What follows belongs to an exercise in optimizing a design on an open flow for a short achievable clock period and few clock cycles; a production flow would make more cautious choices.
At most, simulation tests tie the RTL to the original design; equivalence was not proved.
The series may have gaps, and a smaller design here may also do less where the tests do not look.
Function not checked in run 5: the RTL went through the layout flow alone.
Power and IR drop assume default switching activity.

Figure 1. IR drop map (run 1).
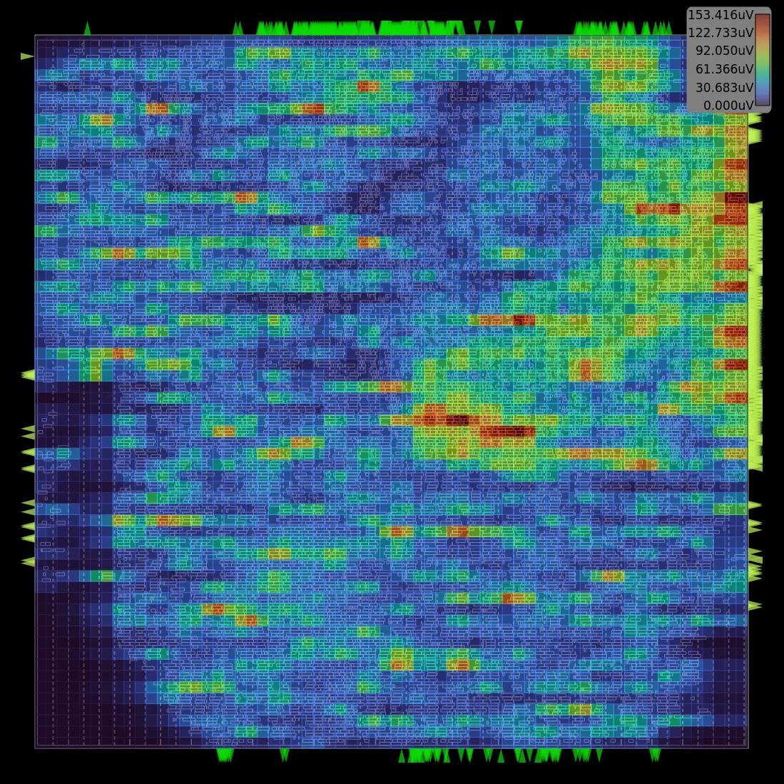
Figure 2. Sequential cells grouped by signal name (run 1).
Scale bar: 200 µm. Other sequential cells in the stronger grey, the rest of the logic in the fainter grey.
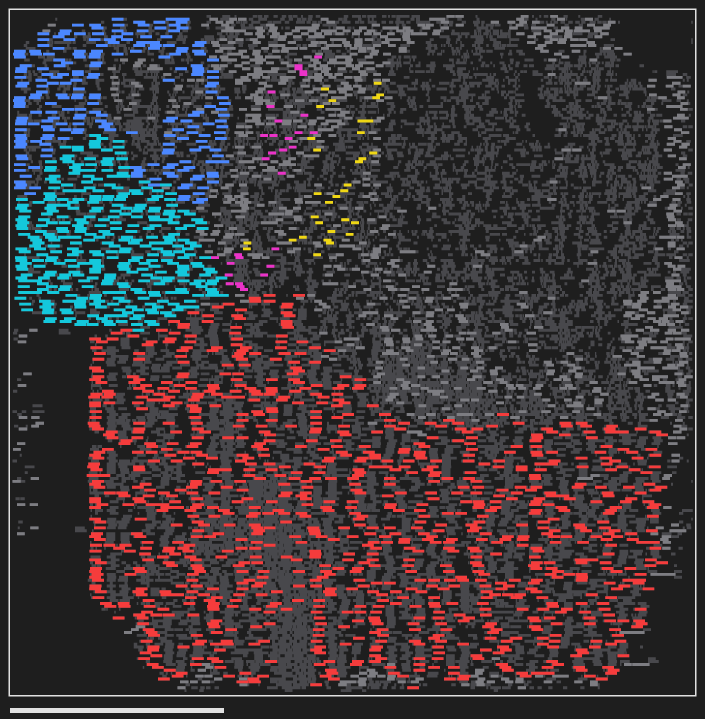
Figure 3. Cell density map (run 1).
Scale bar: 200 µm. 32 x 32 tiles, from dark purple (low) to yellow (high), 0 to 100% covered.
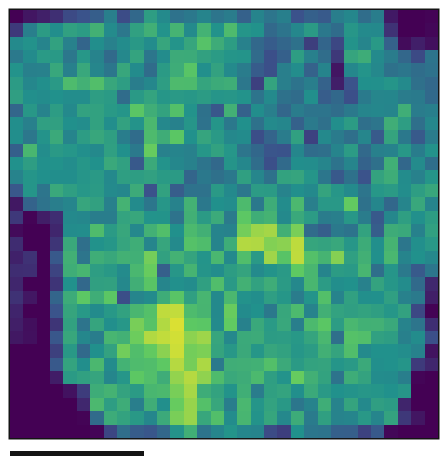
===== flow/design.v =====
`default_nettype none
module hart #(
    parameter RESET_ADDR = 32'h00000000
) (
    input  wire        i_clk,
    input  wire        i_rst,
    output wire [31:0] o_imem_raddr,
    input  wire [31:0] i_imem_rdata,
    output wire [31:0] o_dmem_addr,
    output wire        o_dmem_ren,
    output wire        o_dmem_wen,
    output wire [31:0] o_dmem_wdata,
    output wire [ 3:0] o_dmem_mask,
    input  wire [31:0] i_dmem_rdata,
    output wire        o_retire_valid,
    output wire [31:0] o_retire_inst,
    output wire        o_retire_trap,
    output wire        o_retire_halt,
    output wire [ 4:0] o_retire_rs1_raddr,
    output wire [ 4:0] o_retire_rs2_raddr,
    output wire [31:0] o_retire_rs1_rdata,
    output wire [31:0] o_retire_rs2_rdata,
    output wire [ 4:0] o_retire_rd_waddr,
    output wire [31:0] o_retire_rd_wdata,
    output wire [31:0] o_retire_dmem_addr,
    output wire [ 3:0] o_retire_dmem_mask,
    output wire        o_retire_dmem_ren,
    output wire        o_retire_dmem_wen,
    output wire [31:0] o_retire_dmem_rdata,
    output wire [31:0] o_retire_dmem_wdata,
    output wire [31:0] o_retire_pc,
    output wire [31:0] o_retire_next_pc
);
  reg [31:0] pc;   
  reg        d_valid;
  reg [31:0] d_pc;
  reg        d_pred;
  reg [31:0] d_pred_tgt;
  reg        e_valid;
  reg [31:0] e_inst;
  reg [31:0] e_pc;
  reg [31:0] e_pc4;
  reg        e_pred;
  reg [31:0] e_opa, e_opb, e_ops;
  reg        e_am, e_bm, e_sm;   
  reg [31:0] e_opbx;             
  reg        e_pp, e_mp, e_pm, e_mm;   
  reg        e_spp, e_smp, e_spma, e_spms, e_smma;   
  reg        e_rpp, e_rmp, e_rpma, e_rpms, e_rmma;   
  reg [31:0] e_brimm;        
  reg        e_tgt_ok;       
  reg [31:0] e_passval;  
  reg        e_pass;
  reg        e_sub, e_arith, e_ltu;
  reg        e_sel_add, e_sel_sll, e_sel_slt, e_sel_xor, e_sel_sr, e_sel_or, e_sel_and;   
  reg        e_j_add, e_j_sll, e_j_slt, e_j_xor, e_j_sr, e_j_or, e_j_and;   
  reg        e_br_eq, e_br_ne, e_br_lt, e_br_ge, e_jal, e_jalr, e_br;
  reg        e_ld, e_st;
  reg [4:0]  e_rdw;      
  reg        e_isld;
  reg        m_valid;
  reg [31:0] m_inst, m_pc, m_npc, m_res;
  reg [4:0]  m_rdw;
  reg        m_ld, m_st;
  reg [31:0] m_addr, m_wdata;
  reg [3:0]  m_mask;
  reg        m_uns;
  reg        w_valid;
  reg [31:0] w_inst, w_pc, w_npc, w_res;
  reg [4:0]  w_rdw;
  reg        w_ld, w_st;
  reg [31:0] w_addr, w_wdata;
  reg [3:0]  w_mask;
  reg        w_uns;
  reg        r_valid;
  reg [31:0] r_inst, r_pc, r_npc, r_wdata;
  reg [4:0]  r_rdw;
  reg [31:0] r_rs1v, r_rs2v;
  reg        r_ld, r_st;
  reg [31:0] r_addr, r_mdata, r_mrdata;
  reg [3:0]  r_mask;
  reg        r_halt;
  reg [31:0] rf [0:31];
  reg [31:0] btb_v;
  reg [6:0]  btb_tag [0:31];
  reg [11:0] btb_tgt [0:31];
  reg        bw_en, bw_v, bw_data;
  reg [4:0]  bw_idx;
  reg [6:0]  bw_tag;
  reg [11:0] bw_tgt;
  wire [6:0]  f_tag = {pc[11:7], pc[1:0]};
  reg         f_hit;
  reg  [11:0] f_tgt;
  integer k;
  always @(*) begin
    f_hit = 1'b0;
    f_tgt = 12'd0;
    for (k = 0; k < 32; k = k + 1) begin
      if (btb_v[k] && (pc[6:2] == k[4:0]) && (btb_tag[k] == f_tag)) begin
        f_hit = 1'b1;
        f_tgt = f_tgt | btb_tgt[k];
      end
    end
  end
  wire [31:0] inst = i_imem_rdata;
  wire [6:0]  op   = inst[6:0];
  wire [2:0]  f3   = inst[14:12];
  wire [4:0]  rd   = inst[11:7];
  wire [4:0]  rs1  = inst[19:15];
  wire [4:0]  rs2  = inst[24:20];
  wire is_r     = (op == 7'b0110011);
  wire is_i     = (op == 7'b0010011);
  wire is_ld    = (op == 7'b0000011);
  wire is_st    = (op == 7'b0100011);
  wire is_br    = (op == 7'b1100011);
  wire is_lui   = (op == 7'b0110111);
  wire is_auipc = (op == 7'b0010111);
  wire is_jal   = (op == 7'b1101111);
  wire is_jalr  = (op == 7'b1100111);
  wire regwrite = is_r | is_i | is_ld | is_jal | is_jalr | is_lui | is_auipc;
  wire [4:0] d_rdw = regwrite ? rd : 5'd0;
  wire use1 = is_r | is_i | is_ld | is_st | is_br | is_jalr;
  wire use2 = is_r | is_st | is_br;
  wire [31:0] imm_i = {{20{inst[31]}}, inst[31:20]};
  wire [31:0] imm_s = {{20{inst[31]}}, inst[31:25], inst[11:7]};
  wire [31:0] imm_b = {{20{inst[31]}}, inst[7], inst[30:25], inst[11:8], 1'b0};
  wire [31:0] imm_u = {inst[31:12], 12'b0};
  wire [31:0] imm_j = {{12{inst[31]}}, inst[19:12], inst[20], inst[30:21], 1'b0};
  wire [31:0] d_imm = is_st ? imm_s : is_auipc ? imm_u : imm_i;
  wire b_imm = is_i | is_ld | is_st | is_auipc | is_jalr;
  wire f3op  = is_r | is_i | is_jalr;
  wire d_sel_add = ~(is_lui | is_jal | is_jalr) & (~f3op | (f3 == 3'b000));
  wire [4:0] e_rdq = e_valid ? e_rdw : 5'd0;
  wire [4:0] m_rdq = m_valid ? m_rdw : 5'd0;
  wire [4:0] w_rdq = w_valid ? w_rdw : 5'd0;
  wire [4:0] e_ldq = (e_valid & e_isld) ? e_rdw : 5'd0;
  wire [4:0] m_ldq = (m_valid & m_ld) ? m_rdw : 5'd0;
  wire haz1 = use1 & (rs1 != 5'd0) & ((rs1 == e_ldq) | (rs1 == m_ldq));
  wire haz2 = use2 & (rs2 != 5'd0) & ((rs2 == e_ldq) | (rs2 == m_ldq));
  wire d_stall = d_valid & (haz1 | haz2);
  wire [31:0] d_pred_off = d_pred_tgt - d_pc;
  wire d_tgt_ok = (is_br | is_jal) & (d_pred_off == (is_jal ? imm_j : imm_b));
  wire a_m = (rs1 != 5'd0) & (rs1 == e_rdq);
  wire a_w = (rs1 != 5'd0) & (rs1 == m_rdq) & ~a_m;
  wire a_r = (rs1 != 5'd0) & (rs1 == w_rdq) & ~a_m & ~a_w;
  wire a_f = ~a_m & ~a_w & ~a_r;
  wire b_m = (rs2 != 5'd0) & (rs2 == e_rdq);
  wire b_w = (rs2 != 5'd0) & (rs2 == m_rdq) & ~b_m;
  wire b_r = (rs2 != 5'd0) & (rs2 == w_rdq) & ~b_m & ~b_w;
  wire [31:0] w_wb;
  wire [31:0] rf1 = rf[rs1];
  wire [31:0] rf2 = rf[rs2];
  wire [31:0] d_opa = is_auipc ? d_pc : a_w ? m_res : a_r ? w_wb : rf1;
  wire [31:0] d_opb = b_imm ? d_imm : b_w ? m_res : b_r ? w_wb : rf2;
  wire [31:0] d_ops = b_w ? m_res : b_r ? w_wb : rf2;
  wire [31:0] ea = e_am ? m_res : e_opa;
  wire [31:0] eb = e_bm ? m_res : e_opb;
  wire [31:0] es = e_sm ? m_res : e_ops;
  wire [31:0] sum_pp  = e_opa + e_opbx + {31'd0, e_sub};
  wire [31:0] sum_mp  = m_res + e_opbx + {31'd0, e_sub};
  wire [31:0] sum_pma = e_opa + m_res;
  wire [31:0] sum_pms = e_opa - m_res;
  wire [31:0] sum_mma = {m_res[30:0], 1'b0};
  wire [31:0] sum = ({32{e_spp}} & sum_pp) | ({32{e_smp}} & sum_mp) |
                    ({32{e_spma}} & sum_pma) | ({32{e_spms}} & sum_pms) |
                    ({32{e_smma}} & sum_mma);
  wire        eq_pp = (e_opa == e_opb);
  wire        eq_mp = (m_res == e_opb);
  wire        eq_pm = (e_opa == m_res);
  wire [31:0] ca = {e_opa[31] ^ ~e_ltu, e_opa[30:0]};
  wire [31:0] cb = {e_opb[31] ^ ~e_ltu, e_opb[30:0]};
  wire [31:0] cm = {m_res[31] ^ ~e_ltu, m_res[30:0]};
  wire        lt_pp = (ca < cb);
  wire        lt_mp = (cm < cb);
  wire        lt_pm = (ca < cm);
  wire        lt  = (e_pp & lt_pp) | (e_mp & lt_mp) | (e_pm & lt_pm);
  wire [31:0] sll = ea << eb[4:0];
  wire signed [32:0] sr_in = {e_arith & ea[31], ea};
  wire signed [32:0] sr  = sr_in >>> eb[4:0];
  wire [31:0] res_other = ({32{e_sel_sll}} & sll) |
                      ({32{e_sel_slt}} & {31'd0, lt}) | ({32{e_sel_xor}} & (ea ^ eb)) |
                      ({32{e_sel_sr}} & sr[31:0]) | ({32{e_sel_or}} & (ea | eb)) |
                      ({32{e_sel_and}} & (ea & eb)) | ({32{e_pass}} & e_passval);
  wire [31:0] e_res = ({32{e_rpp}} & sum_pp) | ({32{e_rmp}} & sum_mp) |
                      ({32{e_rpma}} & sum_pma) | ({32{e_rpms}} & sum_pms) |
                      ({32{e_rmma}} & sum_mma) | res_other;
  wire [31:0] e_pcimm = e_pc + e_brimm;
  wire [31:0] tgt_other = ({32{e_j_sll}} & sll) |
                      ({32{e_j_slt}} & {31'd0, lt}) | ({32{e_j_xor}} & (ea ^ eb)) |
                      ({32{e_j_sr}} & sr[31:0]) | ({32{e_j_or}} & (ea | eb)) |
                      ({32{e_j_and}} & (ea & eb)) | ({32{~e_jalr}} & e_pcimm);
  wire [31:0] tgt = ({32{e_j_add}} & sum) | tgt_other;
  wire jmp = e_jal | e_jalr;
  wire tk_pp = jmp | (e_br_eq & eq_pp) | (e_br_ne & ~eq_pp) | (e_br_lt & lt_pp) | (e_br_ge & ~lt_pp);
  wire tk_mp = jmp | (e_br_eq & eq_mp) | (e_br_ne & ~eq_mp) | (e_br_lt & lt_mp) | (e_br_ge & ~lt_mp);
  wire tk_pm = jmp | (e_br_eq & eq_pm) | (e_br_ne & ~eq_pm) | (e_br_lt & lt_pm) | (e_br_ge & ~lt_pm);
  wire tk_mm = jmp | e_br_eq | e_br_ge;
  wire taken = (e_pp & tk_pp) | (e_mp & tk_mp) | (e_pm & tk_pm) | (e_mm & tk_mm);
  wire [31:0] e_npc = taken ? tgt : e_pc4;
  wire pred_ok = e_pred ? (taken & e_tgt_ok) : ~taken;
  wire redirect = e_valid & ~pred_ok;
  wire [1:0] lsb = sum[1:0];
  wire [2:0] ef3 = e_inst[14:12];
  wire [3:0] e_mask = (ef3[1:0] == 2'b00) ? (4'b0001 << lsb) :
                      (ef3[1:0] == 2'b01) ? (lsb[1] ? 4'b1100 : 4'b0011) : 4'b1111;
  wire [31:0] e_mdata = (ef3[1:0] == 2'b00) ? {4{es[7:0]}} :
                        (ef3[1:0] == 2'b01) ? {2{es[15:0]}} : es;
  wire [31:0] ld = i_dmem_rdata;
  wire [15:0] ld_half = w_mask[2] ? ld[31:16] : ld[15:0];
  wire [7:0]  ld_byte = w_mask[3] ? ld[31:24] : w_mask[2] ? ld[23:16] : w_mask[1] ? ld[15:8] : ld[7:0];
  wire [31:0] ld_ext = ((w_mask == 4'b0011) || (w_mask == 4'b1100)) ? {{16{~w_uns & ld_half[15]}}, ld_half} :
                       ((w_mask == 4'b0001) || (w_mask == 4'b0010) || (w_mask == 4'b0100) || (w_mask == 4'b1000)) ?
                         {{24{~w_uns & ld_byte[7]}}, ld_byte} : ld;
  wire [4:0] w_rs1 = w_inst[19:15];
  wire [4:0] w_rs2 = w_inst[24:20];
  assign w_wb = w_ld ? ld_ext : w_res;
  integer i;
  always @(posedge i_clk) begin
    if (i_rst) begin
      pc      <= RESET_ADDR;
      d_valid <= 1'b0;
    end else if (redirect) begin
      pc      <= e_npc;
      d_valid <= 1'b0;
    end else if (d_stall) begin
      pc      <= d_pc;
      d_valid <= 1'b0;
    end else begin
      pc      <= f_hit ? {pc[31:12], f_tgt} : pc + 32'd4;
      d_valid <= 1'b1;
    end
    d_pc       <= pc;
    d_pred     <= f_hit;
    d_pred_tgt <= {pc[31:12], f_tgt};
    e_valid    <= ~i_rst & d_valid & ~d_stall & ~redirect;
    e_inst     <= inst;
    e_pc       <= d_pc;
    e_pc4      <= d_pc + 32'd4;
    e_pred     <= d_pred;
    e_tgt_ok   <= d_tgt_ok;
    e_opa      <= d_opa;
    e_opb      <= d_opb;
    e_ops      <= d_ops;
    e_am       <= ~is_auipc & a_m;
    e_bm       <= ~b_imm & b_m;
    e_opbx     <= (is_r & inst[30]) ? ~d_opb : d_opb;
    e_pp       <= ~(~is_auipc & a_m) & ~(~b_imm & b_m);
    e_mp       <=  (~is_auipc & a_m) & ~(~b_imm & b_m);
    e_pm       <= ~(~is_auipc & a_m) &  (~b_imm & b_m);
    e_mm       <=  (~is_auipc & a_m) &  (~b_imm & b_m);
    e_spp      <= ~(~is_auipc & a_m) & ~(~b_imm & b_m);
    e_smp      <=  (~is_auipc & a_m) & ~(~b_imm & b_m);
    e_spma     <= ~(~is_auipc & a_m) &  (~b_imm & b_m) & ~(is_r & inst[30]);
    e_spms     <= ~(~is_auipc & a_m) &  (~b_imm & b_m) &  (is_r & inst[30]);
    e_smma     <=  (~is_auipc & a_m) &  (~b_imm & b_m) & ~(is_r & inst[30]);
    e_rpp      <= d_sel_add & ~(~is_auipc & a_m) & ~(~b_imm & b_m);
    e_rmp      <= d_sel_add &  (~is_auipc & a_m) & ~(~b_imm & b_m);
    e_rpma     <= d_sel_add & ~(~is_auipc & a_m) &  (~b_imm & b_m) & ~(is_r & inst[30]);
    e_rpms     <= d_sel_add & ~(~is_auipc & a_m) &  (~b_imm & b_m) &  (is_r & inst[30]);
    e_rmma     <= d_sel_add &  (~is_auipc & a_m) &  (~b_imm & b_m) & ~(is_r & inst[30]);
    e_sm       <= b_m;
    e_brimm    <= is_jal ? imm_j : imm_b;
    e_passval  <= is_lui ? imm_u : d_pc + 32'd4;
    e_pass     <= is_lui | is_jal | is_jalr;
    e_sub      <= is_r & inst[30];
    e_arith    <= inst[30];
    e_ltu      <= is_br ? f3[1] : f3[0];
    e_sel_add  <= d_sel_add;
    e_sel_sll  <= (is_r | is_i) & (f3 == 3'b001);
    e_sel_slt  <= (is_r | is_i) & (f3[2:1] == 2'b01);
    e_sel_xor  <= (is_r | is_i) & (f3 == 3'b100);
    e_sel_sr   <= (is_r | is_i) & (f3 == 3'b101);
    e_sel_or   <= (is_r | is_i) & (f3 == 3'b110);
    e_sel_and  <= (is_r | is_i) & (f3 == 3'b111);
    e_j_add    <= is_jalr & (f3 == 3'b000);
    e_j_sll    <= is_jalr & (f3 == 3'b001);
    e_j_slt    <= is_jalr & (f3[2:1] == 2'b01);
    e_j_xor    <= is_jalr & (f3 == 3'b100);
    e_j_sr     <= is_jalr & (f3 == 3'b101);
    e_j_or     <= is_jalr & (f3 == 3'b110);
    e_j_and    <= is_jalr & (f3 == 3'b111);
    e_br_eq    <= is_br & (f3 == 3'b000);
    e_br_ne    <= is_br & (f3 == 3'b001);
    e_br_lt    <= is_br & ((f3 == 3'b100) | (f3 == 3'b110));
    e_br_ge    <= is_br & ((f3 == 3'b101) | (f3 == 3'b111));
    e_br       <= is_br;
    e_jal      <= is_jal;
    e_jalr     <= is_jalr;
    e_ld       <= is_ld;
    e_st       <= is_st;
    e_isld     <= is_ld;
    e_rdw      <= d_rdw;
    m_valid <= ~i_rst & e_valid;
    m_inst  <= e_inst;
    m_pc    <= e_pc;
    m_npc   <= e_npc;
    m_res   <= e_res;
    m_rdw   <= e_rdw;
    m_ld    <= ~i_rst & e_valid & e_ld;
    m_st    <= ~i_rst & e_valid & e_st;
    m_addr  <= {sum[31:2], 2'b00};
    m_mask  <= (e_ld | e_st) ? e_mask : 4'b1111;
    m_wdata <= e_mdata;
    m_uns   <= ef3[2];
    w_valid <= ~i_rst & m_valid;
    w_inst  <= m_inst;
    w_pc    <= m_pc;
    w_npc   <= m_npc;
    w_res   <= m_res;
    w_rdw   <= m_rdw;
    w_ld    <= m_ld;
    w_st    <= m_st;
    w_addr  <= m_addr;
    w_mask  <= m_mask;
    w_wdata <= m_wdata;
    w_uns   <= m_uns;
    r_valid  <= ~i_rst & w_valid;
    r_inst   <= w_inst;
    r_halt   <= (w_inst == 32'h00100073);
    r_pc     <= w_pc;
    r_npc    <= w_npc;
    r_wdata  <= w_wb;
    r_rdw    <= w_rdw;
    r_ld     <= w_ld;
    r_st     <= w_st;
    r_addr   <= w_addr;
    r_mask   <= w_mask;
    r_mdata  <= w_wdata;
    r_mrdata <= ld;
    r_rs1v   <= rf[w_rs1];
    r_rs2v   <= rf[w_rs2];
    if (i_rst) begin
      for (i = 0; i < 32; i = i + 1) rf[i] <= 32'd0;
    end else if (w_valid && (w_rdw != 5'd0)) begin
      rf[w_rdw] <= w_wb;
    end
    bw_en   <= ~i_rst & e_valid & (e_br | e_jal | e_pred);
    bw_v    <= (e_br | e_jal) & taken;
    bw_data <= e_valid & (e_br | e_jal);
    bw_idx  <= e_pc[6:2];
    bw_tag  <= {e_pc[11:7], e_pc[1:0]};
    bw_tgt  <= e_pcimm[11:0];
    if (i_rst) begin
      btb_v <= 32'd0;
    end else if (bw_en) begin
      btb_v[bw_idx] <= bw_v;
    end
    if (bw_data) begin
      btb_tag[bw_idx] <= bw_tag;
      btb_tgt[bw_idx] <= bw_tgt;
    end
  end
  assign o_imem_raddr = pc;
  assign o_dmem_addr  = m_addr;
  assign o_dmem_ren   = m_ld;
  assign o_dmem_wen   = m_st;
  assign o_dmem_wdata = m_wdata;
  assign o_dmem_mask  = m_mask;
  assign o_retire_valid      = r_valid;
  assign o_retire_inst       = r_inst;
  assign o_retire_trap       = 1'b0;
  assign o_retire_halt       = r_halt;
  assign o_retire_rs1_raddr  = r_inst[19:15];
  assign o_retire_rs2_raddr  = r_inst[24:20];
  assign o_retire_rs1_rdata  = r_rs1v;
  assign o_retire_rs2_rdata  = r_rs2v;
  assign o_retire_rd_waddr   = r_rdw;
  assign o_retire_rd_wdata   = r_wdata;
  assign o_retire_dmem_addr  = r_addr;
  assign o_retire_dmem_mask  = r_mask;
  assign o_retire_dmem_ren   = r_ld;
  assign o_retire_dmem_wen   = r_st;
  assign o_retire_dmem_rdata = r_mrdata;
  assign o_retire_dmem_wdata = r_mdata;
  assign o_retire_pc         = r_pc;
  assign o_retire_next_pc    = r_npc;
endmodule
`default_nettype wire

===== flow/flow/run.sh =====
#!/bin/bash
# The standard layout, with timing repair aimed below the clock period: the
# clock, its period and the constraints are the standard flow's; only the repair margin
# differs from the standard flow.
set -uo pipefail
export SETUP_SLACK_MARGIN=7
bash standard.sh > standard.log 2>&1

===== flow/standard.sh =====
#!/bin/bash
# synth_recipe.tcl (not shown) runs the flow's synth.tcl, then flattens the netlist and writes it again
# the make line also repeats each setting of config.mk as NAME=value (left out here)
make -C /OpenROAD-flow-scripts/flow DESIGN_CONFIG=/design/flow/config.mk WORK_HOME=/design/flow/orfs CLKGATE_MAP_FILE= SYNTH_SCRIPT=/design/flow/synth_recipe.tcl "${@:-finish}"

===== flow/config.mk =====
export PLATFORM = sky130hd
export DESIGN_NAME = hart
export DESIGN_NICKNAME = hart
export VERILOG_FILES = /design/flow/design.v
export SDC_FILE = /design/flow/constraint.sdc
export NUM_CORES = 4
export LEC_CHECK = 0
export ABC_CLOCK_PERIOD_IN_PS = 2500
export CAP_MARGIN = 20
export CORE_MARGIN = 2
export CORE_UTILIZATION = 35
export PLACE_DENSITY = 0.45
export SLEW_MARGIN = 20

===== flow/constraint.sdc =====
create_clock -name core_clock -period 10.0 [get_ports {i_clk}]
set_input_delay 2.0000 -clock core_clock [delete_from_list [all_inputs] [get_ports {i_clk}]]
set_output_delay 2.0000 -clock core_clock [all_outputs]
set_load 0.01 [all_outputs]

==> notes.md, run 1 <==
outcome=finished clean; routed len/inst=44.8 µm; Total GRT Usage=0.388; vias per cell=6.56; Synth Area per Inst=12.8 µm²; Final min period=4.11 ns; Worst setup EP type=flop; post-synthesis compound-gate area fraction=0.0856; Core Area=403,000 µm²; Die Wd=641 µm; ranking of synthesized cells by area=edfxtp_1 (34%), mux4_2 (20%), dfxtp_1 (16%), nor2_1 (3.9%), ha_1 (2.7%); Synth top cells by count=edfxtp_1 (1,600), nor2_1 (1,489), mux4_2 (1,291), dfxtp_1 (1,142), clkbuf_1 (644); Hold Path Class=reg -> reg; sequential area share after synthesis=0.499; Hold-fix buffers, CTS=0; simple logic cell fraction of the synthesized area=0.0869; worst hold path stage count=0; Hold Crit Start=w_wdata[17]$_DFF_P_; RSZ-0062 raised after global routing=true; Worst EP required=10.87 ns; Clock Latency Late Sink=1.00 ns; cells after synthesis=11,100; # IOs=480; Layout Nets=13,100; FMAX=244 MHz; first-pass GRT wire length=1070 mm; Area Overhead vs Synth=39.2%; Buffers on Ports=474; initial antenna violation count=83; power per standard cell area=218 nW/µm²; CTS tree=yes; largest registers=rf x1024, btb_tgt x352, btb_tag x224; dominant cell type by area after synthesis=edfxtp_1; Post-DP Area=155,000 µm²; R2R setup slack=5.89 ns; Die Ht=641 µm; GPL Wtd Cong=1.02; main combinational cell family by area after synthesis=multiplexers; period utilisation layout=0.411; critical path peak fanout=11; Final Cell Area=198,000 µm²; async set-reset flop share out of synthesis=0; number of enable flip-flop cells after synthesis=1,600; r2r worst-path depth=13; r2r startpoint=m_res[23]$_DFF_P_; Final Max Tran Viols=0; DRT iter0 DRCs=19,100; Reg with most FFs=rf; grt ovf=0; Critical Path AT=4.97 ns; Critical Path Source=m_res[23]$_DFF_P_; drt drc=0; Slew HR=0.171; maximum vdd drop=144 µV; Synth Flop Type=edfxtp_1; drt total wl=825 mm; Post-Syn Area=142,000 µm²
Testbench counts for the RTL of run 1, summed over its fixed seeds: cycles 62,966.
-- Figure 1 (at the start) --
Switch Pwr: 16.2 mW
total power: 43.2 mW
Cell Int Power: 27.0 mW

-- Figure 2 (at the start) --
[e_pc4] yellow | sequential cells: 32 | where: north
[btb_tag] blue | sequential cells: 224 | where: north-west
[btb_tgt] cyan | sequential cells: 352
[rf] red | sequential cells: 1,024
[d_pred_tgt] magenta | sequential cells: 31
Core Util, Final: 0.490
register area: 71,700 µm²

-- Figure 3 (at the start) --
fullest tile: 94%
mean over tiles: 46%
emptiest ninth of the die: south-west
nearly empty tiles: 6.2%

-- run 1: critical path: stages, from the launching register on --
cell	delay, ns
dfxtp_1	0.30
buf_4	0.23
buf_12	0.28
ha_2	0.42
a21oi_4	0.24
o21bai_1	0.11
a21oi_1	0.39
o31ai_4	0.15
xor2_2	0.21
a221o_1	0.36
o41ai_4	0.78
a41oi_4	0.32
nand2_1	0.15
o21ai_1	0.07
-- run 1: timing repair --
item                       4_1_cts  5_1_grt
pin swaps                      392      272
setup endpoints to repair     2892     2179
resized for setup             4502     1122
buffers inserted               897      251
gates cloned                   216       27
-- run 1: stage by stage --
step,setup WS (ns),hold slack (ns)
after CTS,5.99,0.290
after global routing,5.92,0.281
after global placement,3.34,0.311
after floorplan,5.71,0.310
after detailed placement,3.37,0.312
final,5.89,0.307
-- run 1: report_power, final --
group / leakage [nW] / internal [mW] / total, mW / switching, mW
combinational: 41.1 / 6.93 / 16.8 / 9.87
sequential: 25.4 / 12.9 / 13.9 / 1.06
clock: 5.34 / 7.19 / 12.4 / 5.26
total: 71.8 / 27.0 / 43.2 / 16.2
-- run 1: placed cells by master (no fill, tap or decap), drive strengths merged, types with 30 or more instances in the layout --
cell type	count
edfxtp	1600
a222oi	72
diode	41
nand2	617
nand2b	32
nor2b	41
bufbuf	36
a31oi	43
xor2	68
nor2	1493
a22oi	263
buf	2050
a211oi	81
inv	306
clkinv	111
nand4	135
mux2	122
o221ai	33
o21a	71
nand3	204
mux4	1291
clkbuf	466
o22ai	65
o211ai	66
a221oi	83
nor3	111
conb	37
mux2i	300
o31ai	32
ha	302
a21oi	368
o21ai	255
a21o	95
xnor2	408
and2	43
a221o	39
or3	30
dfxtp	1142
clkinvlp	40
and3	43
-- run 1: routing by layer --
metal | global-route usage | vias to the layer above | part of all wire
met3 | 0.138 | 2559 | 0.13
met2 | 0.556 | 9958 | 0.42
met5 | 0.000473 | - | 0.00067
met1 | 0.482 | 62200 | 0.36
met4 | 0.280 | 54 | 0.090
li1 | - | 46200 | -
-- run 1: final cells by class --
cell class | count | area, µm²
antenna | 41 | 103
clock buffer | 433 | 9140
clock inverter | 164 | 1830
fill | 34900 | 206000
inverter | 320 | 1390
multi-input combinational | 7171 | 78400
sequential | 2742 | 71700
tap | 5405 | 6760
timing repair buffer | 2158 | 28300
timing repair inverter | 1 | 8.76
Figure 4. M3 wires (run 1).
Scale bar: 200 µm.
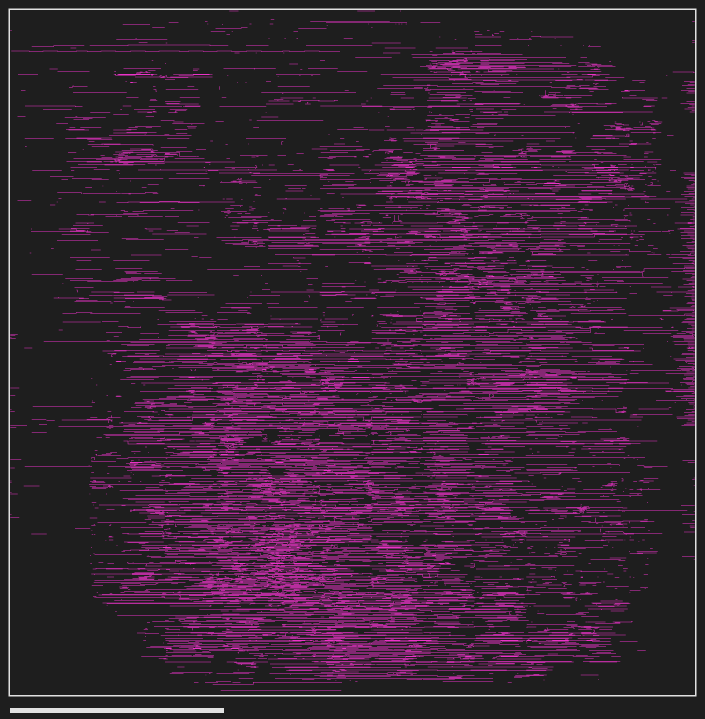

==> inputs of run 2 (changes only) <==
--- a/flow/design.v
+++ b/flow/design.v
@@ -43,15 +43,14 @@
   reg        e_pred;
   reg [31:0] e_opa, e_opb, e_ops;
   reg        e_am, e_bm, e_sm;   
-  reg [31:0] e_opbx;             
   reg        e_pp, e_mp, e_pm, e_mm;   
   reg        e_spp, e_smp, e_spma, e_spms, e_smma;   
-  reg        e_rpp, e_rmp, e_rpma, e_rpms, e_rmma;   
+  reg        e_rppa, e_rpps, e_rmpa, e_rmps, e_rpma, e_rpms, e_rmma;   
   reg [31:0] e_brimm;        
   reg        e_tgt_ok;       
   reg [31:0] e_passval;  
   reg        e_pass;
-  reg        e_sub, e_arith, e_ltu;
+  reg        e_arith, e_ltu;
   reg        e_sel_add, e_sel_sll, e_sel_slt, e_sel_xor, e_sel_sr, e_sel_or, e_sel_and;   
   reg        e_j_add, e_j_sll, e_j_slt, e_j_xor, e_j_sr, e_j_or, e_j_and;   
   reg        e_br_eq, e_br_ne, e_br_lt, e_br_ge, e_jal, e_jalr, e_br;
@@ -59,7 +58,10 @@
   reg [4:0]  e_rdw;      
   reg        e_isld;
   reg        m_valid;
-  reg [31:0] m_inst, m_pc, m_npc, m_res;
+  reg [31:0] m_inst, m_pc, m_res;
+  reg        m_taken;            
+  reg        m_jr;               
+  reg [31:0] m_tgt, m_pc4;
   reg [4:0]  m_rdw;
   reg        m_ld, m_st;
   reg [31:0] m_addr, m_wdata;
@@ -130,6 +132,7 @@
   wire b_imm = is_i | is_ld | is_st | is_auipc | is_jalr;
   wire f3op  = is_r | is_i | is_jalr;
   wire d_sel_add = ~(is_lui | is_jal | is_jalr) & (~f3op | (f3 == 3'b000));
+  wire       ev = e_valid & ~m_jr;
   wire [4:0] e_rdq = e_valid ? e_rdw : 5'd0;
   wire [4:0] m_rdq = m_valid ? m_rdw : 5'd0;
   wire [4:0] w_rdq = w_valid ? w_rdw : 5'd0;
@@ -150,20 +153,24 @@
   wire [31:0] w_wb;
   wire [31:0] rf1 = rf[rs1];
   wire [31:0] rf2 = rf[rs2];
-  wire [31:0] d_opa = is_auipc ? d_pc : a_w ? m_res : a_r ? w_wb : rf1;
-  wire [31:0] d_opb = b_imm ? d_imm : b_w ? m_res : b_r ? w_wb : rf2;
-  wire [31:0] d_ops = b_w ? m_res : b_r ? w_wb : rf2;
+  wire [31:0] d_opa_o = is_auipc ? d_pc : a_w ? m_res : w_wb;
+  wire [31:0] d_opb_o = b_imm ? d_imm : b_w ? m_res : w_wb;
+  wire [31:0] d_ops_o = b_w ? m_res : w_wb;
+  wire [31:0] d_opa = (~is_auipc & ~a_w & ~a_r) ? rf1 : d_opa_o;
+  wire [31:0] d_opb = (~b_imm & ~b_w & ~b_r) ? rf2 : d_opb_o;
+  wire [31:0] d_ops = (~b_w & ~b_r) ? rf2 : d_ops_o;
   wire [31:0] ea = e_am ? m_res : e_opa;
   wire [31:0] eb = e_bm ? m_res : e_opb;
   wire [31:0] es = e_sm ? m_res : e_ops;
-  wire [31:0] sum_pp  = e_opa + e_opbx + {31'd0, e_sub};
-  wire [31:0] sum_mp  = m_res + e_opbx + {31'd0, e_sub};
+  wire [31:0] sum_ppa = e_opa + e_opb;
+  wire [31:0] sum_pps = e_opa - e_opb;
+  wire [31:0] sum_mpa = m_res + e_opb;
+  wire [31:0] sum_mps = m_res - e_opb;
   wire [31:0] sum_pma = e_opa + m_res;
   wire [31:0] sum_pms = e_opa - m_res;
   wire [31:0] sum_mma = {m_res[30:0], 1'b0};
-  wire [31:0] sum = ({32{e_spp}} & sum_pp) | ({32{e_smp}} & sum_mp) |
-                    ({32{e_spma}} & sum_pma) | ({32{e_spms}} & sum_pms) |
-                    ({32{e_smma}} & sum_mma);
+  wire [31:0] sum = ({32{e_spp}} & sum_ppa) | ({32{e_smp}} & sum_mpa) |
+                    ({32{e_spma}} & sum_pma) | ({32{e_smma}} & sum_mma);
   wire        eq_pp = (e_opa == e_opb);
   wire        eq_mp = (m_res == e_opb);
   wire        eq_pm = (e_opa == m_res);
@@ -181,7 +188,8 @@
                       ({32{e_sel_slt}} & {31'd0, lt}) | ({32{e_sel_xor}} & (ea ^ eb)) |
                       ({32{e_sel_sr}} & sr[31:0]) | ({32{e_sel_or}} & (ea | eb)) |
                       ({32{e_sel_and}} & (ea & eb)) | ({32{e_pass}} & e_passval);
-  wire [31:0] e_res = ({32{e_rpp}} & sum_pp) | ({32{e_rmp}} & sum_mp) |
+  wire [31:0] e_res = ({32{e_rppa}} & sum_ppa) | ({32{e_rpps}} & sum_pps) |
+                      ({32{e_rmpa}} & sum_mpa) | ({32{e_rmps}} & sum_mps) |
                       ({32{e_rpma}} & sum_pma) | ({32{e_rpms}} & sum_pms) |
                       ({32{e_rmma}} & sum_mma) | res_other;
   wire [31:0] e_pcimm = e_pc + e_brimm;
@@ -196,9 +204,14 @@
   wire tk_pm = jmp | (e_br_eq & eq_pm) | (e_br_ne & ~eq_pm) | (e_br_lt & lt_pm) | (e_br_ge & ~lt_pm);
   wire tk_mm = jmp | e_br_eq | e_br_ge;
   wire taken = (e_pp & tk_pp) | (e_mp & tk_mp) | (e_pm & tk_pm) | (e_mm & tk_mm);
-  wire [31:0] e_npc = taken ? tgt : e_pc4;
   wire pred_ok = e_pred ? (taken & e_tgt_ok) : ~taken;
-  wire redirect = e_valid & ~pred_ok;
+  wire redirect = ev & ~e_jalr & ~pred_ok;
+  wire [31:0] pc_seq  = d_stall ? d_pc : f_hit ? {pc[31:12], f_tgt} : pc + 32'd4;
+  wire        rd_t    = ev & ~e_jalr & ~(e_pred & e_tgt_ok);   
+  wire        rd_n    = ev & ~e_jalr & e_pred;                 
+  wire [31:0] pc_if_t = rd_t ? e_pcimm : pc_seq;
+  wire [31:0] pc_if_n = rd_n ? e_pc4 : pc_seq;
+  wire [31:0] pc_next = m_jr ? m_tgt : taken ? pc_if_t : pc_if_n;
   wire [1:0] lsb = sum[1:0];
   wire [2:0] ef3 = e_inst[14:12];
   wire [3:0] e_mask = (ef3[1:0] == 2'b00) ? (4'b0001 << lsb) :
@@ -216,23 +229,13 @@
   assign w_wb = w_ld ? ld_ext : w_res;
   integer i;
   always @(posedge i_clk) begin
-    if (i_rst) begin
-      pc      <= RESET_ADDR;
-      d_valid <= 1'b0;
-    end else if (redirect) begin
-      pc      <= e_npc;
-      d_valid <= 1'b0;
-    end else if (d_stall) begin
-      pc      <= d_pc;
-      d_valid <= 1'b0;
-    end else begin
-      pc      <= f_hit ? {pc[31:12], f_tgt} : pc + 32'd4;
-      d_valid <= 1'b1;
-    end
+    if (i_rst) pc <= RESET_ADDR;
+    else       pc <= pc_next;
+    d_valid <= ~i_rst & ~redirect & ~d_stall & ~m_jr;
     d_pc       <= pc;
     d_pred     <= f_hit;
     d_pred_tgt <= {pc[31:12], f_tgt};
-    e_valid    <= ~i_rst & d_valid & ~d_stall & ~redirect;
+    e_valid    <= ~i_rst & d_valid & ~d_stall & ~redirect & ~m_jr;
     e_inst     <= inst;
     e_pc       <= d_pc;
     e_pc4      <= d_pc + 32'd4;
@@ -243,7 +246,6 @@
     e_ops      <= d_ops;
     e_am       <= ~is_auipc & a_m;
     e_bm       <= ~b_imm & b_m;
-    e_opbx     <= (is_r & inst[30]) ? ~d_opb : d_opb;
     e_pp       <= ~(~is_auipc & a_m) & ~(~b_imm & b_m);
     e_mp       <=  (~is_auipc & a_m) & ~(~b_imm & b_m);
     e_pm       <= ~(~is_auipc & a_m) &  (~b_imm & b_m);
@@ -253,8 +255,10 @@
     e_spma     <= ~(~is_auipc & a_m) &  (~b_imm & b_m) & ~(is_r & inst[30]);
     e_spms     <= ~(~is_auipc & a_m) &  (~b_imm & b_m) &  (is_r & inst[30]);
     e_smma     <=  (~is_auipc & a_m) &  (~b_imm & b_m) & ~(is_r & inst[30]);
-    e_rpp      <= d_sel_add & ~(~is_auipc & a_m) & ~(~b_imm & b_m);
-    e_rmp      <= d_sel_add &  (~is_auipc & a_m) & ~(~b_imm & b_m);
+    e_rppa     <= d_sel_add & ~(~is_auipc & a_m) & ~(~b_imm & b_m) & ~(is_r & inst[30]);
+    e_rpps     <= d_sel_add & ~(~is_auipc & a_m) & ~(~b_imm & b_m) &  (is_r & inst[30]);
+    e_rmpa     <= d_sel_add &  (~is_auipc & a_m) & ~(~b_imm & b_m) & ~(is_r & inst[30]);
+    e_rmps     <= d_sel_add &  (~is_auipc & a_m) & ~(~b_imm & b_m) &  (is_r & inst[30]);
     e_rpma     <= d_sel_add & ~(~is_auipc & a_m) &  (~b_imm & b_m) & ~(is_r & inst[30]);
     e_rpms     <= d_sel_add & ~(~is_auipc & a_m) &  (~b_imm & b_m) &  (is_r & inst[30]);
     e_rmma     <= d_sel_add &  (~is_auipc & a_m) &  (~b_imm & b_m) & ~(is_r & inst[30]);
@@ -262,7 +266,6 @@
     e_brimm    <= is_jal ? imm_j : imm_b;
     e_passval  <= is_lui ? imm_u : d_pc + 32'd4;
     e_pass     <= is_lui | is_jal | is_jalr;
-    e_sub      <= is_r & inst[30];
     e_arith    <= inst[30];
     e_ltu      <= is_br ? f3[1] : f3[0];
     e_sel_add  <= d_sel_add;
@@ -290,14 +293,17 @@
     e_st       <= is_st;
     e_isld     <= is_ld;
     e_rdw      <= d_rdw;
-    m_valid <= ~i_rst & e_valid;
+    m_valid <= ~i_rst & ev;
+    m_jr    <= ~i_rst & ev & e_jalr;
     m_inst  <= e_inst;
     m_pc    <= e_pc;
-    m_npc   <= e_npc;
+    m_taken <= taken;
+    m_tgt   <= tgt;
+    m_pc4   <= e_pc4;
     m_res   <= e_res;
     m_rdw   <= e_rdw;
-    m_ld    <= ~i_rst & e_valid & e_ld;
-    m_st    <= ~i_rst & e_valid & e_st;
+    m_ld    <= ~i_rst & ev & e_ld;
+    m_st    <= ~i_rst & ev & e_st;
     m_addr  <= {sum[31:2], 2'b00};
     m_mask  <= (e_ld | e_st) ? e_mask : 4'b1111;
     m_wdata <= e_mdata;
@@ -305,7 +311,7 @@
     w_valid <= ~i_rst & m_valid;
     w_inst  <= m_inst;
     w_pc    <= m_pc;
-    w_npc   <= m_npc;
+    w_npc   <= m_taken ? m_tgt : m_pc4;
     w_res   <= m_res;
     w_rdw   <= m_rdw;
     w_ld    <= m_ld;
@@ -334,9 +340,9 @@
     end else if (w_valid && (w_rdw != 5'd0)) begin
       rf[w_rdw] <= w_wb;
     end
-    bw_en   <= ~i_rst & e_valid & (e_br | e_jal | e_pred);
+    bw_en   <= ~i_rst & ev & (e_br | e_jal | e_pred);
     bw_v    <= (e_br | e_jal) & taken;
-    bw_data <= e_valid & (e_br | e_jal);
+    bw_data <= ev & (e_br | e_jal);
     bw_idx  <= e_pc[6:2];
     bw_tag  <= {e_pc[11:7], e_pc[1:0]};
     bw_tgt  <= e_pcimm[11:0];
Figure 5. M3 wires (run 2).
Scale bar: 200 µm.
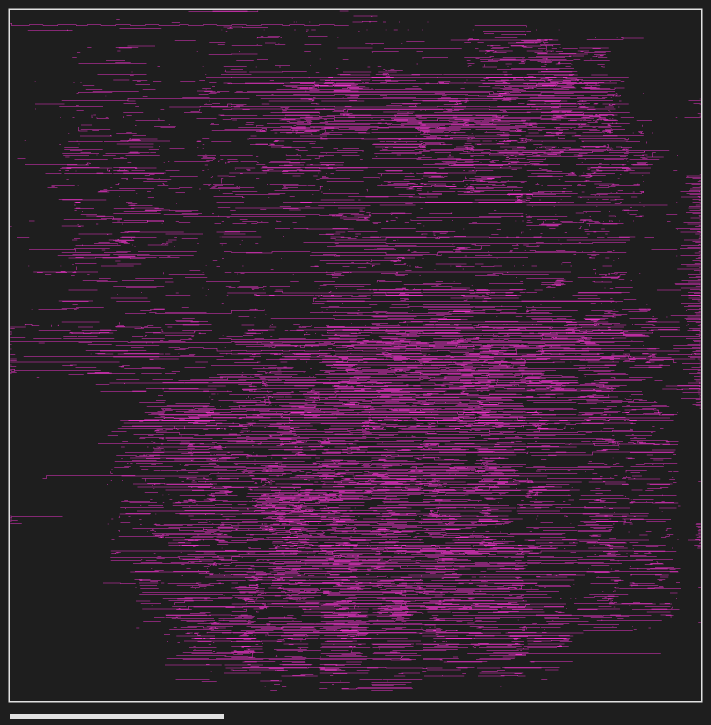
main direction: horizontal
wire length on this layer: 113 mm
drt total wl: 827 mm
total number of vias: 124,000
met3 usage: 0.118

Figure 6. Sequential cells grouped by signal name (run 2).
Scale bar: 200 µm. Other sequential cells in the stronger grey, the rest of the logic in the fainter grey.
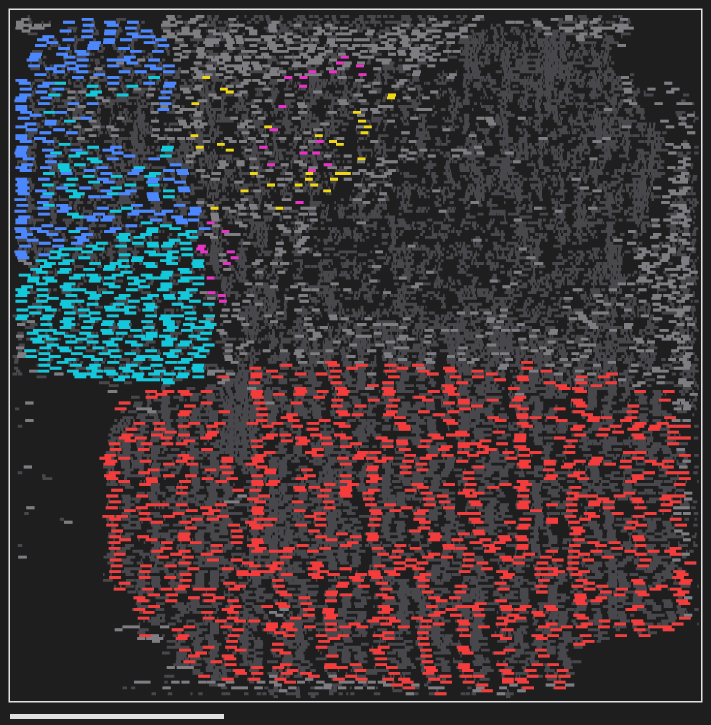
[e_pc4] yellow | sequential cells: 32 | where: north
[btb_tag] blue | sequential cells: 224 | where: north-west
[rf] red | sequential cells: 1,024
[d_pred_tgt] magenta | sequential cells: 31 | where: north
[btb_tgt] cyan | sequential cells: 352 | where: west
not coloured: 1,079

==> run 2 against run 1 <==
  * Critical path type unchanged
  * Die area is 1.7% higher
  * Highest routed layer unchanged
  * Worst hold slack worse by 0.042 ns
  * Still clean on timing, DRC and antenna
  * Non-clock buffer count is 63 higher
  * Sequential power hardly changed
  * Fmax is 2.6% higher
==> notes.md, run 2 <==
async set-reset flop share out of synthesis=0 (unchanged); period utilisation layout=0.400 (-0.0105); Reg with most FFs=rf; Hold-fix buffers, CTS=0 (unchanged); Core Area=410,000 µm² (+1.7%); largest registers=rf x1024, btb_tgt x352, btb_tag x224; Hold Crit Start=m_inst[15]$_DFF_P_; Final Max Tran Viols=0 (unchanged); maximum vdd drop=151 µV (+5.0%); Core Util, Final=0.493 (+0.00272); critical path peak fanout=11 (unchanged); r2r worst-path depth=17 (+4); met2 Resource Use GR=0.546 (-0.00931); CP max stage cell=a221o_2; CP peak stage delay=0.40 ns (-0.38 ns); Layout Nets=13,600 (+4.1%); R2R setup slack=6.00 ns (+0.11 ns); CP Cell Sequence=buf_6 > inv_1 > ha_4 > and3_1 > and4_2 > and3_2 > nand4_1 > mux2_2 > o221ai_2 > a221o_2 > buf_12 > buf_16 > nand2_8 > buf_12 > buf_16 > a21oi_1 > a211o_1; # IOs=480 (unchanged); most frequent cells in the layout=edfxtp_1 (1,600), mux4_2 (1,281), nor2_1 (1,020); FILL cells=35,400 (+1.3%); number of enable flip-flop cells after synthesis=1,600 (unchanged); Worst EP required=10.88 ns (about the same); sequential area share after synthesis=0.491 (-0.00853); drt drc=0 (unchanged); GPL Wtd Cong=0.996 (-2.8%); Most Crowded Layer GR=met2; DRT iter0 DRCs=19,200 (+0.69%); Synth Flop Type=edfxtp_1; GRT met1 Usage=0.475 (-0.00697); Synth top cells by count=edfxtp_1 (1,600), nor2_1 (1,598), mux4_2 (1,281), dfxtp_1 (1,142), clkbuf_1 (717); CTS tree=yes; Slew HR=0.0997 (-0.0710); outcome=finished clean; Die Ht=647 µm (+0.86%); Critical Path AT=4.88 ns (-0.09 ns); cell family contributing the most delay on the critical path=simple AND/OR/NAND/NOR gates; routed len/inst=43.5 µm (-2.8%); Buffers on Ports=474 (unchanged); commonest non-fill, non-tap cell in the layout=edfxtp_1; Worst setup EP type=flop; vias per cell=6.54 (-0.38%); Area Overhead vs Synth=39.9%; RSZ-0062 raised after global routing=true
Testbench counts for the RTL of run 2, summed over its fixed seeds: cycles 63,212.
Figure 7. IR drop map (run 2).
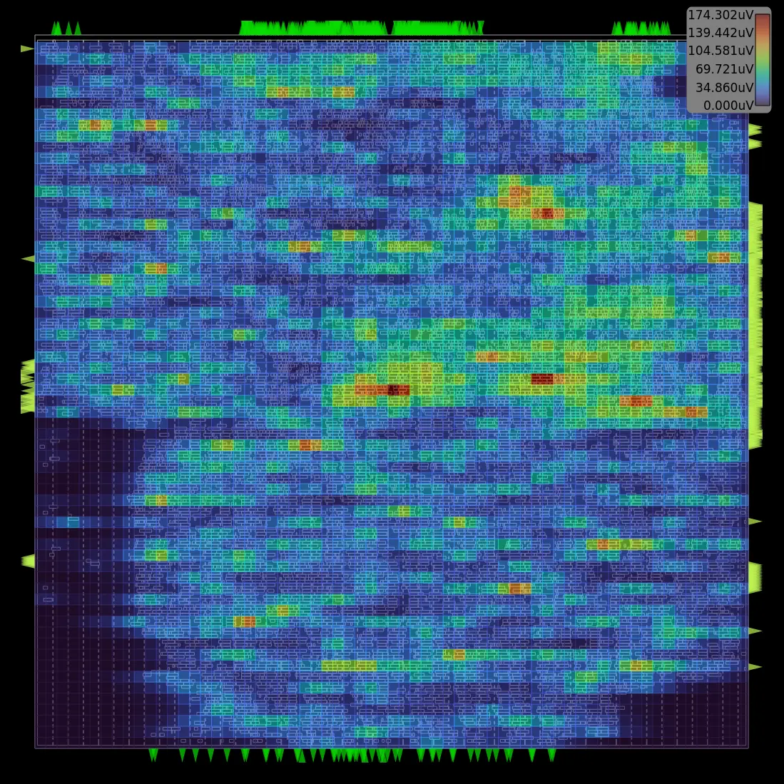
power per standard cell area: 219 nW/µm²
total power: 44.3 mW

run 2: metal layers:
layer,routed length [µm],share of wire
met5,530,0.00064
met3,113000,0.14
met1,295000,0.36
met4,71900,0.087
met2,347000,0.42
run 2: where the power goes:
part / leakage [nW] / total (mW) / switching (mW) / internal, mW
clock network: 5.31 / 12.4 / 5.30 / 7.12
logic: 43.9 / 17.9 / 10.3 / 7.65
registers: 25.3 / 14.0 / 1.10 / 12.9
run 2: cell families (layout without fill, tap and decap cells):
family                   after synthesis  count (layout)  synth area share
AND/OR/NAND/NOR                     3121            3130            0.0953
flip-flops                          2742            2742             0.491
AO/OA/AOI/OAI                       1929            1946            0.0910
multiplexers                        1700            1701             0.230
buffers and inverters               1313            3176            0.0364
XOR/XNOR                             480             480            0.0291
adder cells (fa/ha/maj)              313             313            0.0276
other                                  1              74         0.0000259
run 2: how the worst min path moves through the flow:
stage                               endpoint  cells after the start  slack, ns
after floorplan               e_pred$_DFF_P_                      0       0.31
after global placement     r_addr[7]$_DFF_P_                      0       0.31
after detailed placement  w_inst[15]$_DFF_P_                      0       0.31
after CTS                 w_inst[15]$_DFF_P_                      0       0.26
after global routing      w_inst[15]$_DFF_P_                      0       0.27
final                     w_inst[15]$_DFF_P_                      0       0.27
run 2: timing repair:
action	4_1_cts	5_1_grt
setup endpoints to repair	2822	2108
pin swaps	385	342
setup buffers	786	361
gates resized for setup	4756	1547
gates cloned	211	67
run 2: metrics by stage:
| step | total power, mW | hold WS (ns) | setup slack (ns) |
|---|---|---|---|
| 2_1_floorplan | 20.2 | 0.310 | 5.80 |
| 6_report | 44.3 | 0.265 | 6.00 |
| 5_1_grt | 45.2 | 0.269 | 6.02 |
| 3_5_place_dp | 24.8 | 0.312 | 3.71 |
| 4_1_cts | 41.8 | 0.256 | 6.13 |
| 3_3_place_gp | 24.8 | 0.310 | 3.72 |
run 2: cell type report:
type / count / area [µm²] / share of cell area
diodes: 37 / 92.6 / 0.000458
clock buffers: 442 / 8990 / 0.0444
clock inverters: 159 / 1930 / 0.00955
inverters: 353 / 1540 / 0.00762
multi-input cells: 7607 / 81600 / 0.403
flip-flops and latches: 2742 / 71700 / 0.355
well taps: 5451 / 6820 / 0.0337
repair buffers: 2221 / 29600 / 0.146
repair inverters: 1 / 11.3 / 0.0000557
Figure 8. Nets reached from selected ports (run 2).
Scale bar: 200 µm.
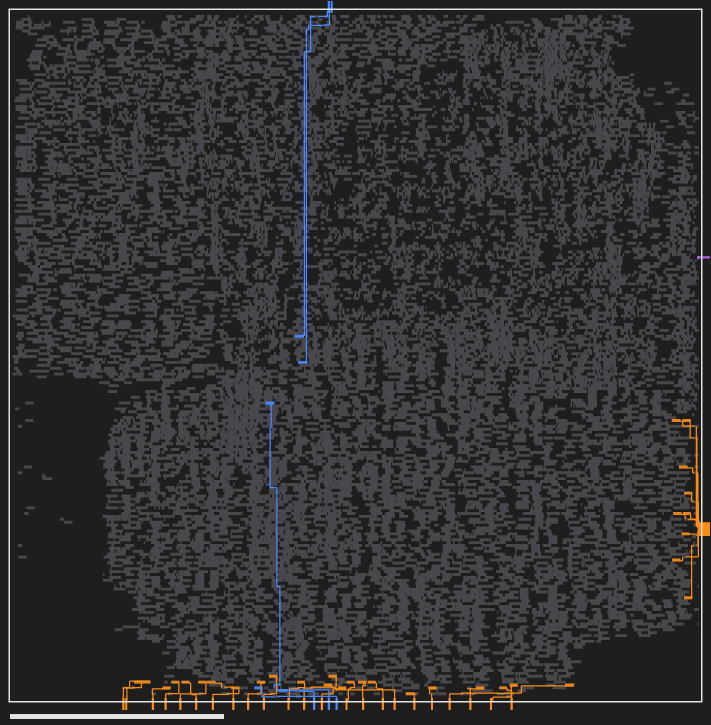

==> inputs of run 3 (changes only) <==
==> flow/flow/run.sh (replaced) <==
#!/bin/bash
# The standard layout, with timing repair aimed below the clock period: the
# clock, its period and the constraints are the standard flow's; only the repair margin
# differs from the standard flow.
set -uo pipefail
export SETUP_SLACK_MARGIN=6
bash standard.sh > standard.log 2>&1
Figure 9. Nets reached from selected ports (run 3).
Scale bar: 200 µm.
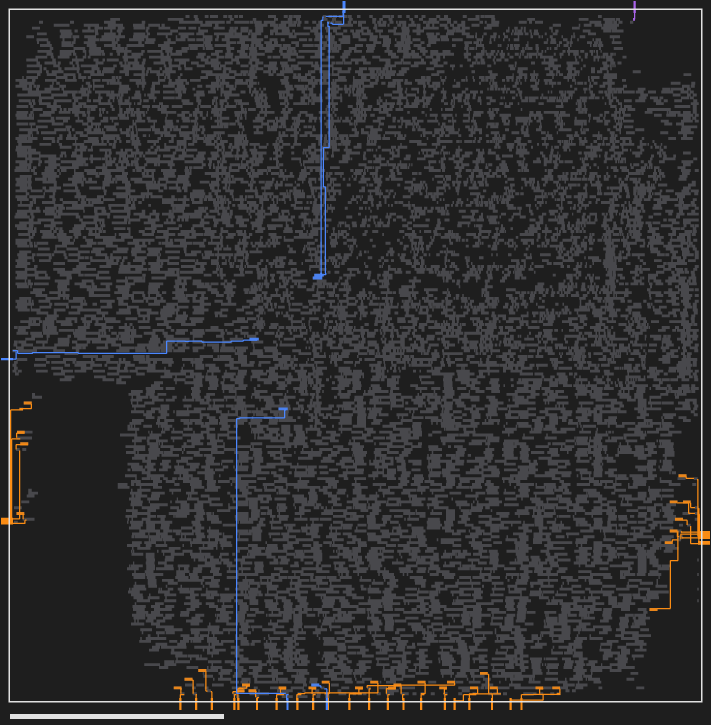
[o_retire_trap] purple | bits: 1 | direction: output | edge: north | end cells: 1 | buffers: 0 | wire: 8.30 µm
[o_retire_rs2_rdata] orange | bits: 32 | direction: output | edge: 21 south, 7 east, 4 west | end cells: 32 | buffers: 32 | wire: 1,360 µm
[o_retire_rd_waddr] blue | bits: 5 | direction: output | edge: 2 north, 2 south, 1 west | end cells: 5 | buffers: 5 | wire: 1,190 µm
Buffers on Ports: 474
# IOs: 480

Figure 10. Cell density map (run 3).
Scale bar: 200 µm. 32 x 32 tiles, from dark purple (low) to yellow (high), 0 to 100% covered.
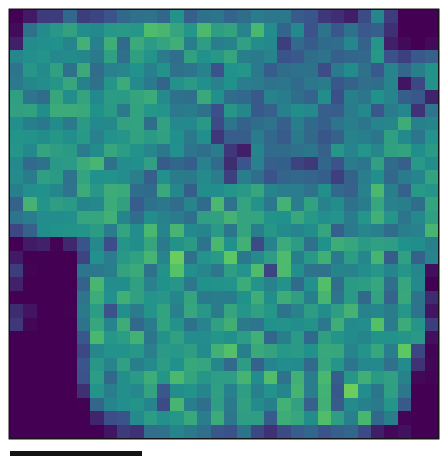
mean over tiles: 40%
tiles over 75% full: 0.20%
nearly empty tiles: 8.9%
emptiest ninth of the die: south-west
Core Util, Final: 0.429
initial core utilization: 0.352

Figure 11. M3 wires (run 3).
Scale bar: 200 µm.
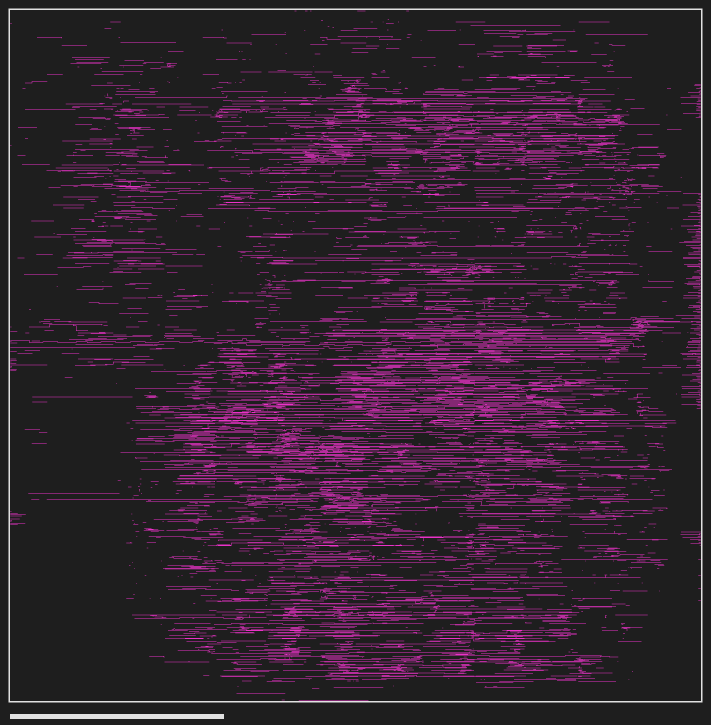
nets with wire on the layer: 2,066
main direction: horizontal
longest straight run: 299 µm
wire length on this layer: 89.6 mm
drt total wl: 750 mm
total number of vias: 116,000
met3 usage: 0.105

==> run 3 against run 2 <==
  * Still clean
  * Sequential share of layout area grew 5.0 points
  * Count of clock-buffer cells in the layout is 2 higher
  * Global-route usage down 2.9 points
  * Final cell count is 5.3% lower
  * Critical path depth did not move
  * First-iteration DRC count decreased by 11%
  * Worst setup slack lost 0.12 ns
  * Critical endpoint is now pc[13]$_SDFF_PP0_
==> notes.md, run 3 <==
outcome=finished clean; most frequent cells in the layout=edfxtp_1 (1,600), nor2_1 (1,532), mux4_2 (1,281); CP Cell Sequence=buf_12 > clkinvlp_4 > ha_4 > nand4_1 > nor2_2 > and3_4 > nand4_1 > mux2_4 > o221ai_1 > a221o_2 > buf_12 > buf_4 > nor2_4 > buf_6 > nand2_2 > a21oi_2 > a2111oi_1; Reg with most FFs=rf; critical path peak fanout=6 (-5); DRT iter0 DRCs=17,200 (-11%); sequential area share after synthesis=0.491 (unchanged); post-synthesis adder-cell area fraction=0.0276 (unchanged); Layout Nets=12,500 (-8.1%); Critical Path AT=5.00 ns (+0.12 ns); largest registers=rf x1024, btb_tgt x352, btb_tag x224; power per standard cell area=222 nW/µm² (+1.1%); total power=39.1 mW (-12%); setup ws final=5.88 ns (-0.116 ns); Slew HR=0.132 (+0.0324); number of enable flip-flop cells after synthesis=1,600 (unchanged); CTS tree=yes; commonest non-fill, non-tap cell in the layout=edfxtp_1; GPL Wtd Cong=0.984 (-1.2%); Worst Hold Slack=0.312 ns (+0.0465 ns); DP Worst Slack=3.74 ns (+0.0274 ns); FILL cells=37,900 (+7.1%); Final Max Tran Viols=0 (unchanged); RSZ-0062 raised after global routing=true; Worst EP required=10.88 ns (about the same); period utilisation layout=0.412 (+0.0116); routed len/inst=41.6 µm (-4.3%); Die Ht=647 µm (unchanged); Core Area=410,000 µm² (unchanged)
==> run 3: cell types whose count changed in the layout (fill, tap and decap cells not counted), moves of 86 or more <==
cell	delta
nor2_4	-411
buf_12	-224
dfxtp_2	-223
dfxtp_1	+272
buf_4	-365
diode_2	+105
nor2_2	-101
nor2_1	+512
a21oi_1	+100
buf_6	-547
o21ai_0	+146
clkdlybuf4s50_1	+362
buf_16	-203
buf_2	-86
==> run 3: final timing paths <==
path                        end  slack [ns]          startpoint  cells past startpoint
min reg2reg  m_inst[18]$_DFF_P_        0.31  e_inst[18]$_DFF_P_                      0
max reg2reg   pc[13]$_SDFF_PP0_        5.88   m_res[20]$_DFF_P_                     17
max           pc[13]$_SDFF_PP0_        5.88   m_res[20]$_DFF_P_                     17
min          m_inst[18]$_DFF_P_        0.31  e_inst[18]$_DFF_P_                      0
==> run 3: cell type report <==
class,count,area (µm²),share of cell area
Antenna cell,142,355,0.00202
Clock buffer,444,9270,0.0526
Clock inverter,148,1670,0.00949
Inverter,353,1420,0.00808
Multi-Input combinational cell,7603,73000,0.414
Sequential cell,2742,71300,0.404
Tap cell,5451,6820,0.0387
Timing Repair Buffer,1126,12400,0.0702
==> run 3: worst max-delay path, delay by kind of cell, from the launching register on <==
| kind | cells | cell delay, ns |
|---|---|---|
| AOI/OAI and AO/OA | 4 | 0.84 |
| DFF | 1 | 0.35 |
| and+or+nand+nor | 6 | 1.25 |
| buffers and inverters | 5 | 0.77 |
| muxes | 1 | 0.49 |
| adders and majority gates | 1 | 0.33 |
==> run 3: kinds of logic after synthesis <==
logic type | count (synthesis)
buffers and inverters | 1313
other | 1
multiplexers | 1700
XOR/XNOR | 480
adder cells (fa/ha/maj) | 313
AO/OA/AOI/OAI | 1929
flip-flops | 2742
AND/OR/NAND/NOR | 3121
==> run 3: power breakdown <==
part / leakage, nW / switching (mW) / internal (mW)
clock: 5.36 / 5.16 / 7.24
combinational: 34.2 / 8.03 / 4.73
sequential: 25.3 / 1.07 / 12.9
total: 64.8 / 14.3 / 24.8
==> run 3: routing by layer <==
metal	global-route usage	vias to the layer above	routed length [µm]
li1	-	45600	-
met1	0.435	59300	278000
met2	0.514	8648	323000
met3	0.105	2046	89600
met4	0.224	42	58500
met5	0.000231	-	343
==> run 3: repair_timing <==
action,in CTS,in global routing
hold buffers,0,0
gates resized for setup,891,406
cloned,52,24
setup endpoints to repair,1523,799
pin swaps,71,119
setup buffers,122,135
Figure 12. IR drop map (run 3).
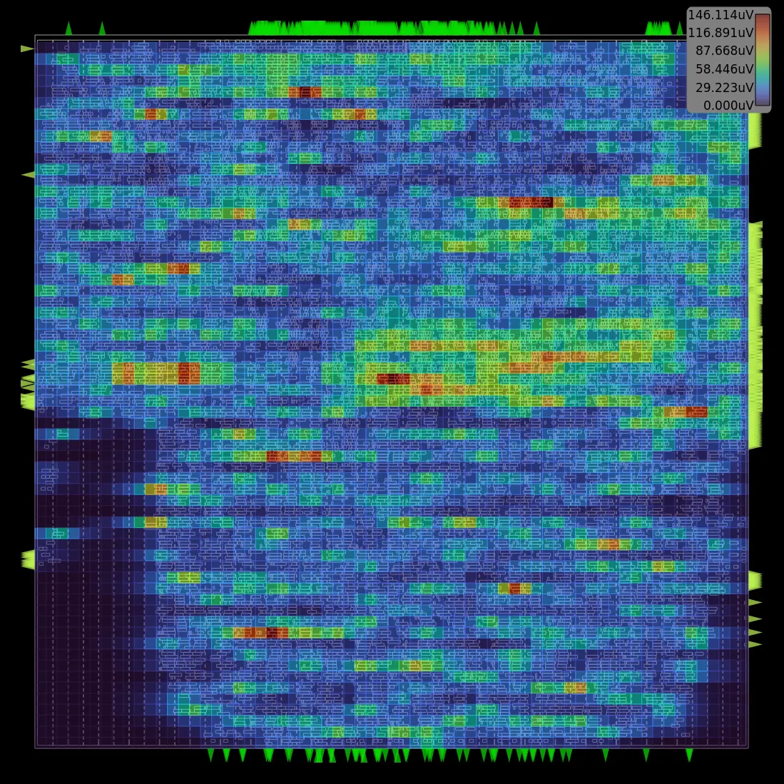

==> inputs of run 4 (changes only) <==
==> flow/flow/run.sh (replaced) <==
#!/bin/bash
# The standard layout, with timing repair aimed below the clock period: the
# clock, its period and the constraints are the standard flow's; only the repair margin
# differs from the standard flow.
set -uo pipefail
export SETUP_SLACK_MARGIN=7
bash standard.sh > standard.log 2>&1
--- a/flow/config.mk
+++ b/flow/config.mk
@@ -8,6 +8,6 @@
 export ABC_CLOCK_PERIOD_IN_PS = 2500
 export CAP_MARGIN = 20
 export CORE_MARGIN = 2
-export CORE_UTILIZATION = 35
-export PLACE_DENSITY = 0.45
+export CORE_UTILIZATION = 40
+export PLACE_DENSITY = 0.5
 export SLEW_MARGIN = 20
Figure 13. IR drop map (run 4).
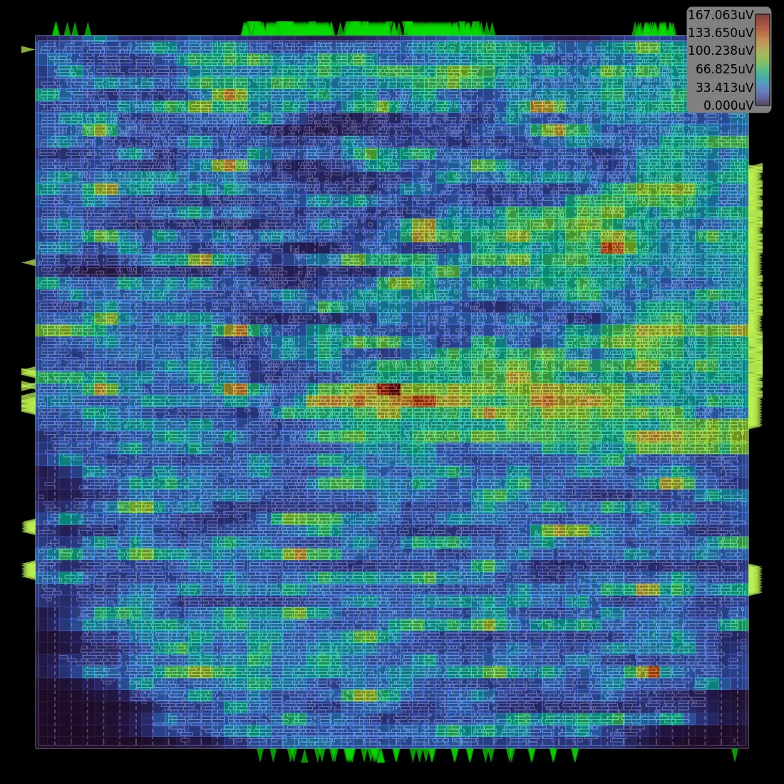
Switch Pwr: 16.8 mW
Cell Int Power: 27.5 mW
power per standard cell area: 221 nW/µm²

Figure 14. Sequential cells grouped by signal name (run 4).
Scale bar: 200 µm. Other sequential cells in the stronger grey, the rest of the logic in the fainter grey.
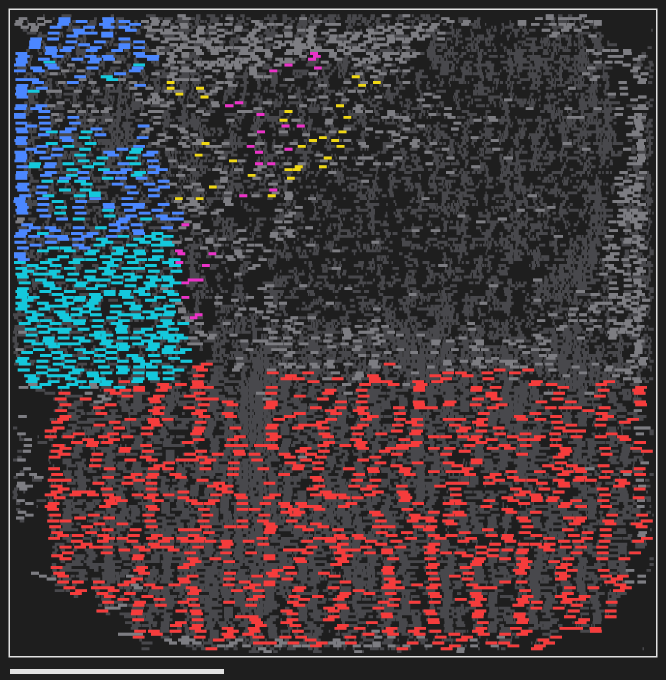
Core Util, Final: 0.558
sequential cell area share: 0.358

Figure 15. Nets reached from selected ports (run 4).
Scale bar: 200 µm.
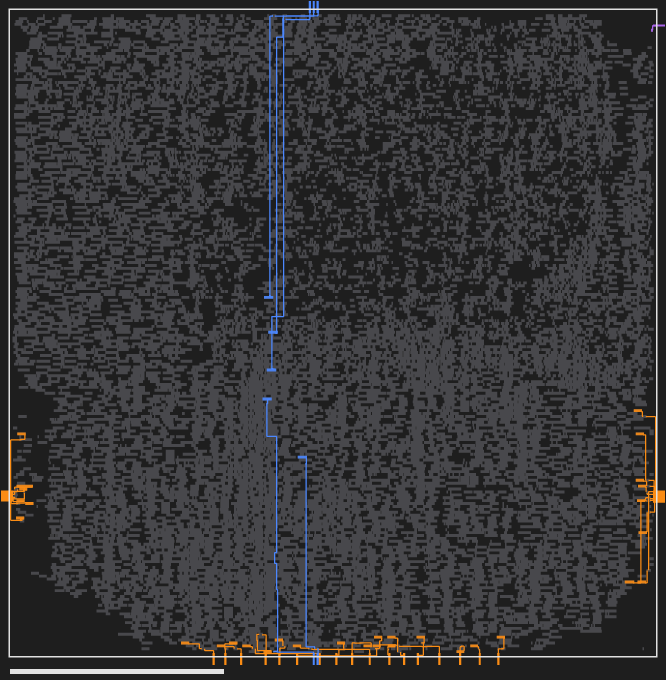

==> run 4 against run 3 <==
  * Highest routed layer unchanged
  * Register-to-register slack gained 0.09 ns
  * Largest cell class unchanged
  * Final cell count rose by 1.5%
  * Largest power group is now combinational cells
  * First-iteration DRC count grew 27%
  * Sequential power barely moved
  * Fmax up 1.5%
  * Power is 13% higher
  * Via count up 9.6%
==> notes.md, run 4 <==
cells after synthesis=11,600; Synth Area per Inst=12.5 µm²; total number of vias=127,000 (+9.6%); max reg flops=1,024; CP Launch Type=primary input; Clock Latency Late Sink=0.96 ns; GPL Wtd Cong=0.984 (about the same); # IOs=480 (unchanged); Worst EP required=10.85 ns (-0.03 ns); Critical Path AT=4.91 ns (-0.09 ns); drt drc=0; site row count=220; Die Ht=605 µm (-6.4%); Final Max Tran Viols=0 (unchanged); Buf+Inv Stages, Crit Path=6 (+1); cell family contributing the most delay on the critical path=multiplexers; Hold-fix buffers, CTS=0 (unchanged); post-synthesis mux area share=0.230; simple logic cell fraction of the synthesized area=0.0953; Worst Hold Slack=0.310 ns (-0.00153 ns); kind of critical path=in -> reg; Total GRT Usage=0.434; Warnings, synthesis=1; Layout Nets=13,600 (+8.3%); FILL cells=29,300 (-23%); post-synthesis adder-cell area fraction=0.0276 (unchanged); drt total wl=833 mm (+11%); CP Cell Sequence=buf_16 > buf_12 > buf_6 > buf_8 > buf_16 > buf_12 > mux4_2 > mux4_2 > mux2i_4 > nor2_4 > a21oi_2 > o21ai_2 > mux2_4; critical path peak fanout=6 (unchanged); largest registers=rf x1024, btb_tgt x352, btb_tag x224; sequential area share after synthesis=0.491 (unchanged); final setup skew=0.0563 ns; clock slew at reported path FFs=0.06 ns; RSZ-0062 raised after global routing=true; initial core utilization=0.402 (+0.0499); number of enable flip-flop cells after synthesis=1,600 (unchanged); xor and xnor area share after synthesis=0.0291; async set-reset flop share out of synthesis=0; Worst Tran Pin Value=1.31 ns; Core Area=359,000 µm² (-12%); CTS tree=yes; DRT iter0 DRCs=21,900 (+27%); period utilisation layout=0.406 (-0.00592); CTS Root Cell=clkbuf_16; final setup TNS=0 ns; Buffers on Ports=474 (unchanged); outcome=finished clean; commonest non-fill, non-tap cell in the layout=edfxtp_1; clock buffer depth=4; FMAX=246 MHz; most frequent cells in the layout=edfxtp_1 (1,600), mux4_2 (1,281), nor2_1 (964); Slew HR=0.126 (-0.00558); Final Setup Violations=0; Final min period=4.06 ns; Reg with most FFs=rf; routed len/inst=45.6 µm (+9.5%); Synth top cells by count=edfxtp_1 (1,600), nor2_1 (1,598), mux4_2 (1,281), dfxtp_1 (1,142), clkbuf_1 (717)
run 4: through the flow:
step / power, mW / setup slack (ns) / instance area (µm²) / instances
global placement: 24.8 / 3.55 / 156000 / 16300
global route: 45.0 / 5.94 / 200000 / 18200
CTS: 41.5 / 6.06 / 190000 / 17800
floorplan: 20.2 / 5.80 / 149000 / 11600
detailed placement: 24.9 / 3.56 / 156000 / 16300
finish: 44.3 / 5.94 / 201000 / 18300
run 4: cell type report:
type	count	area, µm²	share of cell area
clock inverters	152	1550	0.00775
repair buffers	2158	29100	0.145
multi-input cells	7615	81400	0.406
clock buffers	431	9010	0.0449
diodes	47	118	0.000587
well taps	4773	5970	0.0298
flip-flops and latches	2742	71800	0.358
inverters	353	1510	0.00751
run 4: power breakdown:
group	internal, mW	switching [mW]	total, mW
clock	6.87	5.25	12.1
sequential	12.9	1.20	14.1
combinational	7.72	10.3	18.1
total	27.5	16.8	44.3
run 4: metal layers:
layer | global-route usage | vias up | part of all wire
li1 | - | 47800 | -
met1 | 0.535 | 64600 | 0.34
met2 | 0.620 | 11400 | 0.41
met3 | 0.174 | 2870 | 0.15
met4 | 0.305 | 70 | 0.090
met5 | 0 | - | 0.0016
run 4: cells by family (layout without fill, tap and decap cells):
logic type      after synthesis  in the layout
xor+xnor                    480            480
simple gates               3121           3141
compound gates             1929           1943
mux                        1700           1701
other cells                   1             84
fa+ha+maj                   313            313
flops                      2742           2742
buf+inv                    1313           3094
run 4: path summary, 6_finish.rpt:
check / start / end / slack (ns) / cells after the start
setup reg to reg: m_res[24]$_DFF_P_ / pc[21]$_SDFF_PP0_ / 5.97 / 16
hold / removal: w_addr[29]$_DFF_P_ / r_addr[29]$_DFF_P_ / 0.31 / 0
setup / recovery: i_imem_rdata[20] / e_opb[2]$_DFF_P_ / 5.94 / 13
hold reg to reg: w_addr[29]$_DFF_P_ / r_addr[29]$_DFF_P_ / 0.31 / 0
run 4: timing repair:
action	4_1_cts	5_1_grt
pin swaps	324	399
cloned	216	55
setup buffers	763	333
resized for setup	4634	1628
setup endpoints to repair	2815	2192
Figure 16. Cell density map (run 4).
Scale bar: 200 µm. 30 x 30 tiles, from dark purple (low) to yellow (high), 0 to 100% covered.
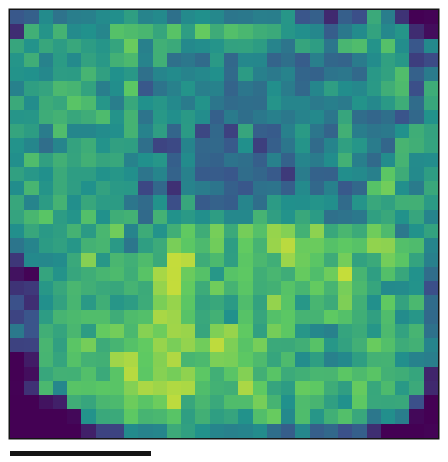

## Run 5: large edit since run 4, in outline
flow/design.v: 384 -> 890 lines; modules unchanged: 0
  Control: new, 52 lines
  imm_format: new, 21 lines
  imm: new, 11 lines
  ID: new, 53 lines
  IF: new, 19 lines
  rf: new, 27 lines
  hazard: new, 23 lines
  alu_control: new, 20 lines
  alu: new, 41 lines
  barrel_shifter: new, 30 lines
  branch: new, 20 lines
  EX: new, 51 lines
  S_extend: new, 29 lines
  mask_gen: new, 20 lines
  WB: new, 13 lines
  hart: edited, 382 -> 434 lines
==> module Control as of run 5 <==
module Control (
    input wire [6:0] i_opcode,
    output wire jal,   
    output wire jalr,   
    output wire branch,   
    output wire MemRead,
    output wire MemWrite,
    output wire ALUsrc2,
    output wire ALUsrc1,
    output wire RegWrite,
    output wire [1:0] Data_sel,
    output wire [2:0] ALUOp
);
  localparam R_type = 7'b0110011;
  localparam I_type = 7'b0010011;
  localparam Load = 7'b0000011;
  localparam S_type = 7'b0100011;
  localparam B_type = 7'b1100011;
  localparam LUI = 7'b0110111;   
  localparam auipc = 7'b0010111;   
  localparam Jump = 7'b1101111;   
  localparam JumpR = 7'b1100111;   
  assign jal = (i_opcode == Jump);   
  assign jalr = (i_opcode == JumpR);   
  assign branch = (i_opcode == B_type);   
  assign MemRead = (i_opcode == Load);   
  assign MemWrite = (i_opcode == S_type);   
  assign ALUsrc1 = (i_opcode == auipc);   
  assign ALUsrc2 = (i_opcode == I_type) || (i_opcode == Load) || (i_opcode == S_type) || (i_opcode==auipc) || (i_opcode == JumpR);
  assign RegWrite = (i_opcode == R_type) ||   
      (i_opcode == I_type) ||   
      (i_opcode == Load) ||   
      (i_opcode == Jump) ||   
      (i_opcode == JumpR)  ||   
      (i_opcode == LUI) || (i_opcode == auipc);
  assign ALUOp    =    (i_opcode == R_type) ? 3'b000 : 
                     (i_opcode == I_type) ? 3'b001 : 
                     (i_opcode == Load)   ? 3'b111 :  
      (i_opcode == S_type) ? 3'b010 :
                     (i_opcode == B_type) ? 3'b011 :
                     (i_opcode == LUI)    ? 3'b100 :  
      (i_opcode == auipc) ? 3'b100 :   
      (i_opcode == Jump)   ? 3'b101 : 
                     (i_opcode == JumpR)  ? 3'b001 : 3'b000;   
  assign Data_sel    = (i_opcode == R_type) ? 2'b10 : 
                     (i_opcode == I_type) ? 2'b10 : 
                     (i_opcode == Load)   ? 2'b11 : 
                     (i_opcode == auipc)  ? 2'b10 :
                     (i_opcode == LUI)    ? 2'b01 :
                     (i_opcode == Jump)   ? 2'b00 : 
                     (i_opcode == JumpR)  ? 2'b00 : 2'b10;
endmodule
==> module mask_gen as of run 5 <==
module mask_gen (
    input wire [31:0] address,
    input wire [2:0] func3,
    input wire [6:0] opcode,
    output wire [31:0] aligned_address,
    output wire o_unsigned,
    output wire [3:0] mask
);
  wire[1:0] lsb;
  assign lsb = address[1:0];
  assign aligned_address = {address[31:2], 2'b0};
  assign mask = (opcode==7'b0000011 || opcode==7'b0100011)?((func3 == 3'b000 || func3 == 3'b100) ?   
      (lsb == 2'b00 ? 4'b0001 :
         lsb == 2'b01 ? 4'b0010 :
         lsb == 2'b10 ? 4'b0100 :
                        4'b1000 ) :
    (func3 == 3'b001 || func3 == 3'b101) ?   
      (lsb[1] == 1'b1 ? 4'b1100 : 4'b0011) : 4'b1111) : 4'b1111;   
  assign o_unsigned = (func3 == 3'b100 || func3 == 3'b101);
endmodule
==> module S_extend as of run 5 <==
module S_extend(
  input wire [3:0] i_mask,         
  input wire i_unsign,
  input wire [3:0] i_old_mask,
  input wire i_old_unsign,
  input wire [31:0] i_Rs2Data,    
  output wire[31:0] o_Memdata,    
  input wire [31:0] i_WB,
  output wire [31:0] o_regData
);
assign o_Memdata = (i_mask == 4'b1111)?  i_Rs2Data :
                   (i_mask == 4'b1100)? { i_Rs2Data[15:0] , 16'h0}:
                   (i_mask == 4'b0011)? { {16{i_Rs2Data[15]}} ,i_Rs2Data[15:0] }:
                   (i_mask == 4'b0001)? { {24{i_Rs2Data[7]}} ,i_Rs2Data[7:0]  }:
                   (i_mask == 4'b0010)? { {16{i_Rs2Data[7]}} ,i_Rs2Data[7:0] , 8'h0 }:
                   (i_mask == 4'b0100)? { {8{i_Rs2Data[7]}} ,i_Rs2Data[7:0] , 16'h0 }:
                   (i_mask == 4'b1000)? { i_Rs2Data[7:0], 24'h0 }:
                   i_Rs2Data; 
wire [15:0] ld_half = i_old_mask[2] ? i_WB[31:16] : i_WB[15:0];
wire [7:0]  ld_byte = i_old_mask[3] ? i_WB[31:24] :
                      i_old_mask[2] ? i_WB[23:16] :
                      i_old_mask[1] ? i_WB[15:8]  : i_WB[7:0];
assign o_regData = ((i_old_mask == 4'b0011) || (i_old_mask == 4'b1100)) ?
                     {{16{~i_old_unsign & ld_half[15]}}, ld_half} :
                   ((i_old_mask == 4'b0001) || (i_old_mask == 4'b0010) ||
                    (i_old_mask == 4'b0100) || (i_old_mask == 4'b1000)) ?
                     {{24{~i_old_unsign & ld_byte[7]}}, ld_byte} :
                   i_WB; 
endmodule
==> module barrel_shifter as of run 5 <==
module barrel_shifter (
    input wire [31:0] i_value,
    input wire [4:0] i_shift_amt,
    input wire i_left,
    input wire i_arith,
    output wire [31:0] o_result
);
  wire [31:0] stage[4:0];
  assign stage[0] = i_shift_amt[0] ? (i_left ? {i_value[30:0], 1'b0} :   
      (i_arith ? {i_value[31], i_value[31:1]} :   
      {1'b0, i_value[31:1]}))   
      : i_value;
  assign stage[1] = i_shift_amt[1] ? (i_left ? {stage[0][29:0], 2'b0} :   
      (i_arith) ? {{2{stage[0][31]}}, stage[0][31:2]} :   
      {2'b0, stage[0][31:2]}) :   
      stage[0];
  assign stage[2] = i_shift_amt[2] ? (i_left ? {stage[1][27:0], 4'b0} :   
      (i_arith ? {{4{stage[1][31]}}, stage[1][31:4]} :   
      {4'b0, stage[1][31:4]})) :   
      stage[1];
  assign stage[3] = i_shift_amt[3] ? (i_left ? {stage[2][23:0], 8'b0} :   
      (i_arith ? {{8{stage[2][31]}}, stage[2][31:8]} :   
      {8'b0, stage[2][31:8]})) :   
      stage[2];
  assign stage[4] = i_shift_amt[4] ? (i_left ? {stage[3][15:0], 16'b0} :   
      (i_arith ? {{16{stage[3][31]}}, stage[3][31:16]} :   
      {16'b0, stage[3][31:16]})) :   
      stage[3];
  assign o_result = stage[4];
endmodule
==> module imm_format as of run 5 <==
module imm_format(
    input wire [6:0] opcode,
    output wire [5:0] i_format
);
localparam R_type = 7'b0110011;
localparam I_type = 7'b0010011;
localparam Load   = 7'b0000011; 
localparam S_type = 7'b0100011; 
localparam B_type = 7'b1100011; 
localparam LUI    = 7'b0110111;  
localparam auipc  = 7'b0010111;  
localparam Jump   = 7'b1101111;  
localparam JumpR  = 7'b1100111;  
    assign i_format = (opcode == R_type) ? 6'b000001 :  
                      (opcode == Load || opcode == I_type || opcode == JumpR) ? 6'b000010 :  
                      (opcode ==  S_type) ? 6'b000100 :  
                      (opcode ==  B_type) ? 6'b001000 :  
                      (opcode == LUI || opcode == auipc) ? 6'b010000 :  
                      (opcode == Jump) ? 6'b100000 :  
                      6'b000001;  
endmodule
==> module IF as of run 5 <==
module IF(
  input wire IF_EN,
  input wire i_clk,            
  input wire i_rst,            
  input wire [31:0] i_NextPC,       
  output reg [31:0] o_PC,           
  output wire [31:0] o_inc_pc   
);
always @(posedge i_clk) begin
    if (i_rst) begin
        o_PC <= 32'h00000000;   
    end else if (IF_EN) begin
        o_PC <= i_NextPC;       
    end else begin
        o_PC <= o_PC;            
    end
end
  assign o_inc_pc = o_PC + 32'd4;
endmodule
==> module rf as of run 5 <==
module rf #(
    parameter BYPASS_EN = 1
) (
    input  wire        i_clk,
    input  wire        i_rst,
    input  wire [ 4:0] i_rs1_raddr,
    output wire [31:0] o_rs1_rdata,
    input  wire [ 4:0] i_rs2_raddr,
    output wire [31:0] o_rs2_rdata,
    input  wire        i_rd_wen,
    input  wire [ 4:0] i_rd_waddr,
    input  wire [31:0] i_rd_wdata
);
  reg [31:0] mem[31:0];   
  integer i;   
  always @(posedge i_clk) begin
    if (i_rst) begin   
      for (i = 0; i < 32; i = i + 1) begin
        mem[i] <= 32'd0;
      end
    end else if (i_rd_wen && (i_rd_waddr != 5'd0)) begin   
      mem[i_rd_waddr] <= i_rd_wdata;
    end
  end
  assign o_rs1_rdata = (BYPASS_EN && i_rd_wen && (i_rd_waddr == i_rs1_raddr) && (i_rd_waddr != 5'd0)) ? i_rd_wdata : mem[i_rs1_raddr];  
  assign o_rs2_rdata = (BYPASS_EN && i_rd_wen && (i_rd_waddr == i_rs2_raddr) && (i_rd_waddr != 5'd0)) ? i_rd_wdata : mem[i_rs2_raddr];  
endmodule
==> module EX as of run 5 <==
module EX (
    input wire[31:0] i_pc,     
    input wire [2:0] func3,   
    input wire i_jal,   
    input wire i_jalr,   
    input wire i_branch,   
    input wire [2:0] i_ALUOp,   
    input wire [31:0] i_op1,   
    input wire [31:0] i_op2,   
    input wire[31:0] i_imm, 
    input wire [3:0] func,   
    output wire [31:0] o_result,   
    output wire [1:0] o_PC_Select,   
    output wire [31:0] o_inc_pc   
);
  wire o_sub;
  wire o_unsigned;
  wire o_arith;
  wire [2:0] o_opsel;
  wire o_eq;   
  wire o_slt;   
  alu_control ALU_cntrl (
      .instruction_bits(func),
      .alu_op(i_ALUOp),
      .o_sub(o_sub),
      .o_unsigned(o_unsigned),
      .o_arith(o_arith),
      .o_opsel(o_opsel)
  );
  alu ALU (
      .i_opsel(o_opsel),
      .i_sub(o_sub),
      .i_unsigned(o_unsigned),
      .i_arith(o_arith),
      .i_op1(i_op1),
      .i_op2(i_op2),
      .o_result(o_result),
      .o_eq(o_eq),
      .o_slt(o_slt)
  );
  branch BRANCH (
      .func3(func3),
      .jal(i_jal),
      .jalr(i_jalr),
      .branch(i_branch),
      .eq(o_eq),
      .slt(o_slt),
      .out(o_PC_Select)
  );
  assign o_inc_pc = i_pc + i_imm; 
endmodule
==> module alu as of run 5 <==
module alu (
    input  wire [ 2:0] i_opsel,
    input  wire        i_sub,
    input  wire        i_unsigned,
    input  wire        i_arith,
    input  wire [31:0] i_op1,
    input  wire [31:0] i_op2,
    output wire [31:0] o_result,
    output wire        o_eq,
    output wire        o_slt
);
  assign o_eq = (i_op1 == i_op2);
  wire signed [31:0] signed_op1 = i_op1;
  wire signed [31:0] signed_op2 = i_op2;
  wire slt_signed = (signed_op1 < signed_op2);
  wire slt_unsigned = (i_op1 < i_op2);
  assign o_slt = i_unsigned ? slt_unsigned : slt_signed;
  wire [31:0] op2_mux = i_sub ? ~i_op2 + 1 : i_op2;
  wire [31:0] add_sub_result = i_op1 + op2_mux;
  wire [31:0] and_result = i_op1 & i_op2;
  wire [31:0] or_result = i_op1 | i_op2;
  wire [31:0] xor_result = i_op1 ^ i_op2;
  wire [31:0] shift_result;
  wire shift_left;
  assign shift_left = (i_opsel == 3'b001) ? 1'b1 : 1'b0;
  barrel_shifter shifter (
      .i_value(i_op1),
      .i_shift_amt(i_op2[4:0]),
      .i_left(shift_left),
      .i_arith(i_arith),
      .o_result(shift_result)
  );
  wire is_shift;
  assign is_shift = (i_opsel == 3'b001) | (i_opsel == 3'b101);
  assign o_result = (i_opsel == 3'b000) ? add_sub_result :   
      (i_opsel == 3'b111) ? and_result :   
      (i_opsel == 3'b110) ? or_result :   
      (i_opsel == 3'b100) ? xor_result :   
      (is_shift) ? shift_result :   
      {{31'b0}, o_slt};   
endmodule
==> module hazard as of run 5 <==
module hazard (
    input wire [4:0] IF_ID_RS1,
    input wire [4:0] IF_ID_RS2,
    input wire valid_inst, 
    input wire [4:0] ID_EX_WriteReg,
    input wire ID_EX_RegWrite,
    input wire [4:0] EX_MEM_WriteReg,
    input wire EX_MEM_RegWrite,
    output wire PC_En,
    output wire IF_ID_En,
    output wire Mux_sel
);
 wire hazard;
assign hazard = valid_inst && (
                   (ID_EX_RegWrite && (ID_EX_WriteReg != 5'd0) &&
                        ((ID_EX_WriteReg == IF_ID_RS1) || (ID_EX_WriteReg == IF_ID_RS2))) ||
                   (EX_MEM_RegWrite && (EX_MEM_WriteReg != 5'd0) &&
                        ((EX_MEM_WriteReg == IF_ID_RS1) || (EX_MEM_WriteReg == IF_ID_RS2)))
                 );
  assign PC_En = (~hazard);
  assign IF_ID_En = (~hazard);
  assign Mux_sel = (hazard);
endmodule
==> module WB as of run 5 <==
module WB(
  input wire[31:0] i_MemData,   
  input wire[31:0] i_AluRslt,    
  input wire[31:0] i_imm,         
  input wire[31:0] i_PC4,        
  input wire [1:0] i_MUXsel,     
  output wire [31:0] o_dataSel  
  );
  assign o_dataSel = 
   (i_MUXsel == 2'b00) ? i_PC4 
  :(i_MUXsel == 2'b01) ? i_imm
  :(i_MUXsel == 2'b10) ? i_AluRslt : i_MemData;
endmodule
==> module branch as of run 5 <==
module branch (
    input wire [2:0] func3,
    input wire jal,
    input wire jalr,
    input wire branch,
    input wire eq,
    input wire slt,
    output wire [1:0] out
);
  assign out=
    (jal)?(2'b11):
    (jalr)?(2'b01):  
    (branch & func3==3'b000)? (eq?  2'b11: 2'b00):
    (branch & func3==3'b001)? (~eq ? 2'b11: 2'b00):
    (branch & func3==3'b100)? (slt ? 2'b11: 2'b00):
    (branch & func3==3'b101)? ((~slt || eq) ? 2'b11:2'b00):
    (branch & func3==3'b110)? (slt ? 2'b11 : 2'b00) :
    (branch & func3==3'b111)? ((~slt||eq) ? 2'b11:2'b00):
    2'b00;
endmodule
==> module imm as of run 5 <==
module imm (
    input  wire [31:0] i_inst,
    input  wire [ 5:0] i_format,
    output wire [31:0] o_immediate
);
    assign o_immediate = i_format[1] ? {{20{i_inst[31]}}, i_inst[31:20]} :  
                         i_format[2] ? {{20{i_inst[31]}}, i_inst[31:25], i_inst[11:7]} :  
                         i_format[3] ? {{20{i_inst[31]}}, i_inst[7], i_inst[30:25], i_inst[11:8], 1'b0} :  
                         i_format[4] ? {i_inst[31:12], 12'b0} :  
                                       {{12{i_inst[31]}}, i_inst[19:12], i_inst[20], i_inst[30:21], 1'b0};  
endmodule
==> flow/run.sh (new file) <==
#!/bin/bash
# synth_recipe.tcl (not shown) runs the flow's synth.tcl, then flattens the netlist and writes it again
# the make line also repeats each setting of config.mk as NAME=value (left out here)
make -C /OpenROAD-flow-scripts/flow DESIGN_CONFIG=/design/flow/config.mk WORK_HOME=/design/flow/orfs CLKGATE_MAP_FILE= SYNTH_SCRIPT=/design/flow/synth_recipe.tcl finish
--- a/flow/config.mk
+++ b/flow/config.mk
@@ -6,8 +6,6 @@
 export NUM_CORES = 4
 export LEC_CHECK = 0
-export ABC_CLOCK_PERIOD_IN_PS = 2500
 export CAP_MARGIN = 20
 export CORE_MARGIN = 2
 export CORE_UTILIZATION = 40
-export PLACE_DENSITY = 0.5
 export SLEW_MARGIN = 20
removed: flow/flow/run.sh
removed: flow/standard.sh
Figure 17. Cell density map (run 5).
Scale bar: 200 µm. 25 x 25 tiles, from dark purple (low) to yellow (high), 0 to 100% covered.
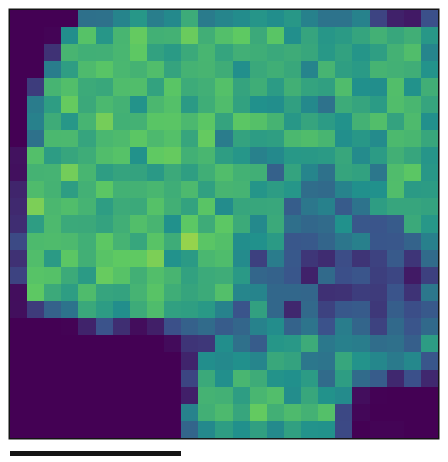
mean over tiles: 44%
fullest tile: 84%
tiles over 75% full: 2.2%
emptiest ninth of the die: south-west

Figure 18. M3 wires (run 5).
Scale bar: 200 µm.
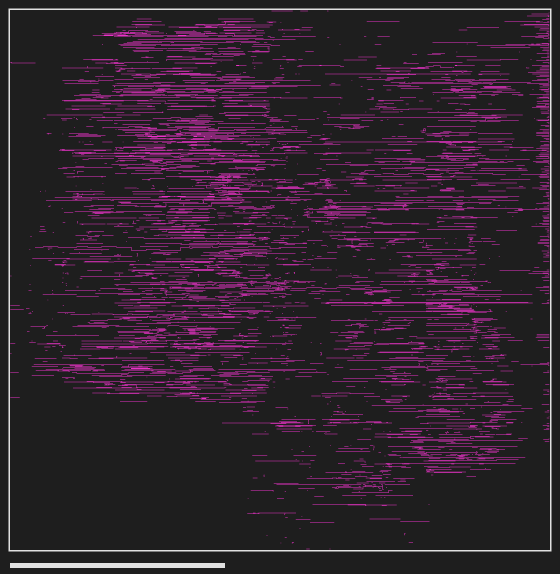
total number of vias: 75,600
met3 usage: 0.0704
drt total wl: 423 mm

Figure 19. Nets reached from selected ports (run 5).
Scale bar: 200 µm.
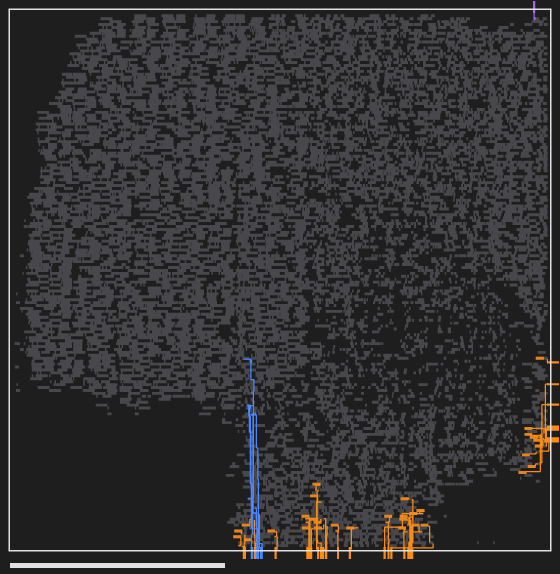

==> run 5 against run 4 <==
  * Global-route usage decreased by 11 points
  * Fmax decreased by 49%
  * Synthesized cell count decreased by 26%
  * Clock power decreased by about 30%
  * Register-to-register slack got worse by 2.5 ns
  * Critical path depth decreased by 4
  * Clock skew increased by 0.041 ns
  * Largest power group is now sequential cells
==> notes.md, run 5 <==
outcome=finished clean; Buffers on Ports=474 (unchanged); total power=20.7 mW (-53%); Core Area=246,000 µm² (-32%); Slew HR=0.150 (+0.0239); setup ws final=2.06 ns (-3.88 ns); initial core utilization=0.403 (+0.000522); FILL cells=22,300 (-24%); Total GRT Usage=0.329 (-0.106); most frequent cells in the layout=nor2_1 (1,438), dfxtp_1 (1,042), edfxtp_1 (1,024); CP Launch Type=primary input; Finished Layout Cells=12,200 (-33%); worst hold path stage count=1 (+1); FMAX=126 MHz (-49%); commonest non-fill, non-tap cell in the layout=nor2_1; site row count=182 (-17%); Core Util, Final=0.464 (-0.0937); Clock Latency Late Sink=0.92 ns (-0.04 ns); async set-reset flop share out of synthesis=0 (unchanged); Final Max Tran Viols=0 (unchanged); r2r startpoint=reg0_ALU_operand2[1]$_SDFF_PP0_; RSZ-0062 raised after global routing=false; Worst EP required=8.00 ns (-2.85 ns); CTS Root Cell=clkbuf_16; Hold Crit Start=reg0_regData1[5]$_SDFF_PP0_
-- run 5: worst max-delay path by stage --
stage                     startpoint                     to  slack, ns  depth (start not counted)
finish               i_dmem_rdata[7]   o_retire_rd_wdata[9]       2.06                          9
global route        i_dmem_rdata[23]  o_retire_rd_wdata[13]       1.92                          9
CTS                 i_dmem_rdata[23]  o_retire_rd_wdata[12]       2.12                          9
detailed placement   i_dmem_rdata[7]  o_retire_rd_wdata[12]       2.15                          9
global placement     i_dmem_rdata[7]  o_retire_rd_wdata[12]       2.14                          9
floorplan            i_dmem_rdata[7]  o_retire_rd_wdata[10]       3.87                         10
-- run 5: routing by layer --
metal  wire, µm  share of wire  vias up  GRT usage
li1           -              -    31000          -
met1     153000           0.36    38000      0.411
met2     190000           0.45     5351      0.509
met3      44200           0.10     1251     0.0704
met4      35300          0.083       12      0.230
met5         80        0.00019        -          0
-- run 5: metrics by stage --
step / hold slack, ns / cell area, µm²
after floorplan: 0.414 / 99200
final: 0.422 / 114000
after detailed placement: 0.420 / 107000
after global routing: 0.425 / 114000
after CTS: 0.422 / 114000
after global placement: 0.417 / 107000
-- run 5: critical path: cells and delay by family --
kind / cells / cell delay (ns)
AND/OR/NAND/NOR: 1 / 0.09
buffers and inverters: 3 / 1.37
multiplexers: 1 / 0.42
AO/OA/AOI/OAI: 4 / 2.02
-- run 5: final cells by class --
class / count / area, µm² / area share
Multi-Input combinational cell: 5529 / 43700 / 0.382
Clock inverter: 113 / 1380 / 0.0121
Inverter: 147 / 553 / 0.00484
Timing Repair Buffer: 684 / 6480 / 0.0567
Antenna cell: 13 / 32.5 / 0.000285
Clock buffer: 292 / 6040 / 0.0528
Tap cell: 3312 / 4140 / 0.0363
Sequential cell: 2082 / 52000 / 0.455
-- run 5: cells by family (layout without fill, tap and decap cells) --
logic type,count (synthesis),after routing,synth area share
simple gates,3073,3073,0.143
buf+inv,980,1236,0.0423
mux,825,825,0.170
xor+xnor,183,183,0.0162
compound gates,1248,1248,0.0843
other cells,1,50,0.0000378
flops,2082,2082,0.524
fa+ha+maj,163,163,0.0207
-- run 5: power by group --
| group | total (mW) | switching (mW) | internal [mW] |
|---|---|---|---|
| sequential | 9.55 | 0.323 | 9.23 |
| clock | 8.41 | 3.62 | 4.78 |
| combinational | 2.72 | 1.75 | 0.972 |
| total | 20.7 | 5.70 | 15.0 |

==> port drivers added, routing unchanged <==
Ports are ideal in the flow. The routed layouts listed here were re-timed in OpenROAD. Step 1, drivers: a clkbuf_16 drives i_clk and a buf_2 each remaining input, both assumed. Step 2 adds t to the input delays and takes it off the output delays; t is the mean of the earliest and latest rising clock arrival at the registers after step 1. Input paths then give back, and output paths get back, about the clock's delay inside the block. a / b / c = ideal ports / drivers / drivers and shift; a / b = the first two.
run	shift t [ns]	setup WS [ns]	worst slew at a driven data input, ns
run 1	1.087	5.895 / 5.468 / 4.381	0.81
run 2	1.099	6.000 / 5.719 / 4.620	0.55
run 3	1.063	5.883 / 5.737 / 4.674	0.38
run 4	1.050	5.942 / 5.595 / 4.545	0.62
run 5	0.980	2.063 / 1.964 / 1.964	0.10
After both steps every run listed still meets setup and hold. For run 1, which loses most, drivers alone change the setup slack by -0.427 ns; drivers and shift together by -1.514 ns.
